This is an optimization exercise on Yosys and OpenROAD, whose aim is small area, a short achievable clock period and few clock cycles, not a production implementation. The RTL was checked by simulation tests, not by an equivalence proof against the original design. Not every run is shown, and edits may drop behaviour that the tests do not exercise. No activity file was given, so power comes from the tool's default toggle rates.

$ cat design/flow/run.sh
#!/bin/bash
# synth_recipe.tcl (not shown) runs the flow's synth.tcl, then flattens the netlist and writes it again
# the make line also repeats each setting of config.mk as NAME=value (left out here)
make -C /OpenROAD-flow-scripts/flow DESIGN_CONFIG=/design/flow/config.mk WORK_HOME=/design/flow/orfs CLKGATE_MAP_FILE= SYNTH_SCRIPT=/design/flow/synth_recipe.tcl finish
$ cat design/flow/config.mk
export PLATFORM = sky130hd
export DESIGN_NAME = simple_cpu
export DESIGN_NICKNAME = simple_cpu
export VERILOG_FILES = /design/flow/design.v
export SDC_FILE = /design/flow/constraint.sdc
export NUM_CORES = 4
export LEC_CHECK = 0
export CAP_MARGIN = 20
export CORE_MARGIN = 2
export CORE_UTILIZATION = 40
export SLEW_MARGIN = 20
$ cat design/flow/constraint.sdc
create_clock -name core_clock -period 8.0 [get_ports {clk}]
set_input_delay 1.6000 -clock core_clock [delete_from_list [all_inputs] [get_ports {clk}]]
set_output_delay 1.6000 -clock core_clock [all_outputs]
set_load 0.01 [all_outputs]
$ cat design/flow/design.v
/*verilator lint_off UNUSED*/
module alu(
in1, in2, control, out, zero, neg
);
input wire [31:0] in1;
input wire [31:0] in2;
input wire [3:0] control;  
output wire [31:0] out;
output wire zero;  
output wire neg;  
reg [31:0] acc;
reg reg_zero;
reg reg_neg;
always @*
begin
   if (control == 4'b0000) begin  
      acc = in1 + in2;
   end else if (control == 4'b1000) begin  
      acc = in1 - in2;
   end else if (control == 4'b1001) begin  
      acc = ($signed(in1) - $signed(in2));
   end else if (control == 4'b0001) begin  
      acc = in1 << in2[4:0];
   end else if (control == 4'b0010) begin  
      acc[0] = ($signed(in1) < $signed(in2));
      acc[31:1] = 31'h0;
   end else if (control == 4'b0011) begin  
      acc[0] = (in1 < in2);
      acc[31:1] = 31'h0;
   end else if (control == 4'b0100) begin  
      acc = in1 ^ in2;
   end else if (control == 4'b101) begin  
      acc = in1 >> in2[4:0];
   end else if (control == 4'b1101) begin  
      acc = $signed(in1) >>> in2[4:0];
   end else if (control == 4'b110) begin  
      acc = in1 | in2;
   end else if (control == 4'b111) begin  
      acc = in1 & in2;
   end else begin
      acc = 32'h0;
   end
   reg_neg = (acc[31] == 1'b1);
   reg_zero = (acc == 32'h0);
end
assign out  = acc;
assign neg  = reg_neg;
assign zero = reg_zero;
endmodule
/*verilator lint_off UNUSED*/
module register_file(
clk, reset, rd_1_en, rd_2_en, read_reg_1, read_reg_2, write_reg, write_data, write_en, data_out_1, data_out_2
);
input wire clk;
input wire reset;
input wire rd_1_en;
input wire rd_2_en;
input wire [4:0] read_reg_1;
input wire [4:0] read_reg_2;
input wire [4:0] write_reg;
input wire [31:0] write_data;
input wire write_en;
output reg [31:0] data_out_1;
output reg [31:0] data_out_2;
reg [31:0] registers_1 [0:31];
reg [31:0] registers_2 [0:31];
always @(posedge clk)
begin
   if(write_en == 1 && write_reg != 0) begin
      registers_1[write_reg] <= write_data;
      registers_2[write_reg] <= write_data;
   end
   if (rd_1_en == 1) begin
      data_out_1 <= (read_reg_1 == 5'd0) ? 32'h0 : registers_1[read_reg_1];
   end
   if (rd_2_en == 1) begin
      data_out_2 <= (read_reg_2 == 5'd0) ? 32'h0 : registers_2[read_reg_2];
   end
end
endmodule
/*verilator lint_off UNUSED*/
module simple_cpu(
clk, reset, read_req, read_addr, read_data, read_data_valid, write_req, write_addr, write_data, memory_mask, error_instruction, debug
);
input wire clk;
input wire reset;
output reg read_req;
output reg [31:0] read_addr;
input wire [31:0] read_data;
input wire read_data_valid;
output reg write_req;
output reg [31:0] write_addr;
output reg [31:0] write_data;
output reg [3:0] memory_mask;
output reg error_instruction;
output reg [31:0] debug;
reg read_1_en;
reg read_2_en;
reg [4:0] read_reg_1;
reg [4:0] read_reg_2;
reg [4:0] write_reg;
reg [31:0] reg_write_data;
reg write_en;
wire [31:0] data_out_1;
wire [31:0] data_out_2;
reg [31:0] pc;
reg misaligned_load;
register_file register_file_inst(
.clk(clk), .reset(reset), .rd_1_en(read_1_en), .rd_2_en(read_2_en), .read_reg_1(read_reg_1), .read_reg_2(read_reg_2), .write_reg(write_reg), .write_data(reg_write_data), .write_en(write_en), .data_out_1(data_out_1), .data_out_2(data_out_2)
);
reg [7:0] state;  
reg [7:0] future_state;  
reg [31:0] instruction_sav;
reg [31:0] jump_add_reg;
parameter IDLE = 0, IF_MEM = IDLE+1, ID = IF_MEM+1, ID_BUF = ID+1,
          EX_LD = ID_BUF+1, MEM_LD = EX_LD+1, WB_LD = MEM_LD+1,
          EX_R = WB_LD+1, MEM_R=EX_R+1, WB_R = MEM_R+1,
          EX_S=WB_R+1, MEM_S=EX_S+1, WB_S = MEM_S+1,
          EX_IR=WB_S+1, MEM_IR=EX_IR+1, WB_IR=MEM_IR+1,
          EX_J=WB_IR+1, MEM_J=EX_J+1, WB_J=MEM_J+1,
          EX_UPC=WB_J+1, MEM_UPC=EX_UPC+1, WB_UPC=MEM_UPC+1,
          EX_LUI=WB_UPC+1, MEM_LUI=EX_LUI+1, WB_LUI=MEM_LUI+1,
          EX_JALR=WB_LUI+1, MEM_JALR=EX_JALR+1, WB_JALR=MEM_JALR+1,
          EX_BR=WB_JALR+1, MEM_BR=EX_BR+1, WB_BR=MEM_BR+1,
          EX_SYS=WB_BR+1, MEM_SYS=EX_SYS+1, WB_SYS=MEM_SYS+1;
reg [31:0] alu_in1;
reg [31:0] alu_in2;
reg [3:0] alu_control;
wire [31:0] alu_out;
wire alu_zero;
wire alu_neg;
parameter mscratch = 0, mtvec = mscratch+1, mepc = mtvec+1, mcause = mepc+1, mtval = mcause+1;
reg [31:0] CSRegs [0:mtval];
alu alu_inst(
.in1(alu_in1), .in2(alu_in2), .control(alu_control), .out(alu_out), .zero(alu_zero), .neg(alu_neg)
);
always @(posedge clk)
begin : main
   reg[31:0] offset;
   reg[31:0] src;
   reg[31:0] csr_idx;
   if(reset == 1) begin
      read_req <= 1'b0;
      read_addr <= 32'b0;
      write_req <= 1'b0;
      write_addr <= 32'b0;
      write_data <= 32'b0;
      read_1_en <= 1'b0;
      read_2_en <= 1'b0;
      read_reg_1 <= 5'b0;
      read_reg_2 <= 5'b0;
      write_reg <= 5'b0;
      write_data <= 32'b0;
      write_en <= 1'b0;
      pc <= 32'b0;
      memory_mask <= 4'b0;
      error_instruction <= 1'b0;
      debug <= 32'b1;
      state <= IF_MEM;
   end else begin
      read_1_en <= 1'b0;
      read_2_en <= 1'b0;
      read_req <= 1'b0;
      write_req <= 1'b0;
      write_en <= 1'b0;
      read_addr <= pc[31:0];
      memory_mask <= 4'b1111;
      misaligned_load <= 1'b0;
      case (state)
      IF_MEM: begin
         if(pc[1:0] == 2'b00) begin
            pc <= pc+4;
            read_req <= 1'b1;
            state <= ID;
         end else begin  
            pc <= CSRegs[mtvec];
            CSRegs[mepc] <= pc;
            CSRegs[mtval] <= pc;
            state <= IF_MEM;
         end
      end
      ID: begin
         if( read_data_valid == 1'b1) begin
            instruction_sav <= read_data;
            state <= ID_BUF;
            if ( read_data[6:0] == 7'b0000011) begin  
               read_1_en <= 1'b1;
               read_reg_1 <= read_data[19:15];
               future_state <= EX_LD;
            end else if ( read_data[6:0] == 7'b0110011 ) begin  
               read_1_en <= 1'b1;
               read_2_en <= 1'b1;
               read_reg_1 <= read_data[19:15];
               read_reg_2 <= read_data[24:20];
               future_state <= EX_R;
            end else if ( read_data[6:0] == 7'b0100011 ) begin  
               read_1_en <= 1'b1;
               read_reg_1 <= read_data[19:15];
               future_state <= EX_S;
            end else if ( read_data[6:0] == 7'b0010011 ) begin  
               read_1_en <= 1'b1;
               read_reg_1 <= read_data[19:15];
               future_state <= EX_IR;
            end else if ( read_data[6:0] == 7'b1101111 ) begin  
               future_state <= EX_J;
            end else if ( read_data[6:0] == 7'b0010111 ) begin  
               future_state <= EX_UPC;
            end else if ( read_data[6:0] == 7'b0110111 ) begin  
               read_1_en <= 1'b1;
               read_reg_1 <= read_data[11:7];
               future_state <= EX_LUI;
            end else if ( read_data[6:0] == 7'b1100111 ) begin  
               read_1_en <= 1'b1;
               read_reg_1 <= read_data[19:15];
               future_state <= EX_JALR;
            end else if ( read_data[6:0] == 7'b1100011 ) begin  
               read_1_en <= 1'b1;
               read_2_en <= 1'b1;
               read_reg_1 <= read_data[19:15];
               read_reg_2 <= read_data[24:20];
               future_state <= EX_BR;
            end else if ( read_data[6:0] == 7'b1110011 ) begin  
               read_1_en <= 1'b1;
               read_reg_1 <= read_data[19:15];
               future_state <= EX_SYS;
            end else begin  
               error_instruction <= 1'b1;
               future_state <= IF_MEM;
            end
         end else begin
            read_req <= 1'b1;
            read_addr <= pc[31:0]-4;  
         end
      end
      ID_BUF: begin  
         state <= future_state;
         if(future_state == EX_S) begin
            read_1_en <= 1'b1;
            read_reg_1 <= instruction_sav[24:20];  
         end
      end
      EX_LD: begin
         alu_in1 <= data_out_1;
         alu_in2 <= {{20{instruction_sav[31]}}, instruction_sav[31:20]};
         alu_control <= 4'b0;  
         state <= MEM_LD;
      end
      MEM_LD: begin
         read_addr <= alu_out[31:0];
         if(instruction_sav[14:12] == 3'b000 || instruction_sav[14:12] == 3'b100) begin  
            memory_mask <= 4'b0001;
            read_req <= 1'b1;
         end else if (instruction_sav[14:12] == 3'b001 || instruction_sav[14:12] == 3'b101) begin  
            memory_mask <= 4'b0011;
            if (alu_out[0] == 1'b0) begin  
               read_req <= 1'b1;
            end else begin
               misaligned_load <= 1'b1;
               pc <= CSRegs[mtvec];
               CSRegs[mepc] <= pc-4;
               CSRegs[mtval] <= alu_out;
               CSRegs[mcause] <= 32'd4;  
            end
         end else if (instruction_sav[14:12] == 3'b010) begin  
            memory_mask <= 4'b1111;
            if (alu_out[1:0] == 2'b0) begin  
               read_req <= 1'b1;
            end else begin
               misaligned_load <= 1'b1;
               pc <= CSRegs[mtvec];
               CSRegs[mepc] <= pc-4;
               CSRegs[mtval] <= alu_out;
               CSRegs[mcause] <= 32'd4;  
            end
         end
         state <= WB_LD;
      end
      WB_LD: begin
         if( read_data_valid == 1'b1) begin
            if(instruction_sav[14:12] == 3'b000) begin  
               reg_write_data <= { {24{read_data[7]}}, read_data[7:0] };
            end else if (instruction_sav[14:12] == 3'b001) begin  
               reg_write_data <= { {16{read_data[15]}}, read_data[15:0] };
            end else if (instruction_sav[14:12] == 3'b010) begin  
               reg_write_data <= read_data[31:0];
            end else if (instruction_sav[14:12] == 3'b100) begin  
               reg_write_data <= {24'b0, read_data[7:0]};
            end else if (instruction_sav[14:12] == 3'b101) begin  
               reg_write_data <= {16'b0, read_data[15:0]};
            end
            write_reg <= instruction_sav[11:7];
            write_en <= 1'b1;
            state <= IF_MEM;
         end else if ( misaligned_load == 1'b1 ) begin  
            state <= IF_MEM;
         end else begin
            read_req <= 1'b1;
            read_addr <= read_addr;
         end
      end
      EX_R: begin
         alu_in1 <= data_out_1;
         alu_in2 <= data_out_2;
         alu_control <= {instruction_sav[30], instruction_sav[14:12]};
         state <= MEM_R;
      end
      MEM_R: begin  
         state <= WB_R;
      end
      WB_R: begin
         reg_write_data <= alu_out;
         write_reg <= instruction_sav[11:7];
         write_en <= 1'b1;
         state <= IF_MEM;
      end
      EX_S: begin
         alu_in1 <= data_out_1;
         alu_in2 <= { {20{instruction_sav[31]}}, instruction_sav[31:25], instruction_sav[11:7]};  
         alu_control <= 4'b0;  
         state <= MEM_S;
      end
      MEM_S: begin
         if(instruction_sav[14:12] == 3'b000) begin  
            memory_mask <= 4'b0001;
            write_req <= 1'b1;
         end else if (instruction_sav[14:12] == 3'b001) begin  
            memory_mask <= 4'b0011;
            if (alu_out[0] == 1'b0) begin  
               write_req <= 1'b1;
            end else begin
               pc <= CSRegs[mtvec];
               CSRegs[mepc] <= pc-4;
               CSRegs[mtval] <= alu_out;
               CSRegs[mcause] <= 32'd6;  
            end
         end else if (instruction_sav[14:12] == 3'b010) begin  
            memory_mask <= 4'b1111;
            if (alu_out[1:0] == 2'b00) begin  
               write_req <= 1'b1;
            end else begin
               pc <= CSRegs[mtvec];
               CSRegs[mepc] <= pc-4;
               CSRegs[mtval] <= alu_out;
               CSRegs[mcause] <= 32'd6;  
            end
         end
         write_addr <= alu_out[31:0];
         write_data <= data_out_1;
         state <= WB_S;
      end
      WB_S : begin
         state <= IF_MEM;
      end
      EX_IR: begin
         alu_control <= {1'b0, instruction_sav[14:12]};
         alu_in1 <= data_out_1;
         if(instruction_sav[14:12] == 3'b000 || instruction_sav[14:12] == 3'b100 || instruction_sav[14:12] == 3'b110|| instruction_sav[14:12] == 3'b111
         || instruction_sav[14:12] == 3'b010 || instruction_sav[14:12] == 3'b011) begin  
            alu_in2 <= { {20{instruction_sav[31]}}, instruction_sav[31:20]};
         end else if(instruction_sav[14:12] == 3'b001 || instruction_sav[14:12] == 3'b101) begin  
            alu_in2 <= {27'b0, instruction_sav[24:20]};
            alu_control <= {instruction_sav[30], instruction_sav[14:12]};
         end else begin
            alu_in2 <= {20'b0, instruction_sav[31:20]};
         end
         state <= MEM_IR;
      end
      MEM_IR: begin
         state <= WB_IR;
      end
      WB_IR: begin
         reg_write_data <= alu_out;
         write_reg <= instruction_sav[11:7];
         write_en <= 1'b1;
         state <= IF_MEM;
      end
      EX_J: begin
         jump_add_reg <= pc + {{11{instruction_sav[31]}}, instruction_sav[31], instruction_sav[19:12], instruction_sav[20], instruction_sav[30:21], 1'b0};
         state <= MEM_J;
      end
      MEM_J: begin
         state <= WB_J;
      end
      WB_J: begin  
         reg_write_data <= pc;  
         pc <= jump_add_reg-4;
         write_reg <= instruction_sav[11:7];
         write_en <= 1'b1;
         state <= IF_MEM;
      end
      EX_UPC: begin
         alu_in1 <= (pc-4);
         alu_in2 <= {instruction_sav[31:12], 12'b0};
         alu_control <= 4'b0;  
         state <= MEM_UPC;
      end
      MEM_UPC: begin
         state <= WB_UPC;
      end
      WB_UPC: begin
         reg_write_data <= alu_out;
         write_reg <= instruction_sav[11:7];
         write_en <= 1'b1;
         state <= IF_MEM;
      end
      EX_LUI: begin
         state <= MEM_LUI;
      end
      MEM_LUI: begin
         state <= WB_LUI;
      end
      WB_LUI: begin
         reg_write_data <= {instruction_sav[31:12], 12'b0};  
         write_reg <= instruction_sav[11:7];
         write_en <= 1'b1;
         state <= IF_MEM;
      end
      EX_JALR : begin
         alu_in1 <= data_out_1;
         alu_in2 <= {{20{instruction_sav[31]}}, instruction_sav[31:20]};
         alu_control <= 4'b0;  
         state <= MEM_JALR;
      end
      MEM_JALR : begin
         state <= WB_JALR;
      end
      WB_JALR : begin
         reg_write_data <= pc;
         pc <= {alu_out[31:1], 1'b0};
         write_reg <= instruction_sav[11:7];
         write_en <= 1'b1;
         state <= IF_MEM;
      end
      EX_BR : begin
         alu_in1 <= data_out_1;
         alu_in2 <= data_out_2;
         if(instruction_sav[14:12] == 3'b000 || instruction_sav[14:12] == 3'b001) begin  
            alu_control <= 4'b1000;  
         end else if(instruction_sav[14:12] == 3'b110 || instruction_sav[14:12] == 3'b111) begin  
            alu_control <= 4'b0011;  
         end else begin
            alu_control <= 4'b0010;  
         end
         state <= MEM_BR;
      end
      MEM_BR: begin
         state <= WB_BR;
      end
      WB_BR: begin
         offset = { {19{instruction_sav[31]}}, instruction_sav[31], instruction_sav[7], instruction_sav[30:25], instruction_sav[11:8], 1'b0};
         if(instruction_sav[14:12] == 3'b000 && alu_zero == 1'b1) begin  
            pc <= pc-4+offset;
         end else if (instruction_sav[14:12] == 3'b001 && alu_zero == 1'b0) begin  
            pc <= pc-4+offset;
         end else if (instruction_sav[14:12] == 3'b101 && alu_out == 32'b0 ) begin  
            pc <= pc-4+offset;
         end else if (instruction_sav[14:12] == 3'b111 && alu_out == 32'b0 ) begin  
            pc <= pc-4+offset;
         end else if (instruction_sav[14:12] == 3'b100 && alu_out == 32'b1 ) begin  
            pc <= pc-4+offset;
         end else if (instruction_sav[14:12] == 3'b110 && alu_out == 32'b1 ) begin  
            pc <= pc-4+offset;
         end
         state <= IF_MEM;
      end
      EX_SYS: begin
         state <= MEM_SYS;
      end
      MEM_SYS: begin
         state <= WB_SYS;
      end
      WB_SYS: begin
         if(instruction_sav[14] == 1'b0) begin
            src = data_out_1;
         end else begin
            src = {27'b0, instruction_sav[19:15]};
         end
         if(instruction_sav[31:20] == 12'h340) begin  
            csr_idx = mscratch;
         end else if (instruction_sav[31:20] == 12'h305) begin  
            csr_idx = mtvec;
         end else if (instruction_sav[31:20] == 12'h341) begin  
            csr_idx = mepc;
         end else if (instruction_sav[31:20] == 12'h342) begin  
            csr_idx = mcause;
         end else if (instruction_sav[31:20] == 12'h343) begin  
            csr_idx = mtval;
         end
         if(instruction_sav[14:12] == 3'b000) begin  
            if(instruction_sav[31:20] == 12'b000000000000) begin  
               pc <= CSRegs[mtvec];
               CSRegs[mepc] <= pc-4;
               CSRegs[mcause] <= 32'd11;  
            end else if(instruction_sav[31:20] == 12'b000000000001) begin  
               pc <= CSRegs[mtvec];
               CSRegs[mepc] <= pc-4;
               CSRegs[mcause] <= 32'd3;  
            end else if(instruction_sav[31:20] == 12'b001100000010) begin  
               pc <= CSRegs[mepc];
            end
         end else if(instruction_sav[13:12] == 2'b01) begin  
            CSRegs[csr_idx] <= src;
            reg_write_data <= CSRegs[csr_idx];
            write_reg <= instruction_sav[11:7];
            write_en <= 1'b1;
         end else if(instruction_sav[13:12] == 2'b10) begin  
            CSRegs[csr_idx] <= (CSRegs[csr_idx] | src);
            reg_write_data <= CSRegs[csr_idx];
            write_reg <= instruction_sav[11:7];
            write_en <= 1'b1;
         end else if(instruction_sav[13:12] == 2'b11) begin  
            CSRegs[csr_idx] <= (CSRegs[csr_idx] & ~src);
            reg_write_data <= CSRegs[csr_idx];
            write_reg <= instruction_sav[11:7];
            write_en <= 1'b1;
         end
         state <= IF_MEM;
      end
      default: begin
      end
      endcase
   end
end
endmodule
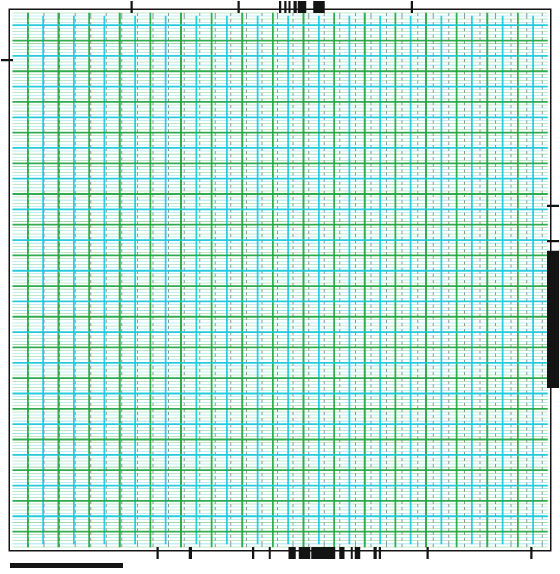
Fig. 1. Floorplan with the power grid (run 1).
The bar under the picture is 100 microns long. Pins as bars on the die edge. Tap cells in grey.
- green: VSS
- cyan: VDD
- met5 straps: 34
- tap cells: 2992
- met1 rails: 175
Die W: 479 microns
Peak VDD IR: 0.236 mV
Die Y: 479 microns
Core Area: 0.224 sq mm

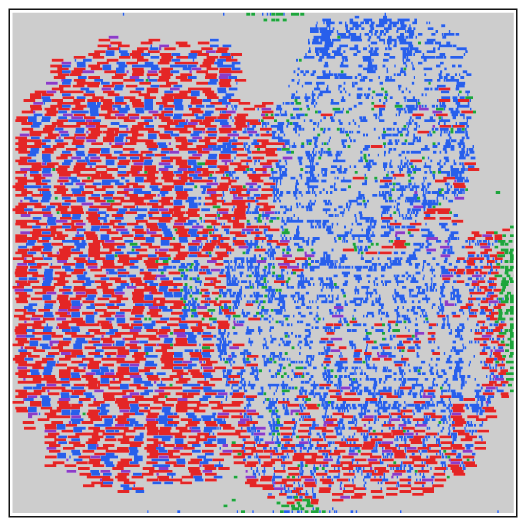
Fig. 2. Placement by cell class (run 1).
Fill, decap, tap and diode cells in grey.
- red: registers (cells 1604)
- blue: remaining logic cells (cells 4836)
- purple: clock drivers and dummy loads (cells 318)
- green: remaining buffers and delay cells (cells 413)
Rows: 174
post-layout util: 45.2%
Seq/total area: 45.9%

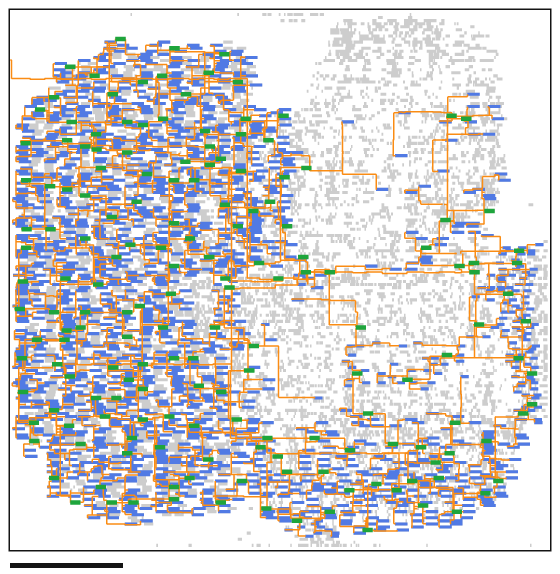
Fig. 3. Routed clock nets over the placement (run 1).
The bar under the picture is 100 microns long.
- orange: clock wires (length 21.3 mm)
- blue: flip-flops (count 1604)
- green: clock-net drivers (count 172)
- flops lie: spread over the die
Clock Latency Late Sink: 0.87 ns
clock power share: 30.0%
worst clock skew: 0.0832 ns
Clk. pwr: 8.20 mW

==> impl_metrics.toml, run 1 <==
[critical_path]
slowest_delay_ns = 0.71
crit_family = "simple AND/OR/NAND/NOR gates"
setup.worst_path.start_class = "register"
crit_arrival_ns = 8.50
path_class = "register to register"
critical_path_depth = 21
critPathBufInv = 2
slowest_stage = "or4_1"
rr_startpoint = "pc[2]"

[cells_and_area]
clk_share_pct = 5.64
num-multi-input-gates = 4639
drive_gt1_share_pct = 20.2
buf_share_pct = 3.59
nNonClkBuffers = 413
seq_cell_count = 1604
largest_reg_flops = 640
regArea_sq_mm = 0.0466
reg.largest.list = "register_file_inst.registers_1 x640, register_file_inst.registers_2 x384, CSRegs x192"
antenna_cells = 15

[grt]
grt_max_degree = 151
grt_use_met1_pct = 42.9
grt_pass1_vias = 65200
grtUsageTotal_pct = 32.5
gr-max-usage-layer = "met2"

[synth]
synth_compound_area_share_pct = 11.4
synthArstFlopShare_pct = 0
synth_ff_type = "edfxtp_1"
synth_area_leader_cell = "edfxtp_1"
netlist_area_sq_mm = 0.0901
synth.distinct_cells = 103
syn_inst = 6969
synth-xor-area-share_pct = 1.57

[detailed_routing]
wl_met3_microns = 39100
topRoutingLayerUsed = "met5"
wl_per_cell_microns = 37.4
first_iter_violations = 10300

[clock_network]
cts_buffers = 172
clockBufferDepth = 3
ctsResizeCount = 0
cts_sinks = 1604
htreeDepth = 4
post_cts_buffers = 0

[placement]
dp_slack_ns = 0.653
dpl.cell_count = 9843
place.gp.congestion = 1.06

[pwr]
internal_power_mw = 17.0
seqPwrFrac_pct = 36.7
power.group.top = "registers"
p_sw_mw = 10.3
fin_total_pwr_mw = 27.3
p_comb_mw = 9.10
power.density_mw_per_mm2 = 269

[sta]
whs_ns = 0.451
fmax_mhz = 129
rsz0062_at_grt = "no"
drv_slew = 0
final_hold_viol_count = 0
setup_violations = 0

[hold_path]
min_from = "write_addr[0]"

[outcome]
outcome = "finished clean"

[job]
cap_viol_max_count = 0
Testbench counts for the RTL of run 1, summed over its fixed seeds: cycles 192,018.
--- run 2 (changed files replaced; the others as in run 1) ---
==> design/flow/design.v <==
module alu(
in1, in2, sub, sel_add, sel_sll, sel_slt, sel_sltu, sel_xor, sel_sr, sel_or, sel_and, arith,
out, sum, lt, ltu, eq
);
input wire [31:0] in1;
input wire [31:0] in2;
input wire sub;
input wire sel_add, sel_sll, sel_slt, sel_sltu, sel_xor, sel_sr, sel_or, sel_and;
input wire arith;  
output wire [31:0] out;
output wire [31:0] sum;
output wire lt;
output wire ltu;
output wire eq;
wire [32:0] s = {1'b0, in1} + {1'b0, sub ? ~in2 : in2} + {32'b0, sub};
assign sum = s[31:0];
assign ltu = ~s[32];
assign lt = (in1[31] ^ in2[31]) ? in1[31] : s[31];
assign eq = (in1 == in2);
wire [31:0] sh_in;
wire [31:0] sh_out;
wire [31:0] sh_rev;
genvar k;
generate for (k = 0; k < 32; k = k + 1) begin : rev
   assign sh_in[k] = sel_sll ? in1[31-k] : in1[k];
   assign sh_rev[k] = sh_out[31-k];
end endgenerate
wire sh_fill = arith & in1[31];
assign sh_out = $signed({sh_fill, sh_in}) >>> in2[4:0];
assign out = ({32{sel_add}} & sum)
           | ({32{sel_sll}} & sh_rev)
           | ({32{sel_sr}} & sh_out)
           | {31'b0, (sel_slt & lt) | (sel_sltu & ltu)}
           | ({32{sel_xor}} & (in1 ^ in2))
           | ({32{sel_or}} & (in1 | in2))
           | ({32{sel_and}} & (in1 & in2));
endmodule
module register_file(
clk, read_reg_1, read_reg_2, write_reg, write_data, write_en, data_out_1, data_out_2
);
input wire clk;
input wire [4:0] read_reg_1;
input wire [4:0] read_reg_2;
input wire [4:0] write_reg;
input wire [31:0] write_data;
input wire write_en;
output wire [31:0] data_out_1;
output wire [31:0] data_out_2;
reg [31:0] registers [1:31];
integer i;
always @(posedge clk) begin
   for (i = 1; i < 32; i = i + 1)
      if (write_en && write_reg == i) registers[i] <= write_data;
end
reg [31:0] o1, o2;
always @* begin
   o1 = 32'h0;
   o2 = 32'h0;
   for (i = 1; i < 32; i = i + 1) begin
      o1 = o1 | ({32{read_reg_1 == i}} & registers[i]);
      o2 = o2 | ({32{read_reg_2 == i}} & registers[i]);
   end
end
assign data_out_1 = o1;
assign data_out_2 = o2;
endmodule
/*verilator lint_off UNUSED*/
module simple_cpu(
clk, reset, read_req, read_addr, read_data, read_data_valid, write_req, write_addr, write_data, memory_mask, error_instruction, debug
);
input wire clk;
input wire reset;
output reg read_req;
output wire [31:0] read_addr;
input wire [31:0] read_data;
input wire read_data_valid;
output wire write_req;
output wire [31:0] write_addr;
output reg [31:0] write_data;
output reg [3:0] memory_mask;
output reg error_instruction;
output wire [31:0] debug;
assign debug = 32'h00000001;
reg [31:0] pc_f;        
reg [31:0] baddr;       
reg        dph_ld;      
reg        dph_st;      
reg [2:0]  ld_f3;
reg [4:0]  ld_rd;
assign read_addr = baddr;
assign write_addr = baddr;
assign write_req = dph_st;
reg        v_e;
reg [31:0] op_a, op_b;
reg [31:0] x_e;         
reg [4:0]  rd_e, rs1_e, rs2_e;
reg [2:0]  f3_e;
reg        a_rs1_e, b_rs2_e;   
reg        wen_e;
reg        e_load, e_store, e_branch, e_jal, e_jalr, e_csr, e_ecall, e_ebreak, e_mret, e_illegal;
reg        e_sub, e_add, e_sll, e_slt, e_sltu, e_xor, e_sr, e_or, e_and, e_arith, e_link;
reg        c_scratch, c_tvec, c_epc, c_cause, c_tval;
reg [31:0] mscratch, mtvec, mepc, mcause, mtval;
wire dph = dph_ld | dph_st;
wire ex = v_e & ~dph;
wire [31:0] alu_out, alu_sum;
wire alu_lt, alu_ltu, alu_eq;
alu alu_inst(
.in1(op_a), .in2(op_b), .sub(e_sub), .sel_add(e_add), .sel_sll(e_sll), .sel_slt(e_slt), .sel_sltu(e_sltu),
.sel_xor(e_xor), .sel_sr(e_sr), .sel_or(e_or), .sel_and(e_and), .arith(e_arith),
.out(alu_out), .sum(alu_sum), .lt(alu_lt), .ltu(alu_ltu), .eq(alu_eq)
);
wire br_cond = f3_e[2] ? (f3_e[1] ? alu_ltu : alu_lt) : alu_eq;
wire taken = e_branch & (br_cond ^ f3_e[0]);
wire mis = (f3_e[1:0] == 2'b01 & alu_sum[0]) | (f3_e[1:0] == 2'b10 & alu_sum[1:0] != 2'b00);
wire trap_mem = ex & (e_load | e_store) & mis;
wire mem_go = ex & (e_load | e_store) & ~mis;
wire trap = ex & (e_ecall | e_ebreak) | trap_mem;
wire redirect = ex & (taken | e_jal | e_jalr | e_mret | e_ecall | e_ebreak) | trap_mem;
wire [31:0] csr_old = ({32{c_scratch}} & mscratch) | ({32{c_tvec}} & mtvec) | ({32{c_epc}} & mepc)
                    | ({32{c_cause}} & mcause) | ({32{c_tval}} & mtval);
wire [31:0] csr_new = (f3_e[1:0] == 2'b01) ? op_a : (f3_e[1:0] == 2'b10) ? (csr_old | op_a) : (csr_old & ~op_a);
wire [31:0] result_e = e_link ? pc_f : e_csr ? csr_old : alu_out;
wire [31:0] tgt_add = pc_f + x_e;
wire [31:0] iw = read_data;
wire [6:0] opc = iw[6:0];
wire [2:0] f3 = iw[14:12];
wire [4:0] rs1 = iw[19:15];
wire [4:0] rs2 = iw[24:20];
wire [4:0] rd = iw[11:7];
wire d_load   = (opc == 7'b0000011);
wire d_store  = (opc == 7'b0100011);
wire d_op     = (opc == 7'b0110011);
wire d_opimm  = (opc == 7'b0010011);
wire d_lui    = (opc == 7'b0110111);
wire d_auipc  = (opc == 7'b0010111);
wire d_jal    = (opc == 7'b1101111);
wire d_jalr   = (opc == 7'b1100111);
wire d_branch = (opc == 7'b1100011);
wire d_sys    = (opc == 7'b1110011);
wire d_illegal = ~(d_load | d_store | d_op | d_opimm | d_lui | d_auipc | d_jal | d_jalr | d_branch | d_sys);
wire d_csr    = d_sys & (f3[1:0] != 2'b00);
wire d_alu    = d_op | d_opimm;
wire [31:0] imm_i = {{20{iw[31]}}, iw[31:20]};
wire [31:0] imm_s = {{20{iw[31]}}, iw[31:25], iw[11:7]};
wire [31:0] imm_b = {{19{iw[31]}}, iw[31], iw[7], iw[30:25], iw[11:8], 1'b0};
wire [31:0] imm_u = {iw[31:12], 12'b0};
wire [31:0] imm_j = {{11{iw[31]}}, iw[31], iw[19:12], iw[20], iw[30:21], 1'b0};
wire [31:0] rf_1, rf_2;
wire [31:0] ld_val = (ld_f3[1:0] == 2'b00) ? {{24{~ld_f3[2] & read_data[7]}}, read_data[7:0]}
                   : (ld_f3[1:0] == 2'b01) ? {{16{~ld_f3[2] & read_data[15]}}, read_data[15:0]}
                   : read_data;
wire ld_done = dph_ld & read_data_valid;
wire [4:0]  rf_wreg = dph ? ld_rd : rd_e;
wire [31:0] rf_wdata = dph ? ld_val : result_e;
wire        rf_wen = dph ? ld_done : ex & wen_e;
register_file register_file_inst(
.clk(clk), .read_reg_1(rs1), .read_reg_2(rs2), .write_reg(rf_wreg), .write_data(rf_wdata), .write_en(rf_wen), .data_out_1(rf_1), .data_out_2(rf_2)
);
wire fw1 = ex & wen_e & (rd_e == rs1);
wire fw2 = ex & wen_e & (rd_e == rs2);
wire fix_a = ld_done & a_rs1_e & (rs1_e == ld_rd) & (ld_rd != 5'd0);
wire fix_b = ld_done & b_rs2_e & (rs2_e == ld_rd) & (ld_rd != 5'd0);
wire fix_x = ld_done & e_store & (rs2_e == ld_rd) & (ld_rd != 5'd0);
wire a_rs1 = ~(d_auipc | d_lui | (d_sys & f3[2]));
wire b_rs2 = d_op | d_branch;
wire ftrap = ~dph & ~v_e & (pc_f[1:0] != 2'b00);
wire fetch_ok = ~dph & read_req & read_data_valid;
wire jump = ex & (taken | e_jal);
reg [31:0] pc_s, pc_n, baddr_n;
always @* begin
   if (ex & e_jalr) pc_s = {alu_sum[31:1], 1'b0};
   else if (ex & e_mret) pc_s = mepc;
   else if (trap | ftrap) pc_s = mtvec;
   else if (fetch_ok) pc_s = pc_f + 32'd4;
   else pc_s = pc_f;
   pc_n = jump ? tgt_add : pc_s;
   baddr_n = jump ? tgt_add : mem_go ? alu_sum : pc_s;
end
always @(posedge clk) begin
   if (reset) begin
      pc_f <= 32'b0;
      baddr <= 32'b0;
      read_req <= 1'b1;
      v_e <= 1'b0;
      dph_ld <= 1'b0;
      dph_st <= 1'b0;
      error_instruction <= 1'b0;
   end else if (dph) begin
      if (dph_st | read_data_valid) begin
         dph_ld <= 1'b0;
         dph_st <= 1'b0;
         baddr <= pc_f;
         read_req <= (pc_f[1:0] == 2'b00);
      end
   end else begin
      if (ex & e_illegal) error_instruction <= 1'b1;
      pc_f <= pc_n;
      v_e <= fetch_ok & ~redirect & ~ftrap;
      baddr <= baddr_n;
      if (mem_go) begin
         dph_ld <= e_load;
         dph_st <= e_store;
         read_req <= e_load;
      end else begin
         read_req <= (pc_n[1:0] == 2'b00);
      end
   end
end
always @(posedge clk) begin
   if (mem_go) begin
      write_data <= x_e;
      memory_mask <= {f3_e[1], f3_e[1], f3_e[1] | f3_e[0], 1'b1};
      ld_f3 <= f3_e;
      ld_rd <= rd_e;
   end
end
always @(posedge clk) begin
   if (~dph | fix_a)
      op_a <= dph ? ld_val : (fw1 & a_rs1) ? result_e : d_auipc ? pc_f : d_lui ? 32'b0 : (d_sys & f3[2]) ? {27'b0, rs1} : rf_1;
   if (~dph | fix_b)
      op_b <= dph ? ld_val : (fw2 & b_rs2) ? result_e : (d_op | d_branch) ? rf_2 : d_store ? imm_s : (d_lui | d_auipc) ? imm_u : imm_i;
   if (~dph | fix_x)
      x_e <= dph ? ld_val : (fw2 & d_store) ? result_e : d_store ? rf_2 : (d_jal ? imm_j : imm_b) - 32'd4;
   if (~dph) begin
      rd_e <= rd;
      rs1_e <= rs1;
      rs2_e <= rs2;
      f3_e <= f3;
      a_rs1_e <= a_rs1;
      b_rs2_e <= b_rs2;
      wen_e <= (d_alu | d_lui | d_auipc | d_jal | d_jalr | d_csr) & (rd != 5'd0);
      e_load <= d_load;
      e_store <= d_store;
      e_branch <= d_branch;
      e_jal <= d_jal;
      e_jalr <= d_jalr;
      e_csr <= d_csr;
      e_ecall <= d_sys & (f3 == 3'b000) & (iw[31:20] == 12'h000);
      e_ebreak <= d_sys & (f3 == 3'b000) & (iw[31:20] == 12'h001);
      e_mret <= d_sys & (f3 == 3'b000) & (iw[31:20] == 12'h302);
      e_illegal <= d_illegal;
      e_sub <= d_branch | (d_op & iw[30] & f3 == 3'b000) | (d_alu & f3[2:1] == 2'b01);
      e_add <= (d_alu & f3 == 3'b000) | d_lui | d_auipc;
      e_sll <= d_alu & f3 == 3'b001;
      e_slt <= d_alu & f3 == 3'b010;
      e_sltu <= d_alu & f3 == 3'b011;
      e_xor <= d_alu & f3 == 3'b100;
      e_sr <= d_alu & f3 == 3'b101;
      e_or <= d_alu & f3 == 3'b110;
      e_and <= d_alu & f3 == 3'b111;
      e_arith <= iw[30];
      e_link <= d_jal | d_jalr;
      c_scratch <= iw[31:20] == 12'h340;
      c_tvec <= iw[31:20] == 12'h305;
      c_epc <= iw[31:20] == 12'h341;
      c_cause <= iw[31:20] == 12'h342;
      c_tval <= iw[31:20] == 12'h343;
   end
end
wire [31:0] pc_e = pc_f - 32'd4;
always @(posedge clk) begin
   if (~reset) begin
      if (ftrap) begin
         mepc <= pc_f;
         mtval <= pc_f;
      end else if (trap) begin
         mepc <= pc_e;
         if (e_ecall) mcause <= 32'd11;
         else if (e_ebreak) mcause <= 32'd3;
         else begin
            mcause <= e_load ? 32'd4 : 32'd6;
            mtval <= alu_sum;
         end
      end else if (ex & e_csr) begin
         if (c_scratch) mscratch <= csr_new;
         if (c_tvec) mtvec <= csr_new;
         if (c_epc) mepc <= csr_new;
         if (c_cause) mcause <= csr_new;
         if (c_tval) mtval <= csr_new;
      end
   end
end
endmodule
==> design/flow/config.mk <==
export PLATFORM = sky130hd
export DESIGN_NAME = simple_cpu
export DESIGN_NICKNAME = simple_cpu
export VERILOG_FILES = /design/flow/design.v
export SDC_FILE = /design/flow/constraint.sdc
export NUM_CORES = 4
export LEC_CHECK = 0
export ABC_CLOCK_PERIOD_IN_PS = 3500
export CAP_MARGIN = 20
export CORE_MARGIN = 2
export CORE_UTILIZATION = 40
export SETUP_SLACK_MARGIN = 4.5
export SLEW_MARGIN = 20
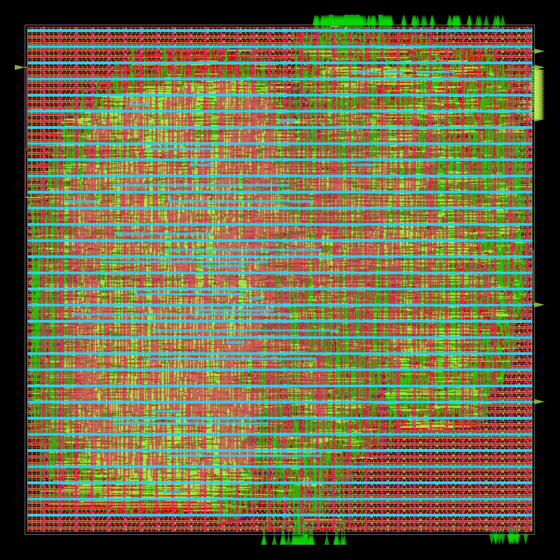
Fig. 4. Full-chip view from the flow's report step (run 2).
post-layout util: 53.9%
Die Footprint: 0.184 sq mm

==> run 2 against run 1 <==
Total power down 27%. Register-to-register slack improved by 3.5 ns. Maximum frequency up 80%. First-iteration DRC count grew 75%. Still clean. Clock power decreased by 11%. Largest cell class unchanged. Global-route usage up 13 points. Clock-buffer cell count down 25. Critical path type unchanged. Critical path depth decreased by 6.
==> impl_metrics.toml, run 2 <==
[grt]
grtUsageTotal_pct = 45.4
grt_max_degree = 114
antenna_found_initial = 37
grt_use_met1_pct = 49.6
grt_pass1_vias = 65800
met2_usage_pct = 61.7
global_route.usage.met3_pct = 25.0
gr-max-usage-layer = "met2"
overflow = 0
grt_pass1_wl_microns = 571000

[cells_and_area]
multi_input_area_share_pct = 35.6
syn_to_final_growth_pct = 34.3
final_cells = 9484
regMostFlops = "register_file_inst.registers"
final_common_cell = "edfxtp_1"
largest_reg_flops = 992
antenna_cells = 42
inverters = 145
num-multi-input-gates = 4159
final_cell_mix = "edfxtp_1 (1336), buf_4 (549), a22oi_1 (438), nand2_1 (420), nor2_1 (264)"
layout.nets = 7113
drive_gt1_share_pct = 30.1
top_area_cell_class = "registers"
clk_share_pct = 5.21
buf_share_pct = 12.6
nNonClkBuffers = 1082
fillers = 14900
multiInputGateArea_sq_mm = 0.0346
clock_buffers = 185
regArea_sq_mm = 0.0415
seq_cell_count = 1405

[detailed_routing]
routed_wl_microns = 434000
viasPerCell = 7.63
topRoutingLayerUsed = "met5"
vias = 72400
drc = 0
wl_met3_microns = 74900
met2_length_microns = 169000
wl_per_cell_microns = 45.8
drtPass1Iterations = 19
wl_met1_microns = 134000
first_iter_violations = 18000
ant_nets = 0

[critical_path]
cp_cell_sequence = "buf_12 -> buf_12 -> xor2_1 -> ha_1 -> nand4_1 -> o211ai_1 -> a21oi_2 -> buf_4 -> o31a_1 -> o2111ai_4 -> o2111a_2 -> o21a_4 -> buf_12 -> nand3_2 -> a311oi_1"
setup.worst_path.start_class = "register"
cp-end-kind = "register"
r2r_setup_slack_ns = 3.70
cp_max_fo = 13
critical_path_depth = 15
slowest_delay_ns = 0.49
timing.critical_path.mode_cell = "buf_12"
crit_start = "e_sub"
reg2regPathDepth = 15
worstSetupEndpoint = "baddr[29]"
crit_arrival_ns = 5.05
required_ns = 8.75
crit_family = "compound AO/OA/AOI/OAI gates"
slowest_stage = "ha_1"
rr_startpoint = "e_sub"
path_class = "register to register"
critPathBufInv = 4
r2r-end = "baddr[29]"

[placement]
dpl.cell_count = 8472
place_area_sq_mm = 0.0790
dp_slack_ns = 1.82
dp.final_hpwl_microns = 253000
place.gp.congestion = 1.03
io_buffers = 136

[clock_network]
clk_latency_ns = 0.88
cts_tree = "yes"
root_buffer = "clkbuf_16"
clockBufferDepth = 3
cts_buffers = 154
htreeDepth = 4
clk_pin_slew_ns = 0.06
ctsResizeCount = 938
cts_hold_buf = 0
cts_sinks = 1405
post_cts_buffers = 523

[synth]
synth_area_leader_cell = "edfxtp_1"
synthSimpleGateAreaFrac_pct = 9.76
netlist_area_sq_mm = 0.0723
synth_common_cells = "edfxtp_1 (1336), nand2_1 (490), a22oi_1 (454), clkbuf_1 (400), nor2_1 (399)"
synth_compound_area_share_pct = 21.8
synth_adder_area_share_pct = 2.29
synth_top_family_by_area = "compound AO/OA/AOI/OAI gates"
synth.area.mux_share_pct = 2.58
synth_area_leaders = "edfxtp_1 (56%), a22oi_1 (4.7%), a221oi_1 (3.7%)"
synth.distinct_cells = 95
synth.avg_cell_area_sq_um = 11.7
yosysMostFrequentCell = "edfxtp_1"
synthArstFlopShare_pct = 0
synth_edf_count = 1336
synth_warnings = 3
synth_ff_type = "edfxtp_1"
syn_inst = 6191
synth-xor-area-share_pct = 2.04
ys_seq_area_share_pct = 57.4
synth-seq-cells = 1405
netlist.area_leader.share_pct = 55.5

[pwr]
p_sw_share_pct = 30.4
internal_power_mw = 13.8
p_seq_mw = 8.35
seqPwrFrac_pct = 42.1
power.group.top = "registers"
p_sw_mw = 6.03
p_comb_share_pct = 21.0
p_leak_nw = 34.0
powerClk_mw = 7.30
ir_drop_mv = 0.193
p_comb_mw = 4.17
fin_total_pwr_mw = 19.8
power.density_mw_per_mm2 = 204
pwr-share-clk_pct = 36.8

[sta]
setup_violations = 0
relSlewSlack_pct = 13.3
min_period_ns = 4.30
fin_crit_sh_pct = 53.7
fmax_mhz = 233
fin_ws_ns = 3.70
skew_ns = 0.0773
worst_pin_slew_ns = 1.29
whs_ns = 0.483
drv_slew = 0
rsz0062_at_grt = "yes"
final_hold_viol_count = 0
tns_ns = 0

[floorplanning]
dieHeight_microns = 429
taps = 2370
fp.dieW_microns = 429
initial_core_util_pct = 40.1
io_pins = 170

[outcome]
outcome = "finished clean"

[hold_path]
holdCritPathClass = "register to register"
min_from = "baddr[3]"
hold_path_end = "baddr[3]"
min_path_cells = 2

[job]
cap_viol_max_count = 0
Testbench counts for the RTL of run 2, summed over its fixed seeds: cycles 44,586.
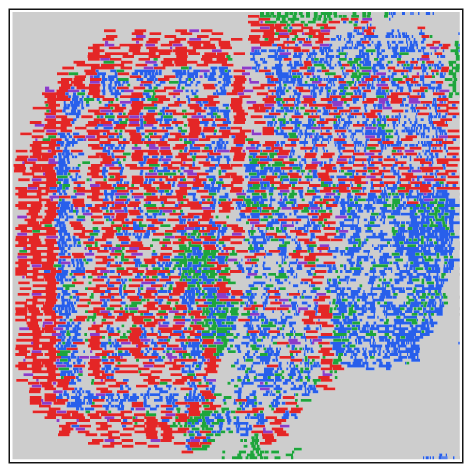
Fig. 5. Placement by cell class (run 2).
Fill, decap, tap and diode cells in grey.
- red: registers (cells 1405)
- purple: clock drivers and dummy loads (cells 281)
- green: remaining buffers and delay cells (cells 1082)
- blue: remaining logic cells (cells 4304)
Core Area: 0.180 sq mm
Seq/total area: 42.8%
design area: 0.0971 sq mm
Rows: 156

==> run 3, diff against run 2 <==
--- a/design/flow/config.mk
+++ b/design/flow/config.mk
@@ -9,5 +9,4 @@
 export CAP_MARGIN = 20
 export CORE_MARGIN = 2
 export CORE_UTILIZATION = 40
-export SETUP_SLACK_MARGIN = 4.5
 export SLEW_MARGIN = 20
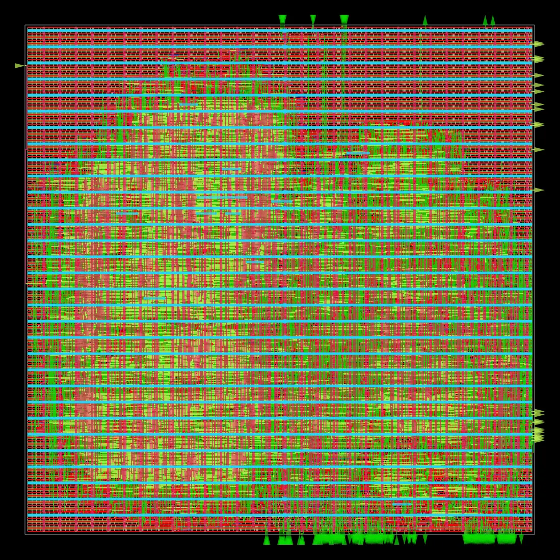
Fig. 6. Full-chip view from the flow's report step (run 3).
Die W: 429 microns
final cell count without fillers: 8768
Ports: 170
total wire length: 380000 microns
design area: 0.0828 sq mm

==> run 3 against run 2 <==
Largest power group unchanged. Highest routed layer unchanged. First-iteration DRC count decreased by 12%. Maximum frequency down 30%. Non-clock buffer count decreased by 645. Routed wire length shrank 12%.
==> impl_metrics.toml, run 3 <==
[critical_path]
r2r-end = "pc_f[19]"
setup.worst_path.start_class = "register"
cp_cell_sequence = "buf_4 -> xor2_1 -> ha_1 -> a21oi_1 -> o21ai_0 -> or3_1 -> a211oi_2 -> mux2i_1 -> o2111ai_2 -> o31ai_1 -> o21a_2 -> nor2_1 -> o21a_1 -> a2111oi_2"
slowest_stage = "edfxtp_1"
critPathBufInv = 1
worstSetupEndpoint = "pc_f[19]"
required_ns = 8.73
r2r_setup_slack_ns = 1.86
path_class = "register to register"
rr_startpoint = "e_sub"
reg2regPathDepth = 14
cp-end-kind = "register"
slowest_delay_ns = 1.03
crit_family = "compound AO/OA/AOI/OAI gates"
crit_start = "e_sub"
crit_arrival_ns = 6.87
critical_path_depth = 14
cp_max_fo = 41

[clock_network]
cts_buffers = 151
post_cts_buffers = 0
clk_latency_ns = 0.86
cts_hold_buf = 0
cts_tree = "yes"
cts_sinks = 1405
htreeDepth = 4
clockBufferDepth = 3
root_buffer = "clkbuf_16"
clk_pin_slew_ns = 0.07
ctsResizeCount = 0

[detailed_routing]
wl_per_cell_microns = 43.3
met2_length_microns = 156000
wl_met3_microns = 58800
drtPass1Iterations = 10
first_iter_violations = 15900
topRoutingLayerUsed = "met5"
viasPerCell = 7.48
ant_nets = 0
drc = 0
vias = 65600
wl_met1_microns = 125000

[synth]
netlist_area_sq_mm = 0.0723
syn_inst = 6191
synth_warnings = 3
synth_area_leaders = "edfxtp_1 (56%), a22oi_1 (4.7%), a221oi_1 (3.7%)"
synth_top_family_by_area = "compound AO/OA/AOI/OAI gates"
synth-xor-area-share_pct = 2.04
synth_common_cells = "edfxtp_1 (1336), nand2_1 (490), a22oi_1 (454), clkbuf_1 (400), nor2_1 (399)"
synth_ff_type = "edfxtp_1"
synth_area_leader_cell = "edfxtp_1"
synth.avg_cell_area_sq_um = 11.7
synth.distinct_cells = 95
yosysMostFrequentCell = "edfxtp_1"
synth-seq-cells = 1405
synth_adder_area_share_pct = 2.29
synth.area.mux_share_pct = 2.58
synthSimpleGateAreaFrac_pct = 9.76
ys_seq_area_share_pct = 57.4
synth_compound_area_share_pct = 21.8
synth_edf_count = 1336
synthArstFlopShare_pct = 0
netlist.area_leader.share_pct = 55.5

[outcome]
outcome = "finished clean"

[cells_and_area]
inverters = 145
final_cell_mix = "edfxtp_1 (1336), nand2_1 (486), a22oi_1 (454), a21oi_1 (320), nor2_1 (310)"
final_common_cell = "edfxtp_1"
drive_gt1_share_pct = 12.1
nNonClkBuffers = 437
multi_input_area_share_pct = 34.8
antenna_cells = 18
largest_reg_flops = 992
num-multi-input-gates = 4116
buf_share_pct = 4.71
seq_cell_count = 1405
syn_to_final_growth_pct = 14.6
regArea_sq_mm = 0.0415
fillers = 16300
multiInputGateArea_sq_mm = 0.0289
sh_seq_area_pct = 50.1
clk_share_pct = 6.04
regMostFlops = "register_file_inst.registers"
clock_buffers = 190
layout.nets = 6422
top_area_cell_class = "registers"

[sta]
whs_ns = 0.481
setup_violations = 0
drv_slew = 0
final_hold_viol_count = 0
relSlewSlack_pct = 13.0
rsz0062_at_grt = "no"
fmax_mhz = 163
worst_pin_slew_ns = 1.30
skew_ns = 0.0734
fin_crit_sh_pct = 76.8

[grt]
gr-max-usage-layer = "met2"
grt_pass1_vias = 60000
grt_max_degree = 103
global_route.usage.met3_pct = 15.8
met2_usage_pct = 57.1
grt_use_met1_pct = 47.4
overflow = 0
grt_pass1_wl_microns = 509000
grtUsageTotal_pct = 39.9
antenna_found_initial = 26

[placement]
dp.final_hpwl_microns = 247000
io_buffers = 136
dp_slack_ns = 1.68
place_area_sq_mm = 0.0777
place.gp.congestion = 1.06
dpl.cell_count = 8471

[floorplanning]
coreArea_sq_mm = 0.180
taps = 2370
row_count = 156
design.die.area_sq_mm = 0.184
initial_core_util_pct = 40.1

[pwr]
powerClk_mw = 7.17
p_comb_share_pct = 15.5
ir_drop_mv = 0.198
p_sw_share_pct = 29.1
p_sw_mw = 5.36
p_comb_mw = 2.86
power.density_mw_per_mm2 = 223
internal_power_mw = 13.1
seqPwrFrac_pct = 45.6
fin_total_pwr_mw = 18.4
p_seq_mw = 8.41
p_leak_nw = 28.2
pwr-share-clk_pct = 38.9
power.group.top = "registers"

[hold_path]
hold_path_end = "baddr[2]"
min_path_cells = 2
holdCritPathClass = "register to register"
min_from = "baddr[2]"

[job]
cap_viol_max_count = 0
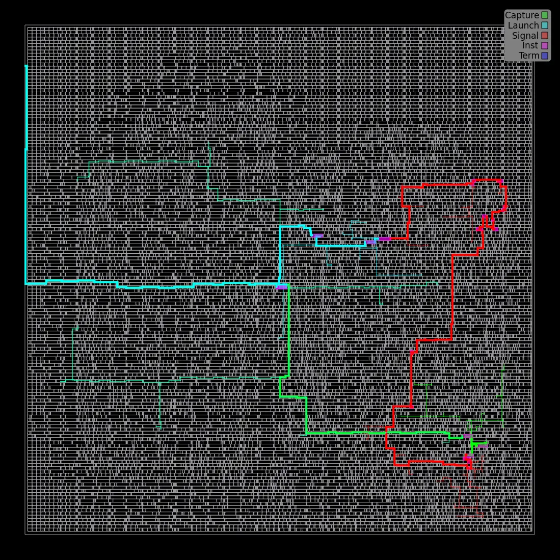
Fig. 7. The worst timing path (run 3).
TNS Setup: 0 ns
post-layout util: 46.0%
post-route setup slack: 1.86 ns
minimum clock period: 6.14 ns

==> run 4, diff against run 3 <==
--- a/design/flow/design.v
+++ b/design/flow/design.v
@@ -14,8 +14,8 @@
 output wire eq;
 wire [32:0] s = {1'b0, in1} + {1'b0, sub ? ~in2 : in2} + {32'b0, sub};
 assign sum = s[31:0];
-assign ltu = ~s[32];
-assign lt = (in1[31] ^ in2[31]) ? in1[31] : s[31];
+assign ltu = in1 < in2;
+assign lt = (in1[31] ^ in2[31]) ? in1[31] : ltu;
 assign eq = (in1 == in2);
 wire [31:0] sh_in;
 wire [31:0] sh_out;
@@ -97,6 +97,7 @@
 reg [2:0]  f3_e;
 reg        a_rs1_e, b_rs2_e;   
 reg        wen_e;
+reg        b_eq_e, b_lt_e, b_ltu_e;
 reg        e_load, e_store, e_branch, e_jal, e_jalr, e_csr, e_ecall, e_ebreak, e_mret, e_illegal;
 reg        e_sub, e_add, e_sll, e_slt, e_sltu, e_xor, e_sr, e_or, e_and, e_arith, e_link;
 reg        c_scratch, c_tvec, c_epc, c_cause, c_tval;
@@ -110,8 +111,9 @@
 .sel_xor(e_xor), .sel_sr(e_sr), .sel_or(e_or), .sel_and(e_and), .arith(e_arith),
 .out(alu_out), .sum(alu_sum), .lt(alu_lt), .ltu(alu_ltu), .eq(alu_eq)
 );
-wire br_cond = f3_e[2] ? (f3_e[1] ? alu_ltu : alu_lt) : alu_eq;
-wire taken = e_branch & (br_cond ^ f3_e[0]);
+wire cond_p = (b_eq_e & alu_eq) | (b_lt_e & alu_lt) | (b_ltu_e & alu_ltu);
+wire cond_n = (b_eq_e & ~alu_eq) | (b_lt_e & ~alu_lt) | (b_ltu_e & ~alu_ltu);
+wire taken = f3_e[0] ? cond_n : cond_p;
 wire mis = (f3_e[1:0] == 2'b01 & alu_sum[0]) | (f3_e[1:0] == 2'b10 & alu_sum[1:0] != 2'b00);
 wire trap_mem = ex & (e_load | e_store) & mis;
 wire mem_go = ex & (e_load | e_store) & ~mis;
@@ -233,6 +235,9 @@
       e_load <= d_load;
       e_store <= d_store;
       e_branch <= d_branch;
+      b_eq_e <= d_branch & ~f3[2];
+      b_lt_e <= d_branch & f3[2] & ~f3[1];
+      b_ltu_e <= d_branch & f3[2] & f3[1];
       e_jal <= d_jal;
       e_jalr <= d_jalr;
       e_csr <= d_csr;
@@ -240,7 +245,7 @@
       e_ebreak <= d_sys & (f3 == 3'b000) & (iw[31:20] == 12'h001);
       e_mret <= d_sys & (f3 == 3'b000) & (iw[31:20] == 12'h302);
       e_illegal <= d_illegal;
-      e_sub <= d_branch | (d_op & iw[30] & f3 == 3'b000) | (d_alu & f3[2:1] == 2'b01);
+      e_sub <= d_op & iw[30] & f3 == 3'b000;
       e_add <= (d_alu & f3 == 3'b000) | d_lui | d_auipc;
       e_sll <= d_alu & f3 == 3'b001;
       e_slt <= d_alu & f3 == 3'b010;
--- a/design/flow/config.mk
+++ b/design/flow/config.mk
@@ -8,5 +8,8 @@
 export ABC_CLOCK_PERIOD_IN_PS = 3500
 export CAP_MARGIN = 20
 export CORE_MARGIN = 2
-export CORE_UTILIZATION = 40
+export CORE_UTILIZATION = 35
+export CTS_CLUSTER_DIAMETER = 80
+export CTS_CLUSTER_SIZE = 20
+export SETUP_SLACK_MARGIN = 4.0
 export SLEW_MARGIN = 20
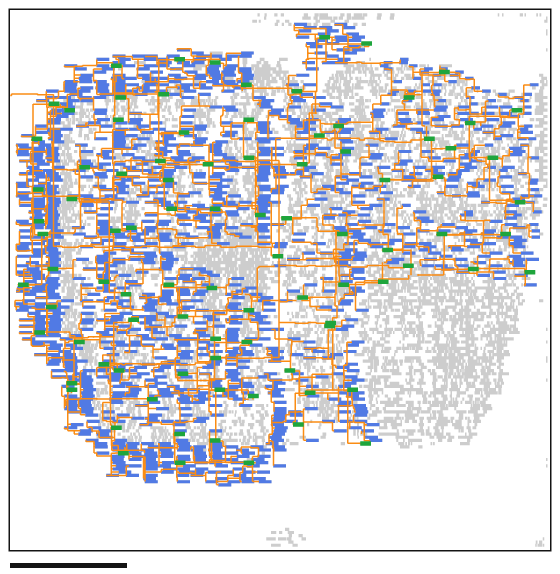
Fig. 8. Routed clock nets over the placement (run 4).
The bar under the picture is 100 microns long.
- green: clock-net drivers (count 92)
- blue: flip-flops (count 1407)
- orange: clock wires (length 16800 microns)
- routed clock nets: 93
Clk. pwr: 5.05 mW
Clock Latency Late Sink: 0.81 ns

==> run 4 against run 3 <==
Highest routed layer unchanged. Combinational power increased by 23%. Global-route usage down 4.0 points. Final cell count rose by 12%. Sequential power fell by 1%. Worst hold slack got worse by 0.071 ns. Critical path type is now input port to register. Clock-buffer cell count shrank 92. Synthesized cell count is 4.4% higher.
==> impl_metrics.toml, run 4 <==
[detailed_routing]
viasPerCell = 7.17
drtPass1Iterations = 13
wl_met1_microns = 129000
topRoutingLayerUsed = "met5"
routed_wl_microns = 405000

[sta]
whs_ns = 0.409
skew_ns = 0.0644
fin_crit_sh_pct = 52.7
final_hold_viol_count = 0
fmax_mhz = 237
min_period_ns = 4.21
worst_pin_slew_ns = 1.21

[cells_and_area]
syn_to_final_growth_pct = 21.6
largest_reg_flops = 992
clk_share_pct = 3.15
num-multi-input-gates = 4404
drive_gt1_share_pct = 20.8
sh_seq_area_pct = 46.4
multi_input_area_share_pct = 36.3
fillers = 19400
final_area_sq_mm = 0.0895
clock_buffers = 98
top_area_cell_class = "registers"
buf_share_pct = 9.46
regArea_sq_mm = 0.0416

[pwr]
power.group.top = "registers"
p_sw_share_pct = 30.8
p_comb_share_pct = 20.8
p_sw_mw = 5.20
p_comb_mw = 3.51
p_leak_nw = 31.5
pwr-share-clk_pct = 29.9
fin_total_pwr_mw = 16.9

[hold_path]
hold_path_end = "ld_f3[2]"
min_path_cells = 0
min_from = "f3_e[2]"

[critical_path]
slowest_delay_ns = 0.52
crit_arrival_ns = 4.81
cp_cell_sequence = "clkdlybuf4s15_2 -> buf_4 -> or3_4 -> nor2_4 -> buf_6 -> a22oi_1 -> nand2_1 -> nor4_1 -> nand3_1 -> a22oi_1 -> o31ai_1"
worstSetupEndpoint = "op_a[19]"
path_class = "input port to register"
reg2regPathDepth = 17
r2r-end = "register_file_inst.registers[16][20]"
cp_max_fo = 12
r2r_setup_slack_ns = 3.83

[clock_network]
clk_pin_slew_ns = 0.09
cts_buffers = 92

[outcome]
outcome = "finished clean"

[synth]
synth_edf_count = 1338
synth-seq-cells = 1407
syn_inst = 6466
synth_top_family_by_area = "compound AO/OA/AOI/OAI gates"
netlist.area_leader.share_pct = 54.6
synth_adder_area_share_pct = 2.77
ys_seq_area_share_pct = 56.5
synth_common_cells = "edfxtp_1 (1338), a22oi_1 (913), nand2_1 (741), nor2_1 (375), clkbuf_1 (374)"
synth.avg_cell_area_sq_um = 11.4
synth_warnings = 3

[job]
cap_viol_max_count = 0

[grt]
grt_pass1_wl_microns = 536000

[placement]
dp_slack_ns = 1.85

[floorplanning]
design.die.area_sq_mm = 0.214
taps = 2805
Testbench counts for the RTL of run 4, summed over its fixed seeds: cycles 44,586.
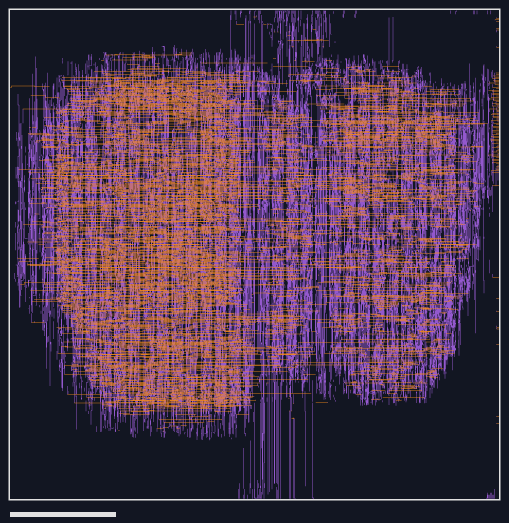
Fig. 9. Metal layers overlaid (run 4).
The bar under the picture is 100 microns long. Only two layers are drawn.
- purple: M2 (wire length 160 mm)
- orange: M3 (wire length 69.8 mm)
wire per inst: 41.4 microns
vias: 70100

==> run 5, diff against run 4 <==
--- a/design/flow/design.v
+++ b/design/flow/design.v
@@ -12,8 +12,9 @@
 output wire lt;
 output wire ltu;
 output wire eq;
-wire [32:0] s = {1'b0, in1} + {1'b0, sub ? ~in2 : in2} + {32'b0, sub};
-assign sum = s[31:0];
+wire [31:0] s_add = in1 + in2;
+wire [31:0] s_sub = in1 - in2;
+assign sum = sub ? s_sub : s_add;
 assign ltu = in1 < in2;
 assign lt = (in1[31] ^ in2[31]) ? in1[31] : ltu;
 assign eq = (in1 == in2);
--- a/design/flow/config.mk
+++ b/design/flow/config.mk
@@ -11,5 +11,6 @@
 export CORE_UTILIZATION = 35
 export CTS_CLUSTER_DIAMETER = 80
 export CTS_CLUSTER_SIZE = 20
+export PLACE_DENSITY = 0.5
 export SETUP_SLACK_MARGIN = 4.0
 export SLEW_MARGIN = 20
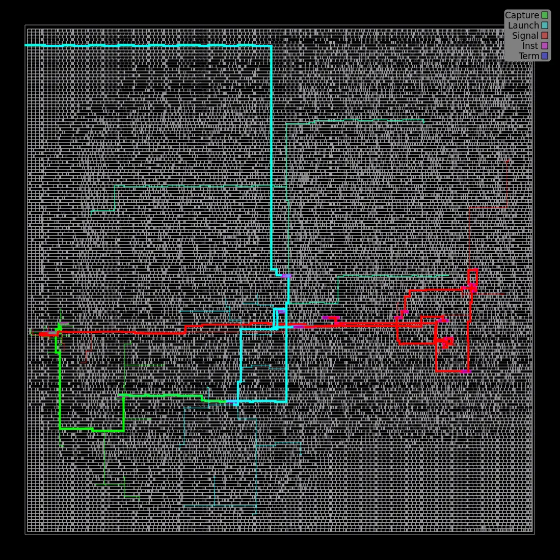
Fig. 10. The worst timing path (run 5).
final cell count without fillers: 10100
post-layout util: 43.7%
post-route setup slack: 3.76 ns
minimum clock period: 4.24 ns

==> run 5 against run 4 <==
First-iteration DRC count shrank 14%. Synthesized cell count is 3.2% higher. Still clean on timing, DRC and antenna. Non-clock buffer count increased by 96. Via count increased by 2.8%. Core utilization is 0.99 points higher. Largest cell class unchanged. Final cell count up 3.0%. Routed wire length increased by 9.7%. Combinational power is 25% higher. Global-route usage rose by 3.5 points. Clock-buffer cell count up 9.
==> impl_metrics.toml, run 5 <==
[outcome]
outcome = "finished clean"

[cells_and_area]
drive_gt1_share_pct = 21.3
num-multi-input-gates = 4555
fillers = 19700
buf_share_pct = 10.8
final_common_cell = "edfxtp_1"
regArea_sq_mm = 0.0416
top_area_cell_class = "registers"
multi_input_area_share_pct = 35.8
largest_reg_flops = 992
clock_buffers = 107
syn_to_final_growth_pct = 24.2
sh_seq_area_pct = 45.3
clk_share_pct = 3.55

[critical_path]
r2r-end = "register_file_inst.registers[14][28]"
cp_cell_sequence = "inv_2 -> ha_4 -> inv_1 -> a21oi_1 -> a31oi_4 -> a211oi_4 -> buf_12 -> buf_6 -> o21ai_2 -> a22oi_2 -> xnor2_2 -> buf_6 -> o221ai_4 -> a221oi_4 -> a31oi_4 -> buf_12 -> buf_12"
reg2regPathDepth = 17
crit_arrival_ns = 4.80
worstSetupEndpoint = "register_file_inst.registers[14][28]"
slowest_delay_ns = 0.57
r2r_setup_slack_ns = 3.76
cp_max_fo = 9
path_class = "register to register"

[pwr]
internal_power_mw = 12.3
power.density_mw_per_mm2 = 199
p_comb_share_pct = 23.9
power.group.top = "registers"
fin_total_pwr_mw = 18.3
p_sw_mw = 5.98
pwr-share-clk_pct = 30.2
p_comb_mw = 4.37
powerClk_mw = 5.52
ir_drop_mv = 0.196

[detailed_routing]
topRoutingLayerUsed = "met5"
wl_per_cell_microns = 44.1
drc = 0
routed_wl_microns = 444000
met2_length_microns = 181000
wl_met1_microns = 150000
viasPerCell = 7.16
drtPass1Iterations = 15

[placement]
dp.final_hpwl_microns = 279000
dp_slack_ns = 1.84

[synth]
netlist.area_leader.share_pct = 54.4
synth_adder_area_share_pct = 2.28
synth_edf_count = 1338
synth_common_cells = "edfxtp_1 (1338), a22oi_1 (914), nand2_1 (760), clkbuf_1 (436), nor2_1 (404)"
synth_warnings = 3
synth.avg_cell_area_sq_um = 11.1
ys_seq_area_share_pct = 56.3
synth_top_family_by_area = "compound AO/OA/AOI/OAI gates"
synth.distinct_cells = 98
syn_inst = 6670
synth-seq-cells = 1407

[clock_network]
cts_buffers = 99
clk_latency_ns = 0.86
clk_pin_slew_ns = 0.08
cts_tree = "yes"

[sta]
fmax_mhz = 236
whs_ns = 0.483
final_hold_viol_count = 0
skew_ns = 0.113
fin_crit_sh_pct = 53.0
rsz0062_at_grt = "yes"

[floorplanning]
taps = 2805

[hold_path]
hold_path_end = "ld_f3[2]"
min_from = "f3_e[2]"
min_path_cells = 0

[grt]
grt_use_met1_pct = 46.8
grt_pass1_wl_microns = 582000

[job]
cap_viol_max_count = 0
Testbench counts for the RTL of run 5, summed over its fixed seeds: cycles 44,586.
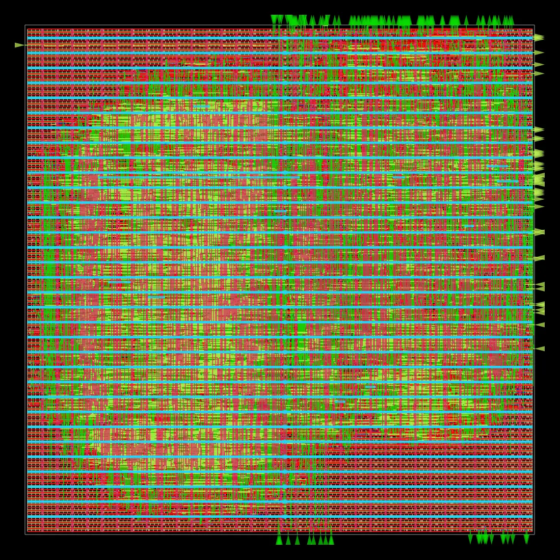
Fig. 11. Full-chip view from the flow's report step (run 5).
Die Footprint: 0.215 sq mm
Rows: 168
Die W: 463 microns
design area: 0.0918 sq mm
Die Y: 463 microns

==> run 6, diff against run 5 <==
--- a/design/flow/config.mk
+++ b/design/flow/config.mk
@@ -9,8 +9,7 @@
 export CAP_MARGIN = 20
 export CORE_MARGIN = 2
 export CORE_UTILIZATION = 35
-export CTS_CLUSTER_DIAMETER = 80
-export CTS_CLUSTER_SIZE = 20
-export PLACE_DENSITY = 0.5
+export CTS_CLUSTER_DIAMETER = 100
+export CTS_CLUSTER_SIZE = 25
 export SETUP_SLACK_MARGIN = 4.0
 export SLEW_MARGIN = 20
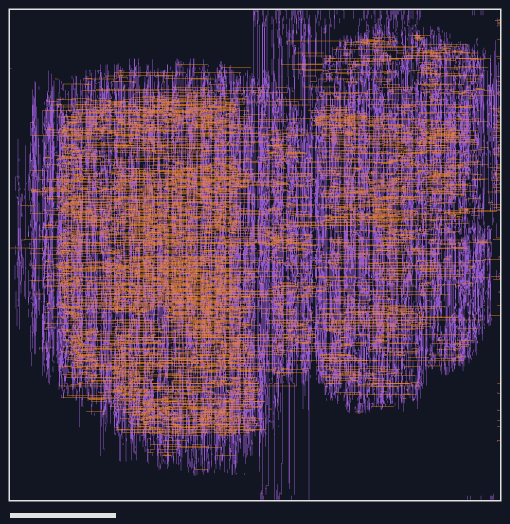
Fig. 12. Metal layers overlaid (run 6).
The bar under the picture is 100 microns long. Only two layers are drawn.
- orange: M3 (wire length 67.4 mm)
- purple: M2 (wire length 169 mm)
vias: 71900
wire per inst: 42.8 microns
GRT Util Overall: 37.4%
total wire length: 424000 microns

==> run 6 against run 5 <==
Final area decreased by 2.2%. Sequential power hardly changed. Largest power group unchanged. Combinational power about the same. Sequential share of layout area increased by 1.0 points. Critical endpoint is now register_file_inst.registers[14][5]. Register-to-register slack lost 0.05 ns. Highest routed layer unchanged. Synthesized area stayed put. Global-route usage fell by 2.0 points.
==> impl_metrics.toml, run 6 <==
[floorplanning]
design.die.area_sq_mm = 0.215
row_count = 168
fp.dieW_microns = 463
dieHeight_microns = 463
io_pins = 170
initial_core_util_pct = 35.2
taps = 2805

[clock_network]
cts_tree = "yes"
clk_latency_ns = 0.80
clk_pin_slew_ns = 0.11
cts_buffers = 69
clockBufferDepth = 3

[sta]
tns_ns = 0
fin_crit_sh_pct = 53.6
min_period_ns = 4.29
rsz0062_at_grt = "yes"
skew_ns = 0.0630
final_hold_viol_count = 0
fmax_mhz = 233
worst_pin_slew_ns = 1.21
relSlewSlack_pct = 19.3
whs_ns = 0.434
fin_ws_ns = 3.71

[synth]
ys_seq_area_share_pct = 56.3
synth_common_cells = "edfxtp_1 (1338), a22oi_1 (914), nand2_1 (760), clkbuf_1 (436), nor2_1 (404)"
synth_area_leaders = "edfxtp_1 (54%), a22oi_1 (9.3%), nand2_1 (3.9%)"
synth.distinct_cells = 98
synth.avg_cell_area_sq_um = 11.1
netlist.area_leader.share_pct = 54.4
synth_edf_count = 1338
syn_inst = 6670
synth_warnings = 3
synth_adder_area_share_pct = 2.28
synth_top_family_by_area = "compound AO/OA/AOI/OAI gates"
synth-seq-cells = 1407
synthSimpleGateAreaFrac_pct = 11.3

[cells_and_area]
multiInputGateArea_sq_mm = 0.0330
regArea_sq_mm = 0.0416
num-multi-input-gates = 4561
drive_gt1_share_pct = 20.1
final_common_cell = "edfxtp_1"
final_area_sq_mm = 0.0897
buf_share_pct = 9.94
top_area_cell_class = "registers"
seq_cell_count = 1407
clk_share_pct = 2.31
largest_reg_flops = 992
multi_input_area_share_pct = 36.8
fillers = 19600
syn_to_final_growth_pct = 21.5
clock_buffers = 79
sh_seq_area_pct = 46.3

[detailed_routing]
wl_met1_microns = 140000
viasPerCell = 7.25
drtPass1Iterations = 12
wl_met3_microns = 67400
topRoutingLayerUsed = "met5"
met2_length_microns = 169000
drc = 0

[critical_path]
slowest_stage = "a211oi_1"
cp_cell_sequence = "buf_6 -> buf_6 -> buf_4 -> xor2_1 -> mux2i_2 -> mux4_2 -> a211oi_1 -> a211oi_1 -> o221ai_1 -> o21ai_2 -> buf_4"
critPathBufInv = 4
crit_arrival_ns = 4.80
cp_max_fo = 31
reg2regPathDepth = 11
r2r-end = "register_file_inst.registers[14][5]"
slowest_delay_ns = 0.68
worstSetupEndpoint = "register_file_inst.registers[14][5]"
r2r_setup_slack_ns = 3.71
rr_startpoint = "op_b[0]"
path_class = "register to register"

[hold_path]
min_path_cells = 0
holdCritPathClass = "register to register"
hold_path_end = "ld_f3[2]"
min_from = "f3_e[2]"

[grt]
grt_pass1_wl_microns = 557000
grt_use_met1_pct = 44.8
antenna_found_initial = 36
gr-max-usage-layer = "met2"
grt_max_degree = 89

[pwr]
p_sw_mw = 5.60
ir_drop_mv = 0.250
p_sw_share_pct = 32.9
pwr-share-clk_pct = 25.0
fin_total_pwr_mw = 17.0
seqPwrFrac_pct = 49.5
p_comb_share_pct = 25.5
power.group.top = "registers"
power.density_mw_per_mm2 = 190
p_comb_mw = 4.34
powerClk_mw = 4.26
internal_power_mw = 11.4

[job]
cap_viol_max_count = 0

[placement]
place.gp.congestion = 1.06
dp_slack_ns = 1.93
place_area_sq_mm = 0.0797
dpl.cell_count = 9347
dp.final_hpwl_microns = 263000

[outcome]
outcome = "finished clean"
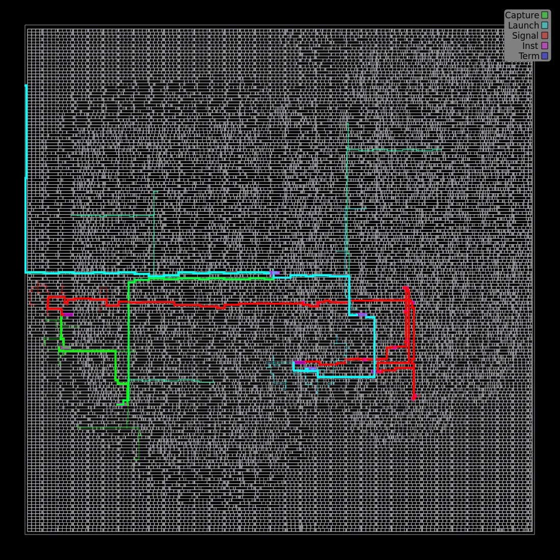
Fig. 13. The worst timing path (run 6).
final cell count without fillers: 9917
post-layout util: 42.8%

==> run 7, diff against run 6 <==
--- a/design/flow/design.v
+++ b/design/flow/design.v
@@ -12,9 +12,8 @@
 output wire lt;
 output wire ltu;
 output wire eq;
-wire [31:0] s_add = in1 + in2;
-wire [31:0] s_sub = in1 - in2;
-assign sum = sub ? s_sub : s_add;
+wire [32:0] s = {1'b0, in1} + {1'b0, sub ? ~in2 : in2} + {32'b0, sub};
+assign sum = s[31:0];
 assign ltu = in1 < in2;
 assign lt = (in1[31] ^ in2[31]) ? in1[31] : ltu;
 assign eq = (in1 == in2);
@@ -123,7 +122,7 @@
 wire [31:0] csr_old = ({32{c_scratch}} & mscratch) | ({32{c_tvec}} & mtvec) | ({32{c_epc}} & mepc)
                     | ({32{c_cause}} & mcause) | ({32{c_tval}} & mtval);
 wire [31:0] csr_new = (f3_e[1:0] == 2'b01) ? op_a : (f3_e[1:0] == 2'b10) ? (csr_old | op_a) : (csr_old & ~op_a);
-wire [31:0] result_e = e_link ? pc_f : e_csr ? csr_old : alu_out;
+wire [31:0] result_e = ({32{e_link}} & pc_f) | ({32{e_csr}} & csr_old) | alu_out;
 wire [31:0] tgt_add = pc_f + x_e;
 wire [31:0] iw = read_data;
 wire [6:0] opc = iw[6:0];
@@ -211,20 +210,20 @@
    end
 end
 always @(posedge clk) begin
+   write_data <= x_e;
+   memory_mask <= {f3_e[1], f3_e[1], f3_e[1] | f3_e[0], 1'b1};
    if (mem_go) begin
-      write_data <= x_e;
-      memory_mask <= {f3_e[1], f3_e[1], f3_e[1] | f3_e[0], 1'b1};
       ld_f3 <= f3_e;
       ld_rd <= rd_e;
    end
 end
 always @(posedge clk) begin
    if (~dph | fix_a)
-      op_a <= dph ? ld_val : (fw1 & a_rs1) ? result_e : d_auipc ? pc_f : d_lui ? 32'b0 : (d_sys & f3[2]) ? {27'b0, rs1} : rf_1;
+      op_a <= (~dph & fw1 & a_rs1) ? result_e : dph ? ld_val : d_auipc ? pc_f : d_lui ? 32'b0 : (d_sys & f3[2]) ? {27'b0, rs1} : rf_1;
    if (~dph | fix_b)
-      op_b <= dph ? ld_val : (fw2 & b_rs2) ? result_e : (d_op | d_branch) ? rf_2 : d_store ? imm_s : (d_lui | d_auipc) ? imm_u : imm_i;
+      op_b <= (~dph & fw2 & b_rs2) ? result_e : dph ? ld_val : (d_op | d_branch) ? rf_2 : d_store ? imm_s : (d_lui | d_auipc) ? imm_u : imm_i;
    if (~dph | fix_x)
-      x_e <= dph ? ld_val : (fw2 & d_store) ? result_e : d_store ? rf_2 : (d_jal ? imm_j : imm_b) - 32'd4;
+      x_e <= (~dph & fw2 & d_store) ? result_e : dph ? ld_val : d_store ? rf_2 : (d_jal ? imm_j : imm_b) - 32'd4;
    if (~dph) begin
       rd_e <= rd;
       rs1_e <= rs1;
--- a/design/flow/config.mk
+++ b/design/flow/config.mk
@@ -9,7 +9,7 @@
 export CAP_MARGIN = 20
 export CORE_MARGIN = 2
 export CORE_UTILIZATION = 35
-export CTS_CLUSTER_DIAMETER = 100
-export CTS_CLUSTER_SIZE = 25
+export CTS_CLUSTER_DIAMETER = 80
+export CTS_CLUSTER_SIZE = 20
 export SETUP_SLACK_MARGIN = 4.0
 export SLEW_MARGIN = 20
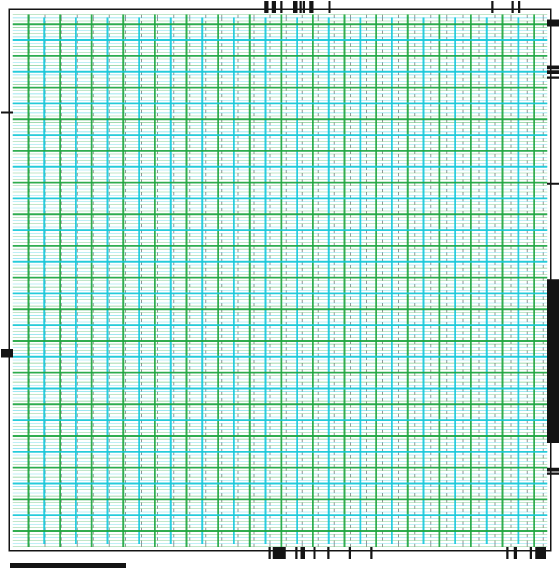
Fig. 14. Floorplan with the power grid (run 7).
The bar under the picture is 100 microns long. Pins as bars on the die edge. Tap cells in grey.
- cyan: VDD
- green: VSS
- rows: 168
- tap cells: 2805
- met5 straps: 33
- signal pins: 170
Die W: 464 microns
Core Area: 0.210 sq mm
Die Y: 464 microns
Peak VDD IR: 0.202 mV

==> run 7 against run 6 <==
Synthesized cell count decreased by 1.2%. Sequential power about the same. Worst setup slack improved by 0.17 ns. Clock skew increased by 0.032 ns. Via count decreased by 2.0%. Final area decreased by 0.11%. Maximum frequency increased by 4.2%. Still clean on timing, DRC and antenna.
==> impl_metrics.toml, run 7 <==
[pwr]
powerClk_mw = 5.37
pwr-share-clk_pct = 30.5
fin_total_pwr_mw = 17.6
p_sw_mw = 5.60
p_leak_nw = 32.6
p_comb_mw = 3.82
internal_power_mw = 12.0
power.group.top = "registers"
seqPwrFrac_pct = 47.8
p_seq_mw = 8.42
power.density_mw_per_mm2 = 196
p_comb_share_pct = 21.7
p_sw_share_pct = 31.8

[detailed_routing]
topRoutingLayerUsed = "met5"
wl_met3_microns = 64000
drtPass1Iterations = 15
first_iter_violations = 14900
viasPerCell = 7.11
routed_wl_microns = 423000
met2_length_microns = 175000
ant_nets = 0
wl_per_cell_microns = 42.7
wl_met1_microns = 139000
vias = 70500
drc = 0

[cells_and_area]
clock_buffers = 104
seq_cell_count = 1408
fillers = 19600
sh_seq_area_pct = 46.0
final_cell_mix = "edfxtp_1 (1305), a22oi_1 (746), nand2_1 (604), buf_4 (541), nor2_1 (287)"
syn_to_final_growth_pct = 21.2
nNonClkBuffers = 850
top_area_cell_class = "registers"
inverters = 135
clk_share_pct = 3.50
antenna_cells = 32
multiInputGateArea_sq_mm = 0.0328
regArea_sq_mm = 0.0413
layout.nets = 7206
final_common_cell = "edfxtp_1"
drive_gt1_share_pct = 20.0
num-multi-input-gates = 4518
multi_input_area_share_pct = 36.6
regMostFlops = "register_file_inst.registers"
largest_reg_flops = 992
buf_share_pct = 9.25
final_util_pct = 42.7

[grt]
gr-max-usage-layer = "met2"
overflow = 0
grt_pass1_wl_microns = 560000
global_route.usage.met3_pct = 16.1
grt_use_met1_pct = 43.1
antenna_found_initial = 45
grt_pass1_vias = 65200
met2_usage_pct = 54.8
grt_max_degree = 110
grtUsageTotal_pct = 37.6

[synth]
synth_top_family_by_area = "compound AO/OA/AOI/OAI gates"
synth_compound_area_share_pct = 20.1
synthArstFlopShare_pct = 0
yosysMostFrequentCell = "edfxtp_1"
ys_seq_area_share_pct = 55.8
synth-xor-area-share_pct = 2.11
synthSimpleGateAreaFrac_pct = 12.8
netlist_area_sq_mm = 0.0740
synth.area.mux_share_pct = 2.34
synth.distinct_cells = 100
synth_adder_area_share_pct = 2.76
synth_ff_type = "edfxtp_1"
netlist.area_leader.share_pct = 53.0
synth_area_leader_cell = "edfxtp_1"
synth-seq-cells = 1408
synth_edf_count = 1305
synth_area_leaders = "edfxtp_1 (53%), a22oi_1 (7.7%), nand2_1 (3.1%)"
syn_inst = 6592
synth_common_cells = "edfxtp_1 (1305), a22oi_1 (754), nand2_1 (609), clkbuf_1 (367), nor2_1 (333)"
synth.avg_cell_area_sq_um = 11.2
synth_warnings = 3

[placement]
dpl.cell_count = 9284
dp.final_hpwl_microns = 264000
place_area_sq_mm = 0.0796
io_buffers = 136
place.gp.congestion = 1.03
dp_slack_ns = 1.75

[sta]
tns_ns = 0
worst_pin_slew_ns = 1.22
rsz0062_at_grt = "yes"
setup_violations = 0
fin_ws_ns = 3.88
relSlewSlack_pct = 18.9
fmax_mhz = 243
fin_crit_sh_pct = 51.5
skew_ns = 0.0947
min_period_ns = 4.12
drv_slew = 0
whs_ns = 0.408
final_hold_viol_count = 0

[critical_path]
required_ns = 8.51
crit_arrival_ns = 4.63
critical_path_depth = 10
rr_startpoint = "e_sll"
reg2regPathDepth = 10
critPathBufInv = 1
worstSetupEndpoint = "register_file_inst.registers[11][0]"
cp_max_fo = 31
crit_start = "e_sll"
crit_family = "multiplexers"
slowest_stage = "nor2_4"
r2r-end = "register_file_inst.registers[11][0]"
r2r_setup_slack_ns = 3.88
cp-end-kind = "register"
path_class = "register to register"
setup.worst_path.start_class = "register"
slowest_delay_ns = 0.67
cp_cell_sequence = "buf_4 -> mux4_2 -> mux2i_1 -> mux2_2 -> mux2i_1 -> nor2_1 -> a31o_2 -> o211ai_1 -> nor2_1 -> nor2_4"

[floorplanning]
taps = 2805
design.die.area_sq_mm = 0.215
row_count = 168
io_pins = 170
initial_core_util_pct = 35.3

[clock_network]
ctsResizeCount = 468
clk_latency_ns = 0.84
root_buffer = "clkbuf_16"
htreeDepth = 3
clockBufferDepth = 3
cts_hold_buf = 0
cts_buffers = 96
post_cts_buffers = 301
cts_tree = "yes"
clk_pin_slew_ns = 0.09
cts_sinks = 1408

[hold_path]
min_from = "f3_e[1]"
holdCritPathClass = "register to register"
hold_path_end = "memory_mask[2]"
min_path_cells = 0

[job]
cap_viol_max_count = 0

[outcome]
outcome = "finished clean"
Testbench counts for the RTL of run 7, summed over its fixed seeds: cycles 44,586.
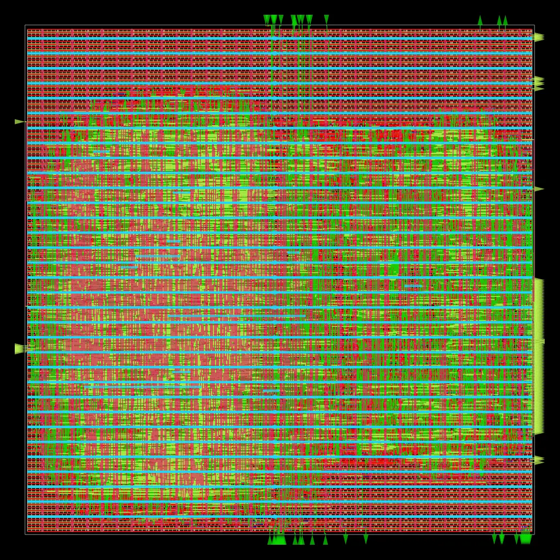
Fig. 15. Full-chip view from the flow's report step (run 7).
final cell count without fillers: 9905
design area: 0.0896 sq mm

==> run 8, diff against run 7 <==
--- a/design/flow/config.mk
+++ b/design/flow/config.mk
@@ -8,7 +8,7 @@
 export ABC_CLOCK_PERIOD_IN_PS = 3500
 export CAP_MARGIN = 20
 export CORE_MARGIN = 2
-export CORE_UTILIZATION = 35
+export CORE_UTILIZATION = 40
 export CTS_CLUSTER_DIAMETER = 80
 export CTS_CLUSTER_SIZE = 20
 export SETUP_SLACK_MARGIN = 4.0
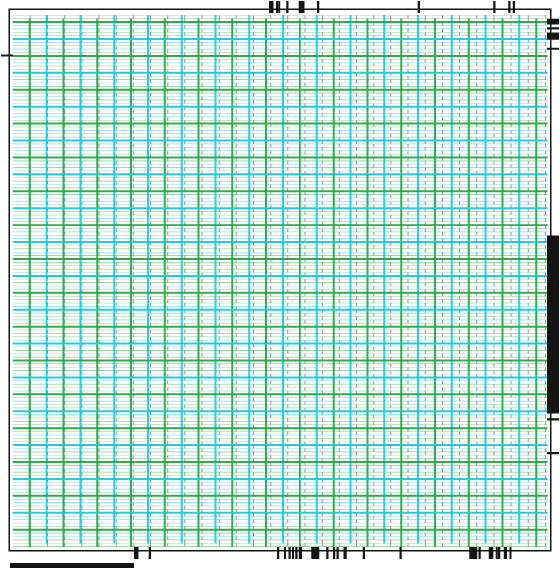
Fig. 16. Floorplan with the power grid (run 8).
The bar under the picture is 100 microns long. Pins as bars on the die edge. Tap cells in grey.
- cyan: VDD
- green: VSS
- rows: 157
- signal pins: 170
- met5 straps: 31
Die Y: 434 microns
Die W: 434 microns
Peak VDD IR: 0.197 mV

==> run 8 against run 7 <==
Sequential power about the same. Still clean on timing, DRC and antenna. Combinational power down 2%. Non-clock buffer count down 107. Core utilization up 4.9 points. Sequential cell count unchanged. Final cell count down 4.9%.
==> impl_metrics.toml, run 8 <==
[outcome]
outcome = "finished clean"

[pwr]
p_sw_mw = 5.41
fin_total_pwr_mw = 17.2
pwr-share-clk_pct = 29.1
p_seq_mw = 8.40
p_comb_mw = 3.76
power.density_mw_per_mm2 = 196
seqPwrFrac_pct = 49.0

[synth]
synth-xor-area-share_pct = 2.11
synth_adder_area_share_pct = 2.76
netlist_area_sq_mm = 0.0740
synth_area_leader_cell = "edfxtp_1"
netlist.area_leader.share_pct = 53.0
synth_warnings = 3
synth.avg_cell_area_sq_um = 11.2
synth_edf_count = 1305
synth-seq-cells = 1408
ys_seq_area_share_pct = 55.8
synth_compound_area_share_pct = 20.1

[cells_and_area]
multi_input_area_share_pct = 37.2
multiInputGateArea_sq_mm = 0.0324
final_common_cell = "edfxtp_1"
final_cells = 9419
final_cell_mix = "edfxtp_1 (1305), a22oi_1 (748), nand2_1 (598), buf_4 (471), nor2_1 (284)"
clock_buffers = 102
regMostFlops = "register_file_inst.registers"
top_area_cell_class = "registers"
largest_reg_flops = 992
clk_share_pct = 3.26
inverters = 135
antenna_cells = 20

[critical_path]
setup.worst_path.start_class = "input port"
critPathBufInv = 3
cp_max_fo = 21
r2r_setup_slack_ns = 3.91
reg2regPathDepth = 10
slowest_stage = "a31oi_1"

[clock_network]
clk_pin_slew_ns = 0.09
clockBufferDepth = 3
cts_tree = "yes"
cts_buffers = 93
htreeDepth = 3
ctsResizeCount = 419

[placement]
dpl.cell_count = 8903
dp.final_hpwl_microns = 246000
dp_slack_ns = 1.62

[grt]
grt_max_degree = 65
gr-max-usage-layer = "met2"
met2_usage_pct = 59.5
grt_use_met1_pct = 46.5

[hold_path]
hold_path_end = "ld_f3[2]"

[sta]
skew_ns = 0.0593
fin_ws_ns = 3.80
fmax_mhz = 238
drv_slew = 0

[detailed_routing]
drc = 0
wl_met3_microns = 63200
topRoutingLayerUsed = "met5"
met2_length_microns = 163000

[floorplanning]
row_count = 157
design.die.area_sq_mm = 0.188
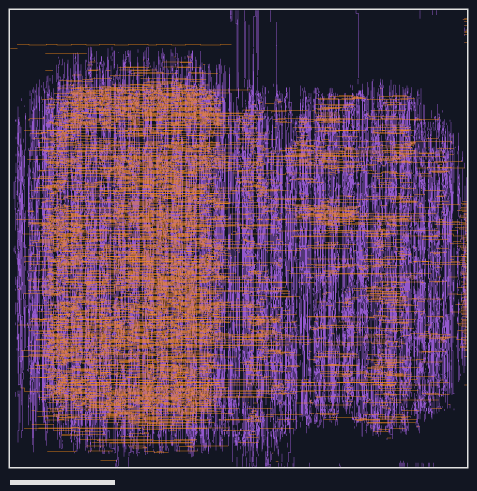
Fig. 17. Metal layers overlaid (run 8).
The bar under the picture is 100 microns long. Only two layers are drawn.
- orange: M3 (wire length 63.2 mm)
- purple: M2 (wire length 163 mm)
GRT Util Overall: 41.1%
wire per inst: 42.4 microns
total wire length: 399000 microns
vias: 69500

==> run 9, diff against run 8 <==
--- a/design/flow/config.mk
+++ b/design/flow/config.mk
@@ -8,7 +8,7 @@
 export ABC_CLOCK_PERIOD_IN_PS = 3500
 export CAP_MARGIN = 20
 export CORE_MARGIN = 2
-export CORE_UTILIZATION = 40
+export CORE_UTILIZATION = 45
 export CTS_CLUSTER_DIAMETER = 80
 export CTS_CLUSTER_SIZE = 20
 export SETUP_SLACK_MARGIN = 4.0
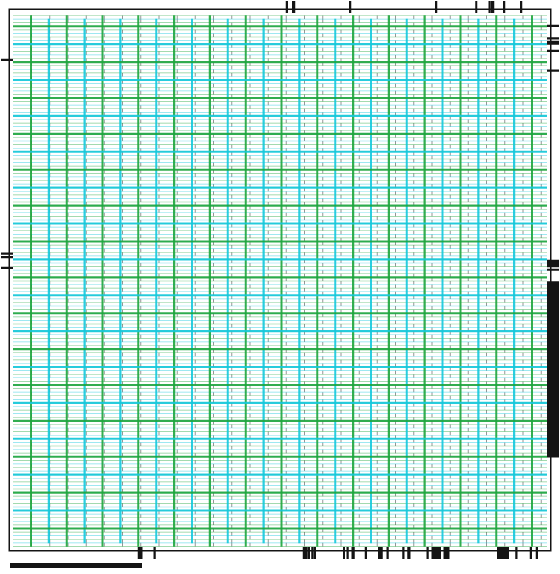
Fig. 18. Floorplan with the power grid (run 9).
The bar under the picture is 100 microns long. Pins as bars on the die edge. Tap cells in grey.
- green: VSS
- cyan: VDD
- signal pins: 170
- met4 straps: 29
- rows: 148
Die Y: 409 microns
Peak VDD IR: 0.192 mV
Core Area: 0.163 sq mm

==> run 9 against run 8 <==
Still clean on timing, DRC and antenna. Core utilization rose by 6.4 points. Clock-buffer cell count rose by 4. Global-route usage rose by 5.8 points. Register-to-register slack got worse by 0.04 ns. Synthesized cell count did not move. Critical endpoint unchanged. Largest power group unchanged.
==> impl_metrics.toml, run 9 <==
[floorplanning]
io_pins = 170
fp.dieW_microns = 409
row_count = 148
initial_core_util_pct = 45.4
taps = 2175
design.die.area_sq_mm = 0.168

[detailed_routing]
wl_met1_microns = 127000
first_iter_violations = 18600
drc = 0
vias = 71300
ant_nets = 0
drtPass1Iterations = 19
wl_per_cell_microns = 44.5
topRoutingLayerUsed = "met5"
viasPerCell = 7.74
met2_length_microns = 165000
wl_met3_microns = 64700
routed_wl_microns = 410000

[cells_and_area]
buf_share_pct = 8.67
top_area_cell_class = "registers"
final_common_cell = "edfxtp_1"
syn_to_final_growth_pct = 19.0
regMostFlops = "register_file_inst.registers"
largest_reg_flops = 992
final_cell_mix = "edfxtp_1 (1305), a22oi_1 (745), nand2_1 (600), buf_4 (495), nor2_1 (285)"
nNonClkBuffers = 791
sh_seq_area_pct = 46.9
layout.nets = 7145
clk_share_pct = 3.47
fillers = 13900
regArea_sq_mm = 0.0413
multiInputGateArea_sq_mm = 0.0327
multi_input_area_share_pct = 37.2
drive_gt1_share_pct = 19.3
final_area_sq_mm = 0.0880
num-multi-input-gates = 4518
antenna_cells = 37
seq_cell_count = 1408
clock_buffers = 106
inverters = 135

[grt]
global_route.usage.met3_pct = 20.9
grtUsageTotal_pct = 46.9
antenna_found_initial = 40
met2_usage_pct = 66.9
grt_pass1_vias = 64500
grt_max_degree = 100
overflow = 0
gr-max-usage-layer = "met2"
grt_pass1_wl_microns = 542000
grt_use_met1_pct = 52.5

[sta]
tns_ns = 0
skew_ns = 0.0653
drv_slew = 0
fin_crit_sh_pct = 52.1
rsz0062_at_grt = "yes"
whs_ns = 0.405
relSlewSlack_pct = 10.5
setup_violations = 0
final_hold_viol_count = 0
fmax_mhz = 240
worst_pin_slew_ns = 1.34

[critical_path]
cp-end-kind = "register"
critical_path_depth = 11
crit_arrival_ns = 4.77
path_class = "input port to register"
r2r-end = "register_file_inst.registers[31][7]"
reg2regPathDepth = 9
crit_start = "read_data[18]"
setup.worst_path.start_class = "input port"
critPathBufInv = 2
worstSetupEndpoint = "op_a[4]"
cp_max_fo = 25
slowest_delay_ns = 0.67
cp_cell_sequence = "buf_2 -> nor2b_4 -> buf_6 -> and2_2 -> a22oi_1 -> nand4_1 -> nor2_1 -> a31oi_2 -> a211oi_1 -> or3_1 -> o21ai_0"
rr_startpoint = "op_a[6]"
crit_family = "simple AND/OR/NAND/NOR gates"
required_ns = 8.61
r2r_setup_slack_ns = 3.87
slowest_stage = "and2_2"

[clock_network]
ctsResizeCount = 521
cts_buffers = 94
cts_sinks = 1408
htreeDepth = 3
root_buffer = "clkbuf_16"
cts_hold_buf = 0
cts_tree = "yes"
post_cts_buffers = 278
clk_pin_slew_ns = 0.09
clk_latency_ns = 0.80
clockBufferDepth = 3

[placement]
dpl.cell_count = 8625
place.gp.congestion = 1.09
place_area_sq_mm = 0.0786
io_buffers = 136
dp.final_hpwl_microns = 252000
dp_slack_ns = 1.62

[synth]
synth_area_leaders = "edfxtp_1 (53%), a22oi_1 (7.7%), nand2_1 (3.1%)"
synth_top_family_by_area = "compound AO/OA/AOI/OAI gates"
syn_inst = 6592
synth-xor-area-share_pct = 2.11
netlist_area_sq_mm = 0.0740
synth_area_leader_cell = "edfxtp_1"
synth.avg_cell_area_sq_um = 11.2
ys_seq_area_share_pct = 55.8
synth_common_cells = "edfxtp_1 (1305), a22oi_1 (754), nand2_1 (609), clkbuf_1 (367), nor2_1 (333)"
yosysMostFrequentCell = "edfxtp_1"
synth_adder_area_share_pct = 2.76
synthArstFlopShare_pct = 0
synth_compound_area_share_pct = 20.1
synth.area.mux_share_pct = 2.34
synth.distinct_cells = 100
synthSimpleGateAreaFrac_pct = 12.8
synth_warnings = 3
synth_ff_type = "edfxtp_1"
synth-seq-cells = 1408
synth_edf_count = 1305
netlist.area_leader.share_pct = 53.0

[pwr]
powerClk_mw = 5.23
p_sw_mw = 5.53
p_sw_share_pct = 31.6
power.group.top = "registers"
p_comb_share_pct = 21.7
fin_total_pwr_mw = 17.5
p_comb_mw = 3.79
power.density_mw_per_mm2 = 199
p_leak_nw = 32.3
pwr-share-clk_pct = 29.9
seqPwrFrac_pct = 48.4
internal_power_mw = 12.0
p_seq_mw = 8.46

[hold_path]
holdCritPathClass = "register to register"
min_from = "f3_e[1]"
hold_path_end = "memory_mask[2]"
min_path_cells = 0

[job]
cap_viol_max_count = 0

[outcome]
outcome = "finished clean"
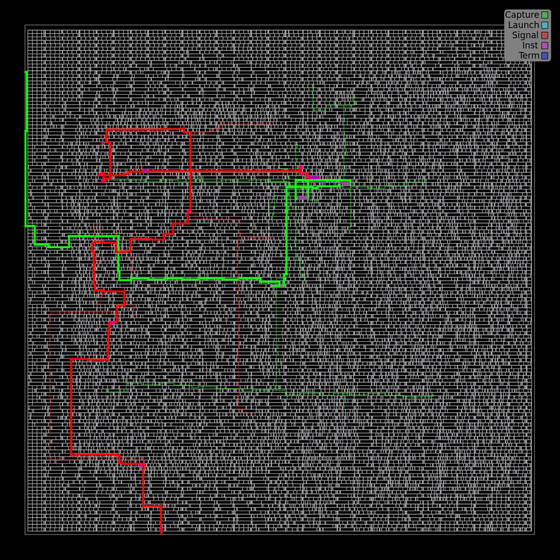
Fig. 19. The worst timing path (run 9).
post-layout util: 54.0%
final cell count without fillers: 9213
minimum clock period: 4.16 ns
post-route setup slack: 3.84 ns

==> run 10, diff against run 9 <==
--- a/design/flow/config.mk
+++ b/design/flow/config.mk
@@ -8,8 +8,8 @@
 export ABC_CLOCK_PERIOD_IN_PS = 3500
 export CAP_MARGIN = 20
 export CORE_MARGIN = 2
-export CORE_UTILIZATION = 45
+export CORE_UTILIZATION = 35
 export CTS_CLUSTER_DIAMETER = 80
 export CTS_CLUSTER_SIZE = 20
-export SETUP_SLACK_MARGIN = 4.0
+export SETUP_SLACK_MARGIN = 3.8
 export SLEW_MARGIN = 20
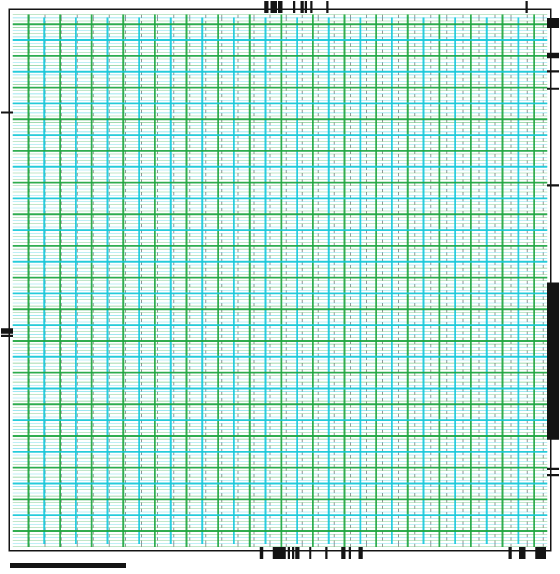
Fig. 20. Floorplan with the power grid (run 10).
The bar under the picture is 100 microns long. Pins as bars on the die edge. Tap cells in grey.
- cyan: VDD
- green: VSS
- met1 rails: 169
- signal pins: 170
- rows: 168
Core Area: 0.210 sq mm
Die Y: 464 microns
Die W: 464 microns
Peak VDD IR: 0.181 mV

==> run 10 against run 9 <==
Total power decreased by 3.0%. Worst setup slack got worse by 0.23 ns. Final cell count increased by 4.7%. Maximum frequency decreased by 5.1%. Core utilization decreased by 13 points. Sequential power about the same.
==> impl_metrics.toml, run 10 <==
[outcome]
outcome = "finished clean"

[grt]
grt_pass1_vias = 62300
overflow = 0
global_route.usage.met3_pct = 15.0
met2_usage_pct = 49.9

[critical_path]
slowest_delay_ns = 0.67
setup.worst_path.start_class = "input port"
crit_arrival_ns = 4.90
critPathBufInv = 3
crit_family = "simple AND/OR/NAND/NOR gates"
required_ns = 8.52
rr_startpoint = "e_sub"
reg2regPathDepth = 16
crit_start = "read_data[24]"

[clock_network]
root_buffer = "clkbuf_16"
clockBufferDepth = 3
post_cts_buffers = 158
cts_buffers = 91
htreeDepth = 3

[detailed_routing]
wl_met1_microns = 130000
drtPass1Iterations = 14
first_iter_violations = 16400
wl_per_cell_microns = 41.0
drc = 0
wl_met3_microns = 64400

[synth]
yosysMostFrequentCell = "edfxtp_1"
synth.avg_cell_area_sq_um = 11.2
netlist.area_leader.share_pct = 53.0
synth_edf_count = 1305
synth_top_family_by_area = "compound AO/OA/AOI/OAI gates"
synth.distinct_cells = 100
synth_area_leader_cell = "edfxtp_1"
synth_compound_area_share_pct = 20.1

[cells_and_area]
clk_share_pct = 3.28
clock_buffers = 103
syn_to_final_growth_pct = 16.2
largest_reg_flops = 992
nNonClkBuffers = 633
multiInputGateArea_sq_mm = 0.0318
antenna_cells = 23
fillers = 20000

[placement]
place.gp.congestion = 1.02
io_buffers = 136
dp.final_hpwl_microns = 244000
dp_slack_ns = 1.76

[floorplanning]
initial_core_util_pct = 35.3
row_count = 168
io_pins = 170

[pwr]
p_seq_mw = 8.43
p_leak_nw = 31.0
pwr-share-clk_pct = 29.6
internal_power_mw = 11.7
powerClk_mw = 5.02

[sta]
fmax_mhz = 228
tns_ns = 0
min_period_ns = 4.39
fin_ws_ns = 3.61
fin_crit_sh_pct = 54.9
worst_pin_slew_ns = 1.21

[hold_path]
min_path_cells = 0
hold_path_end = "ld_f3[2]"
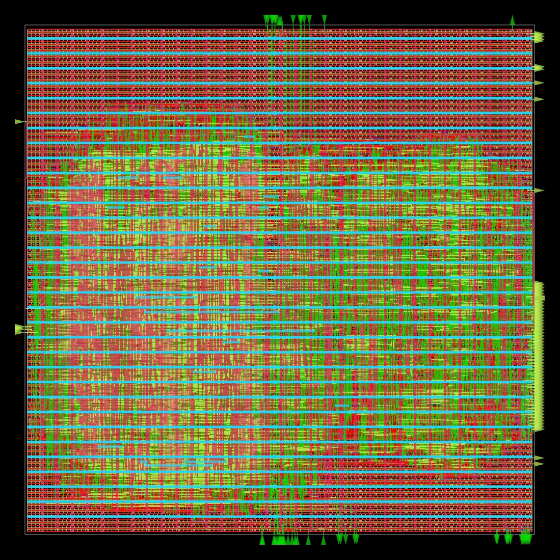
Fig. 21. Full-chip view from the flow's report step (run 10).
Die Footprint: 0.215 sq mm
total wire length: 395000 microns
design area: 0.0859 sq mm

afterwards: timing with drivers on the ports:
No port has a modelled driver above. Below, the same layouts with a new extraction and two added sets of constraints. Step 1: set_driving_cell puts a clkbuf_16 on clk and a buf_2 on each other input, an assumption about the parent block. Step 2, shift: input delay + t, output delay - t, t = (earliest + latest rising clock arrival at the registers) / 2. This alone moves slack from input paths to output paths. Slacks: no drivers / after step 1 / after step 2; pairs: no drivers / after step 1.
run	t (ns)	setup slack, ns	cell pins on the clock port's net
run 1	0.921	0.251 / 0.251 / 0.251	1
run 2	0.943	3.702 / 3.702 / 3.059	1
run 3	0.907	1.857 / 1.857 / 1.454	1
run 4	0.869	3.786 / 3.829 / 2.989	1
run 5	0.890	3.763 / 3.763 / 2.962	1
run 6	0.849	3.709 / 3.709 / 3.076	1
run 7	0.887	3.880 / 3.880 / 3.067	1
run 8	0.859	3.797 / 3.860 / 3.001	1
run 9	0.865	3.836 / 3.873 / 3.018	1
run 10	0.867	3.611 / 3.661 / 2.795	1
After both steps every run listed still meets setup and hold. The setup slack of run 9, which loses most, moves by +0.037 ns with the drivers and by -0.818 ns with both steps.
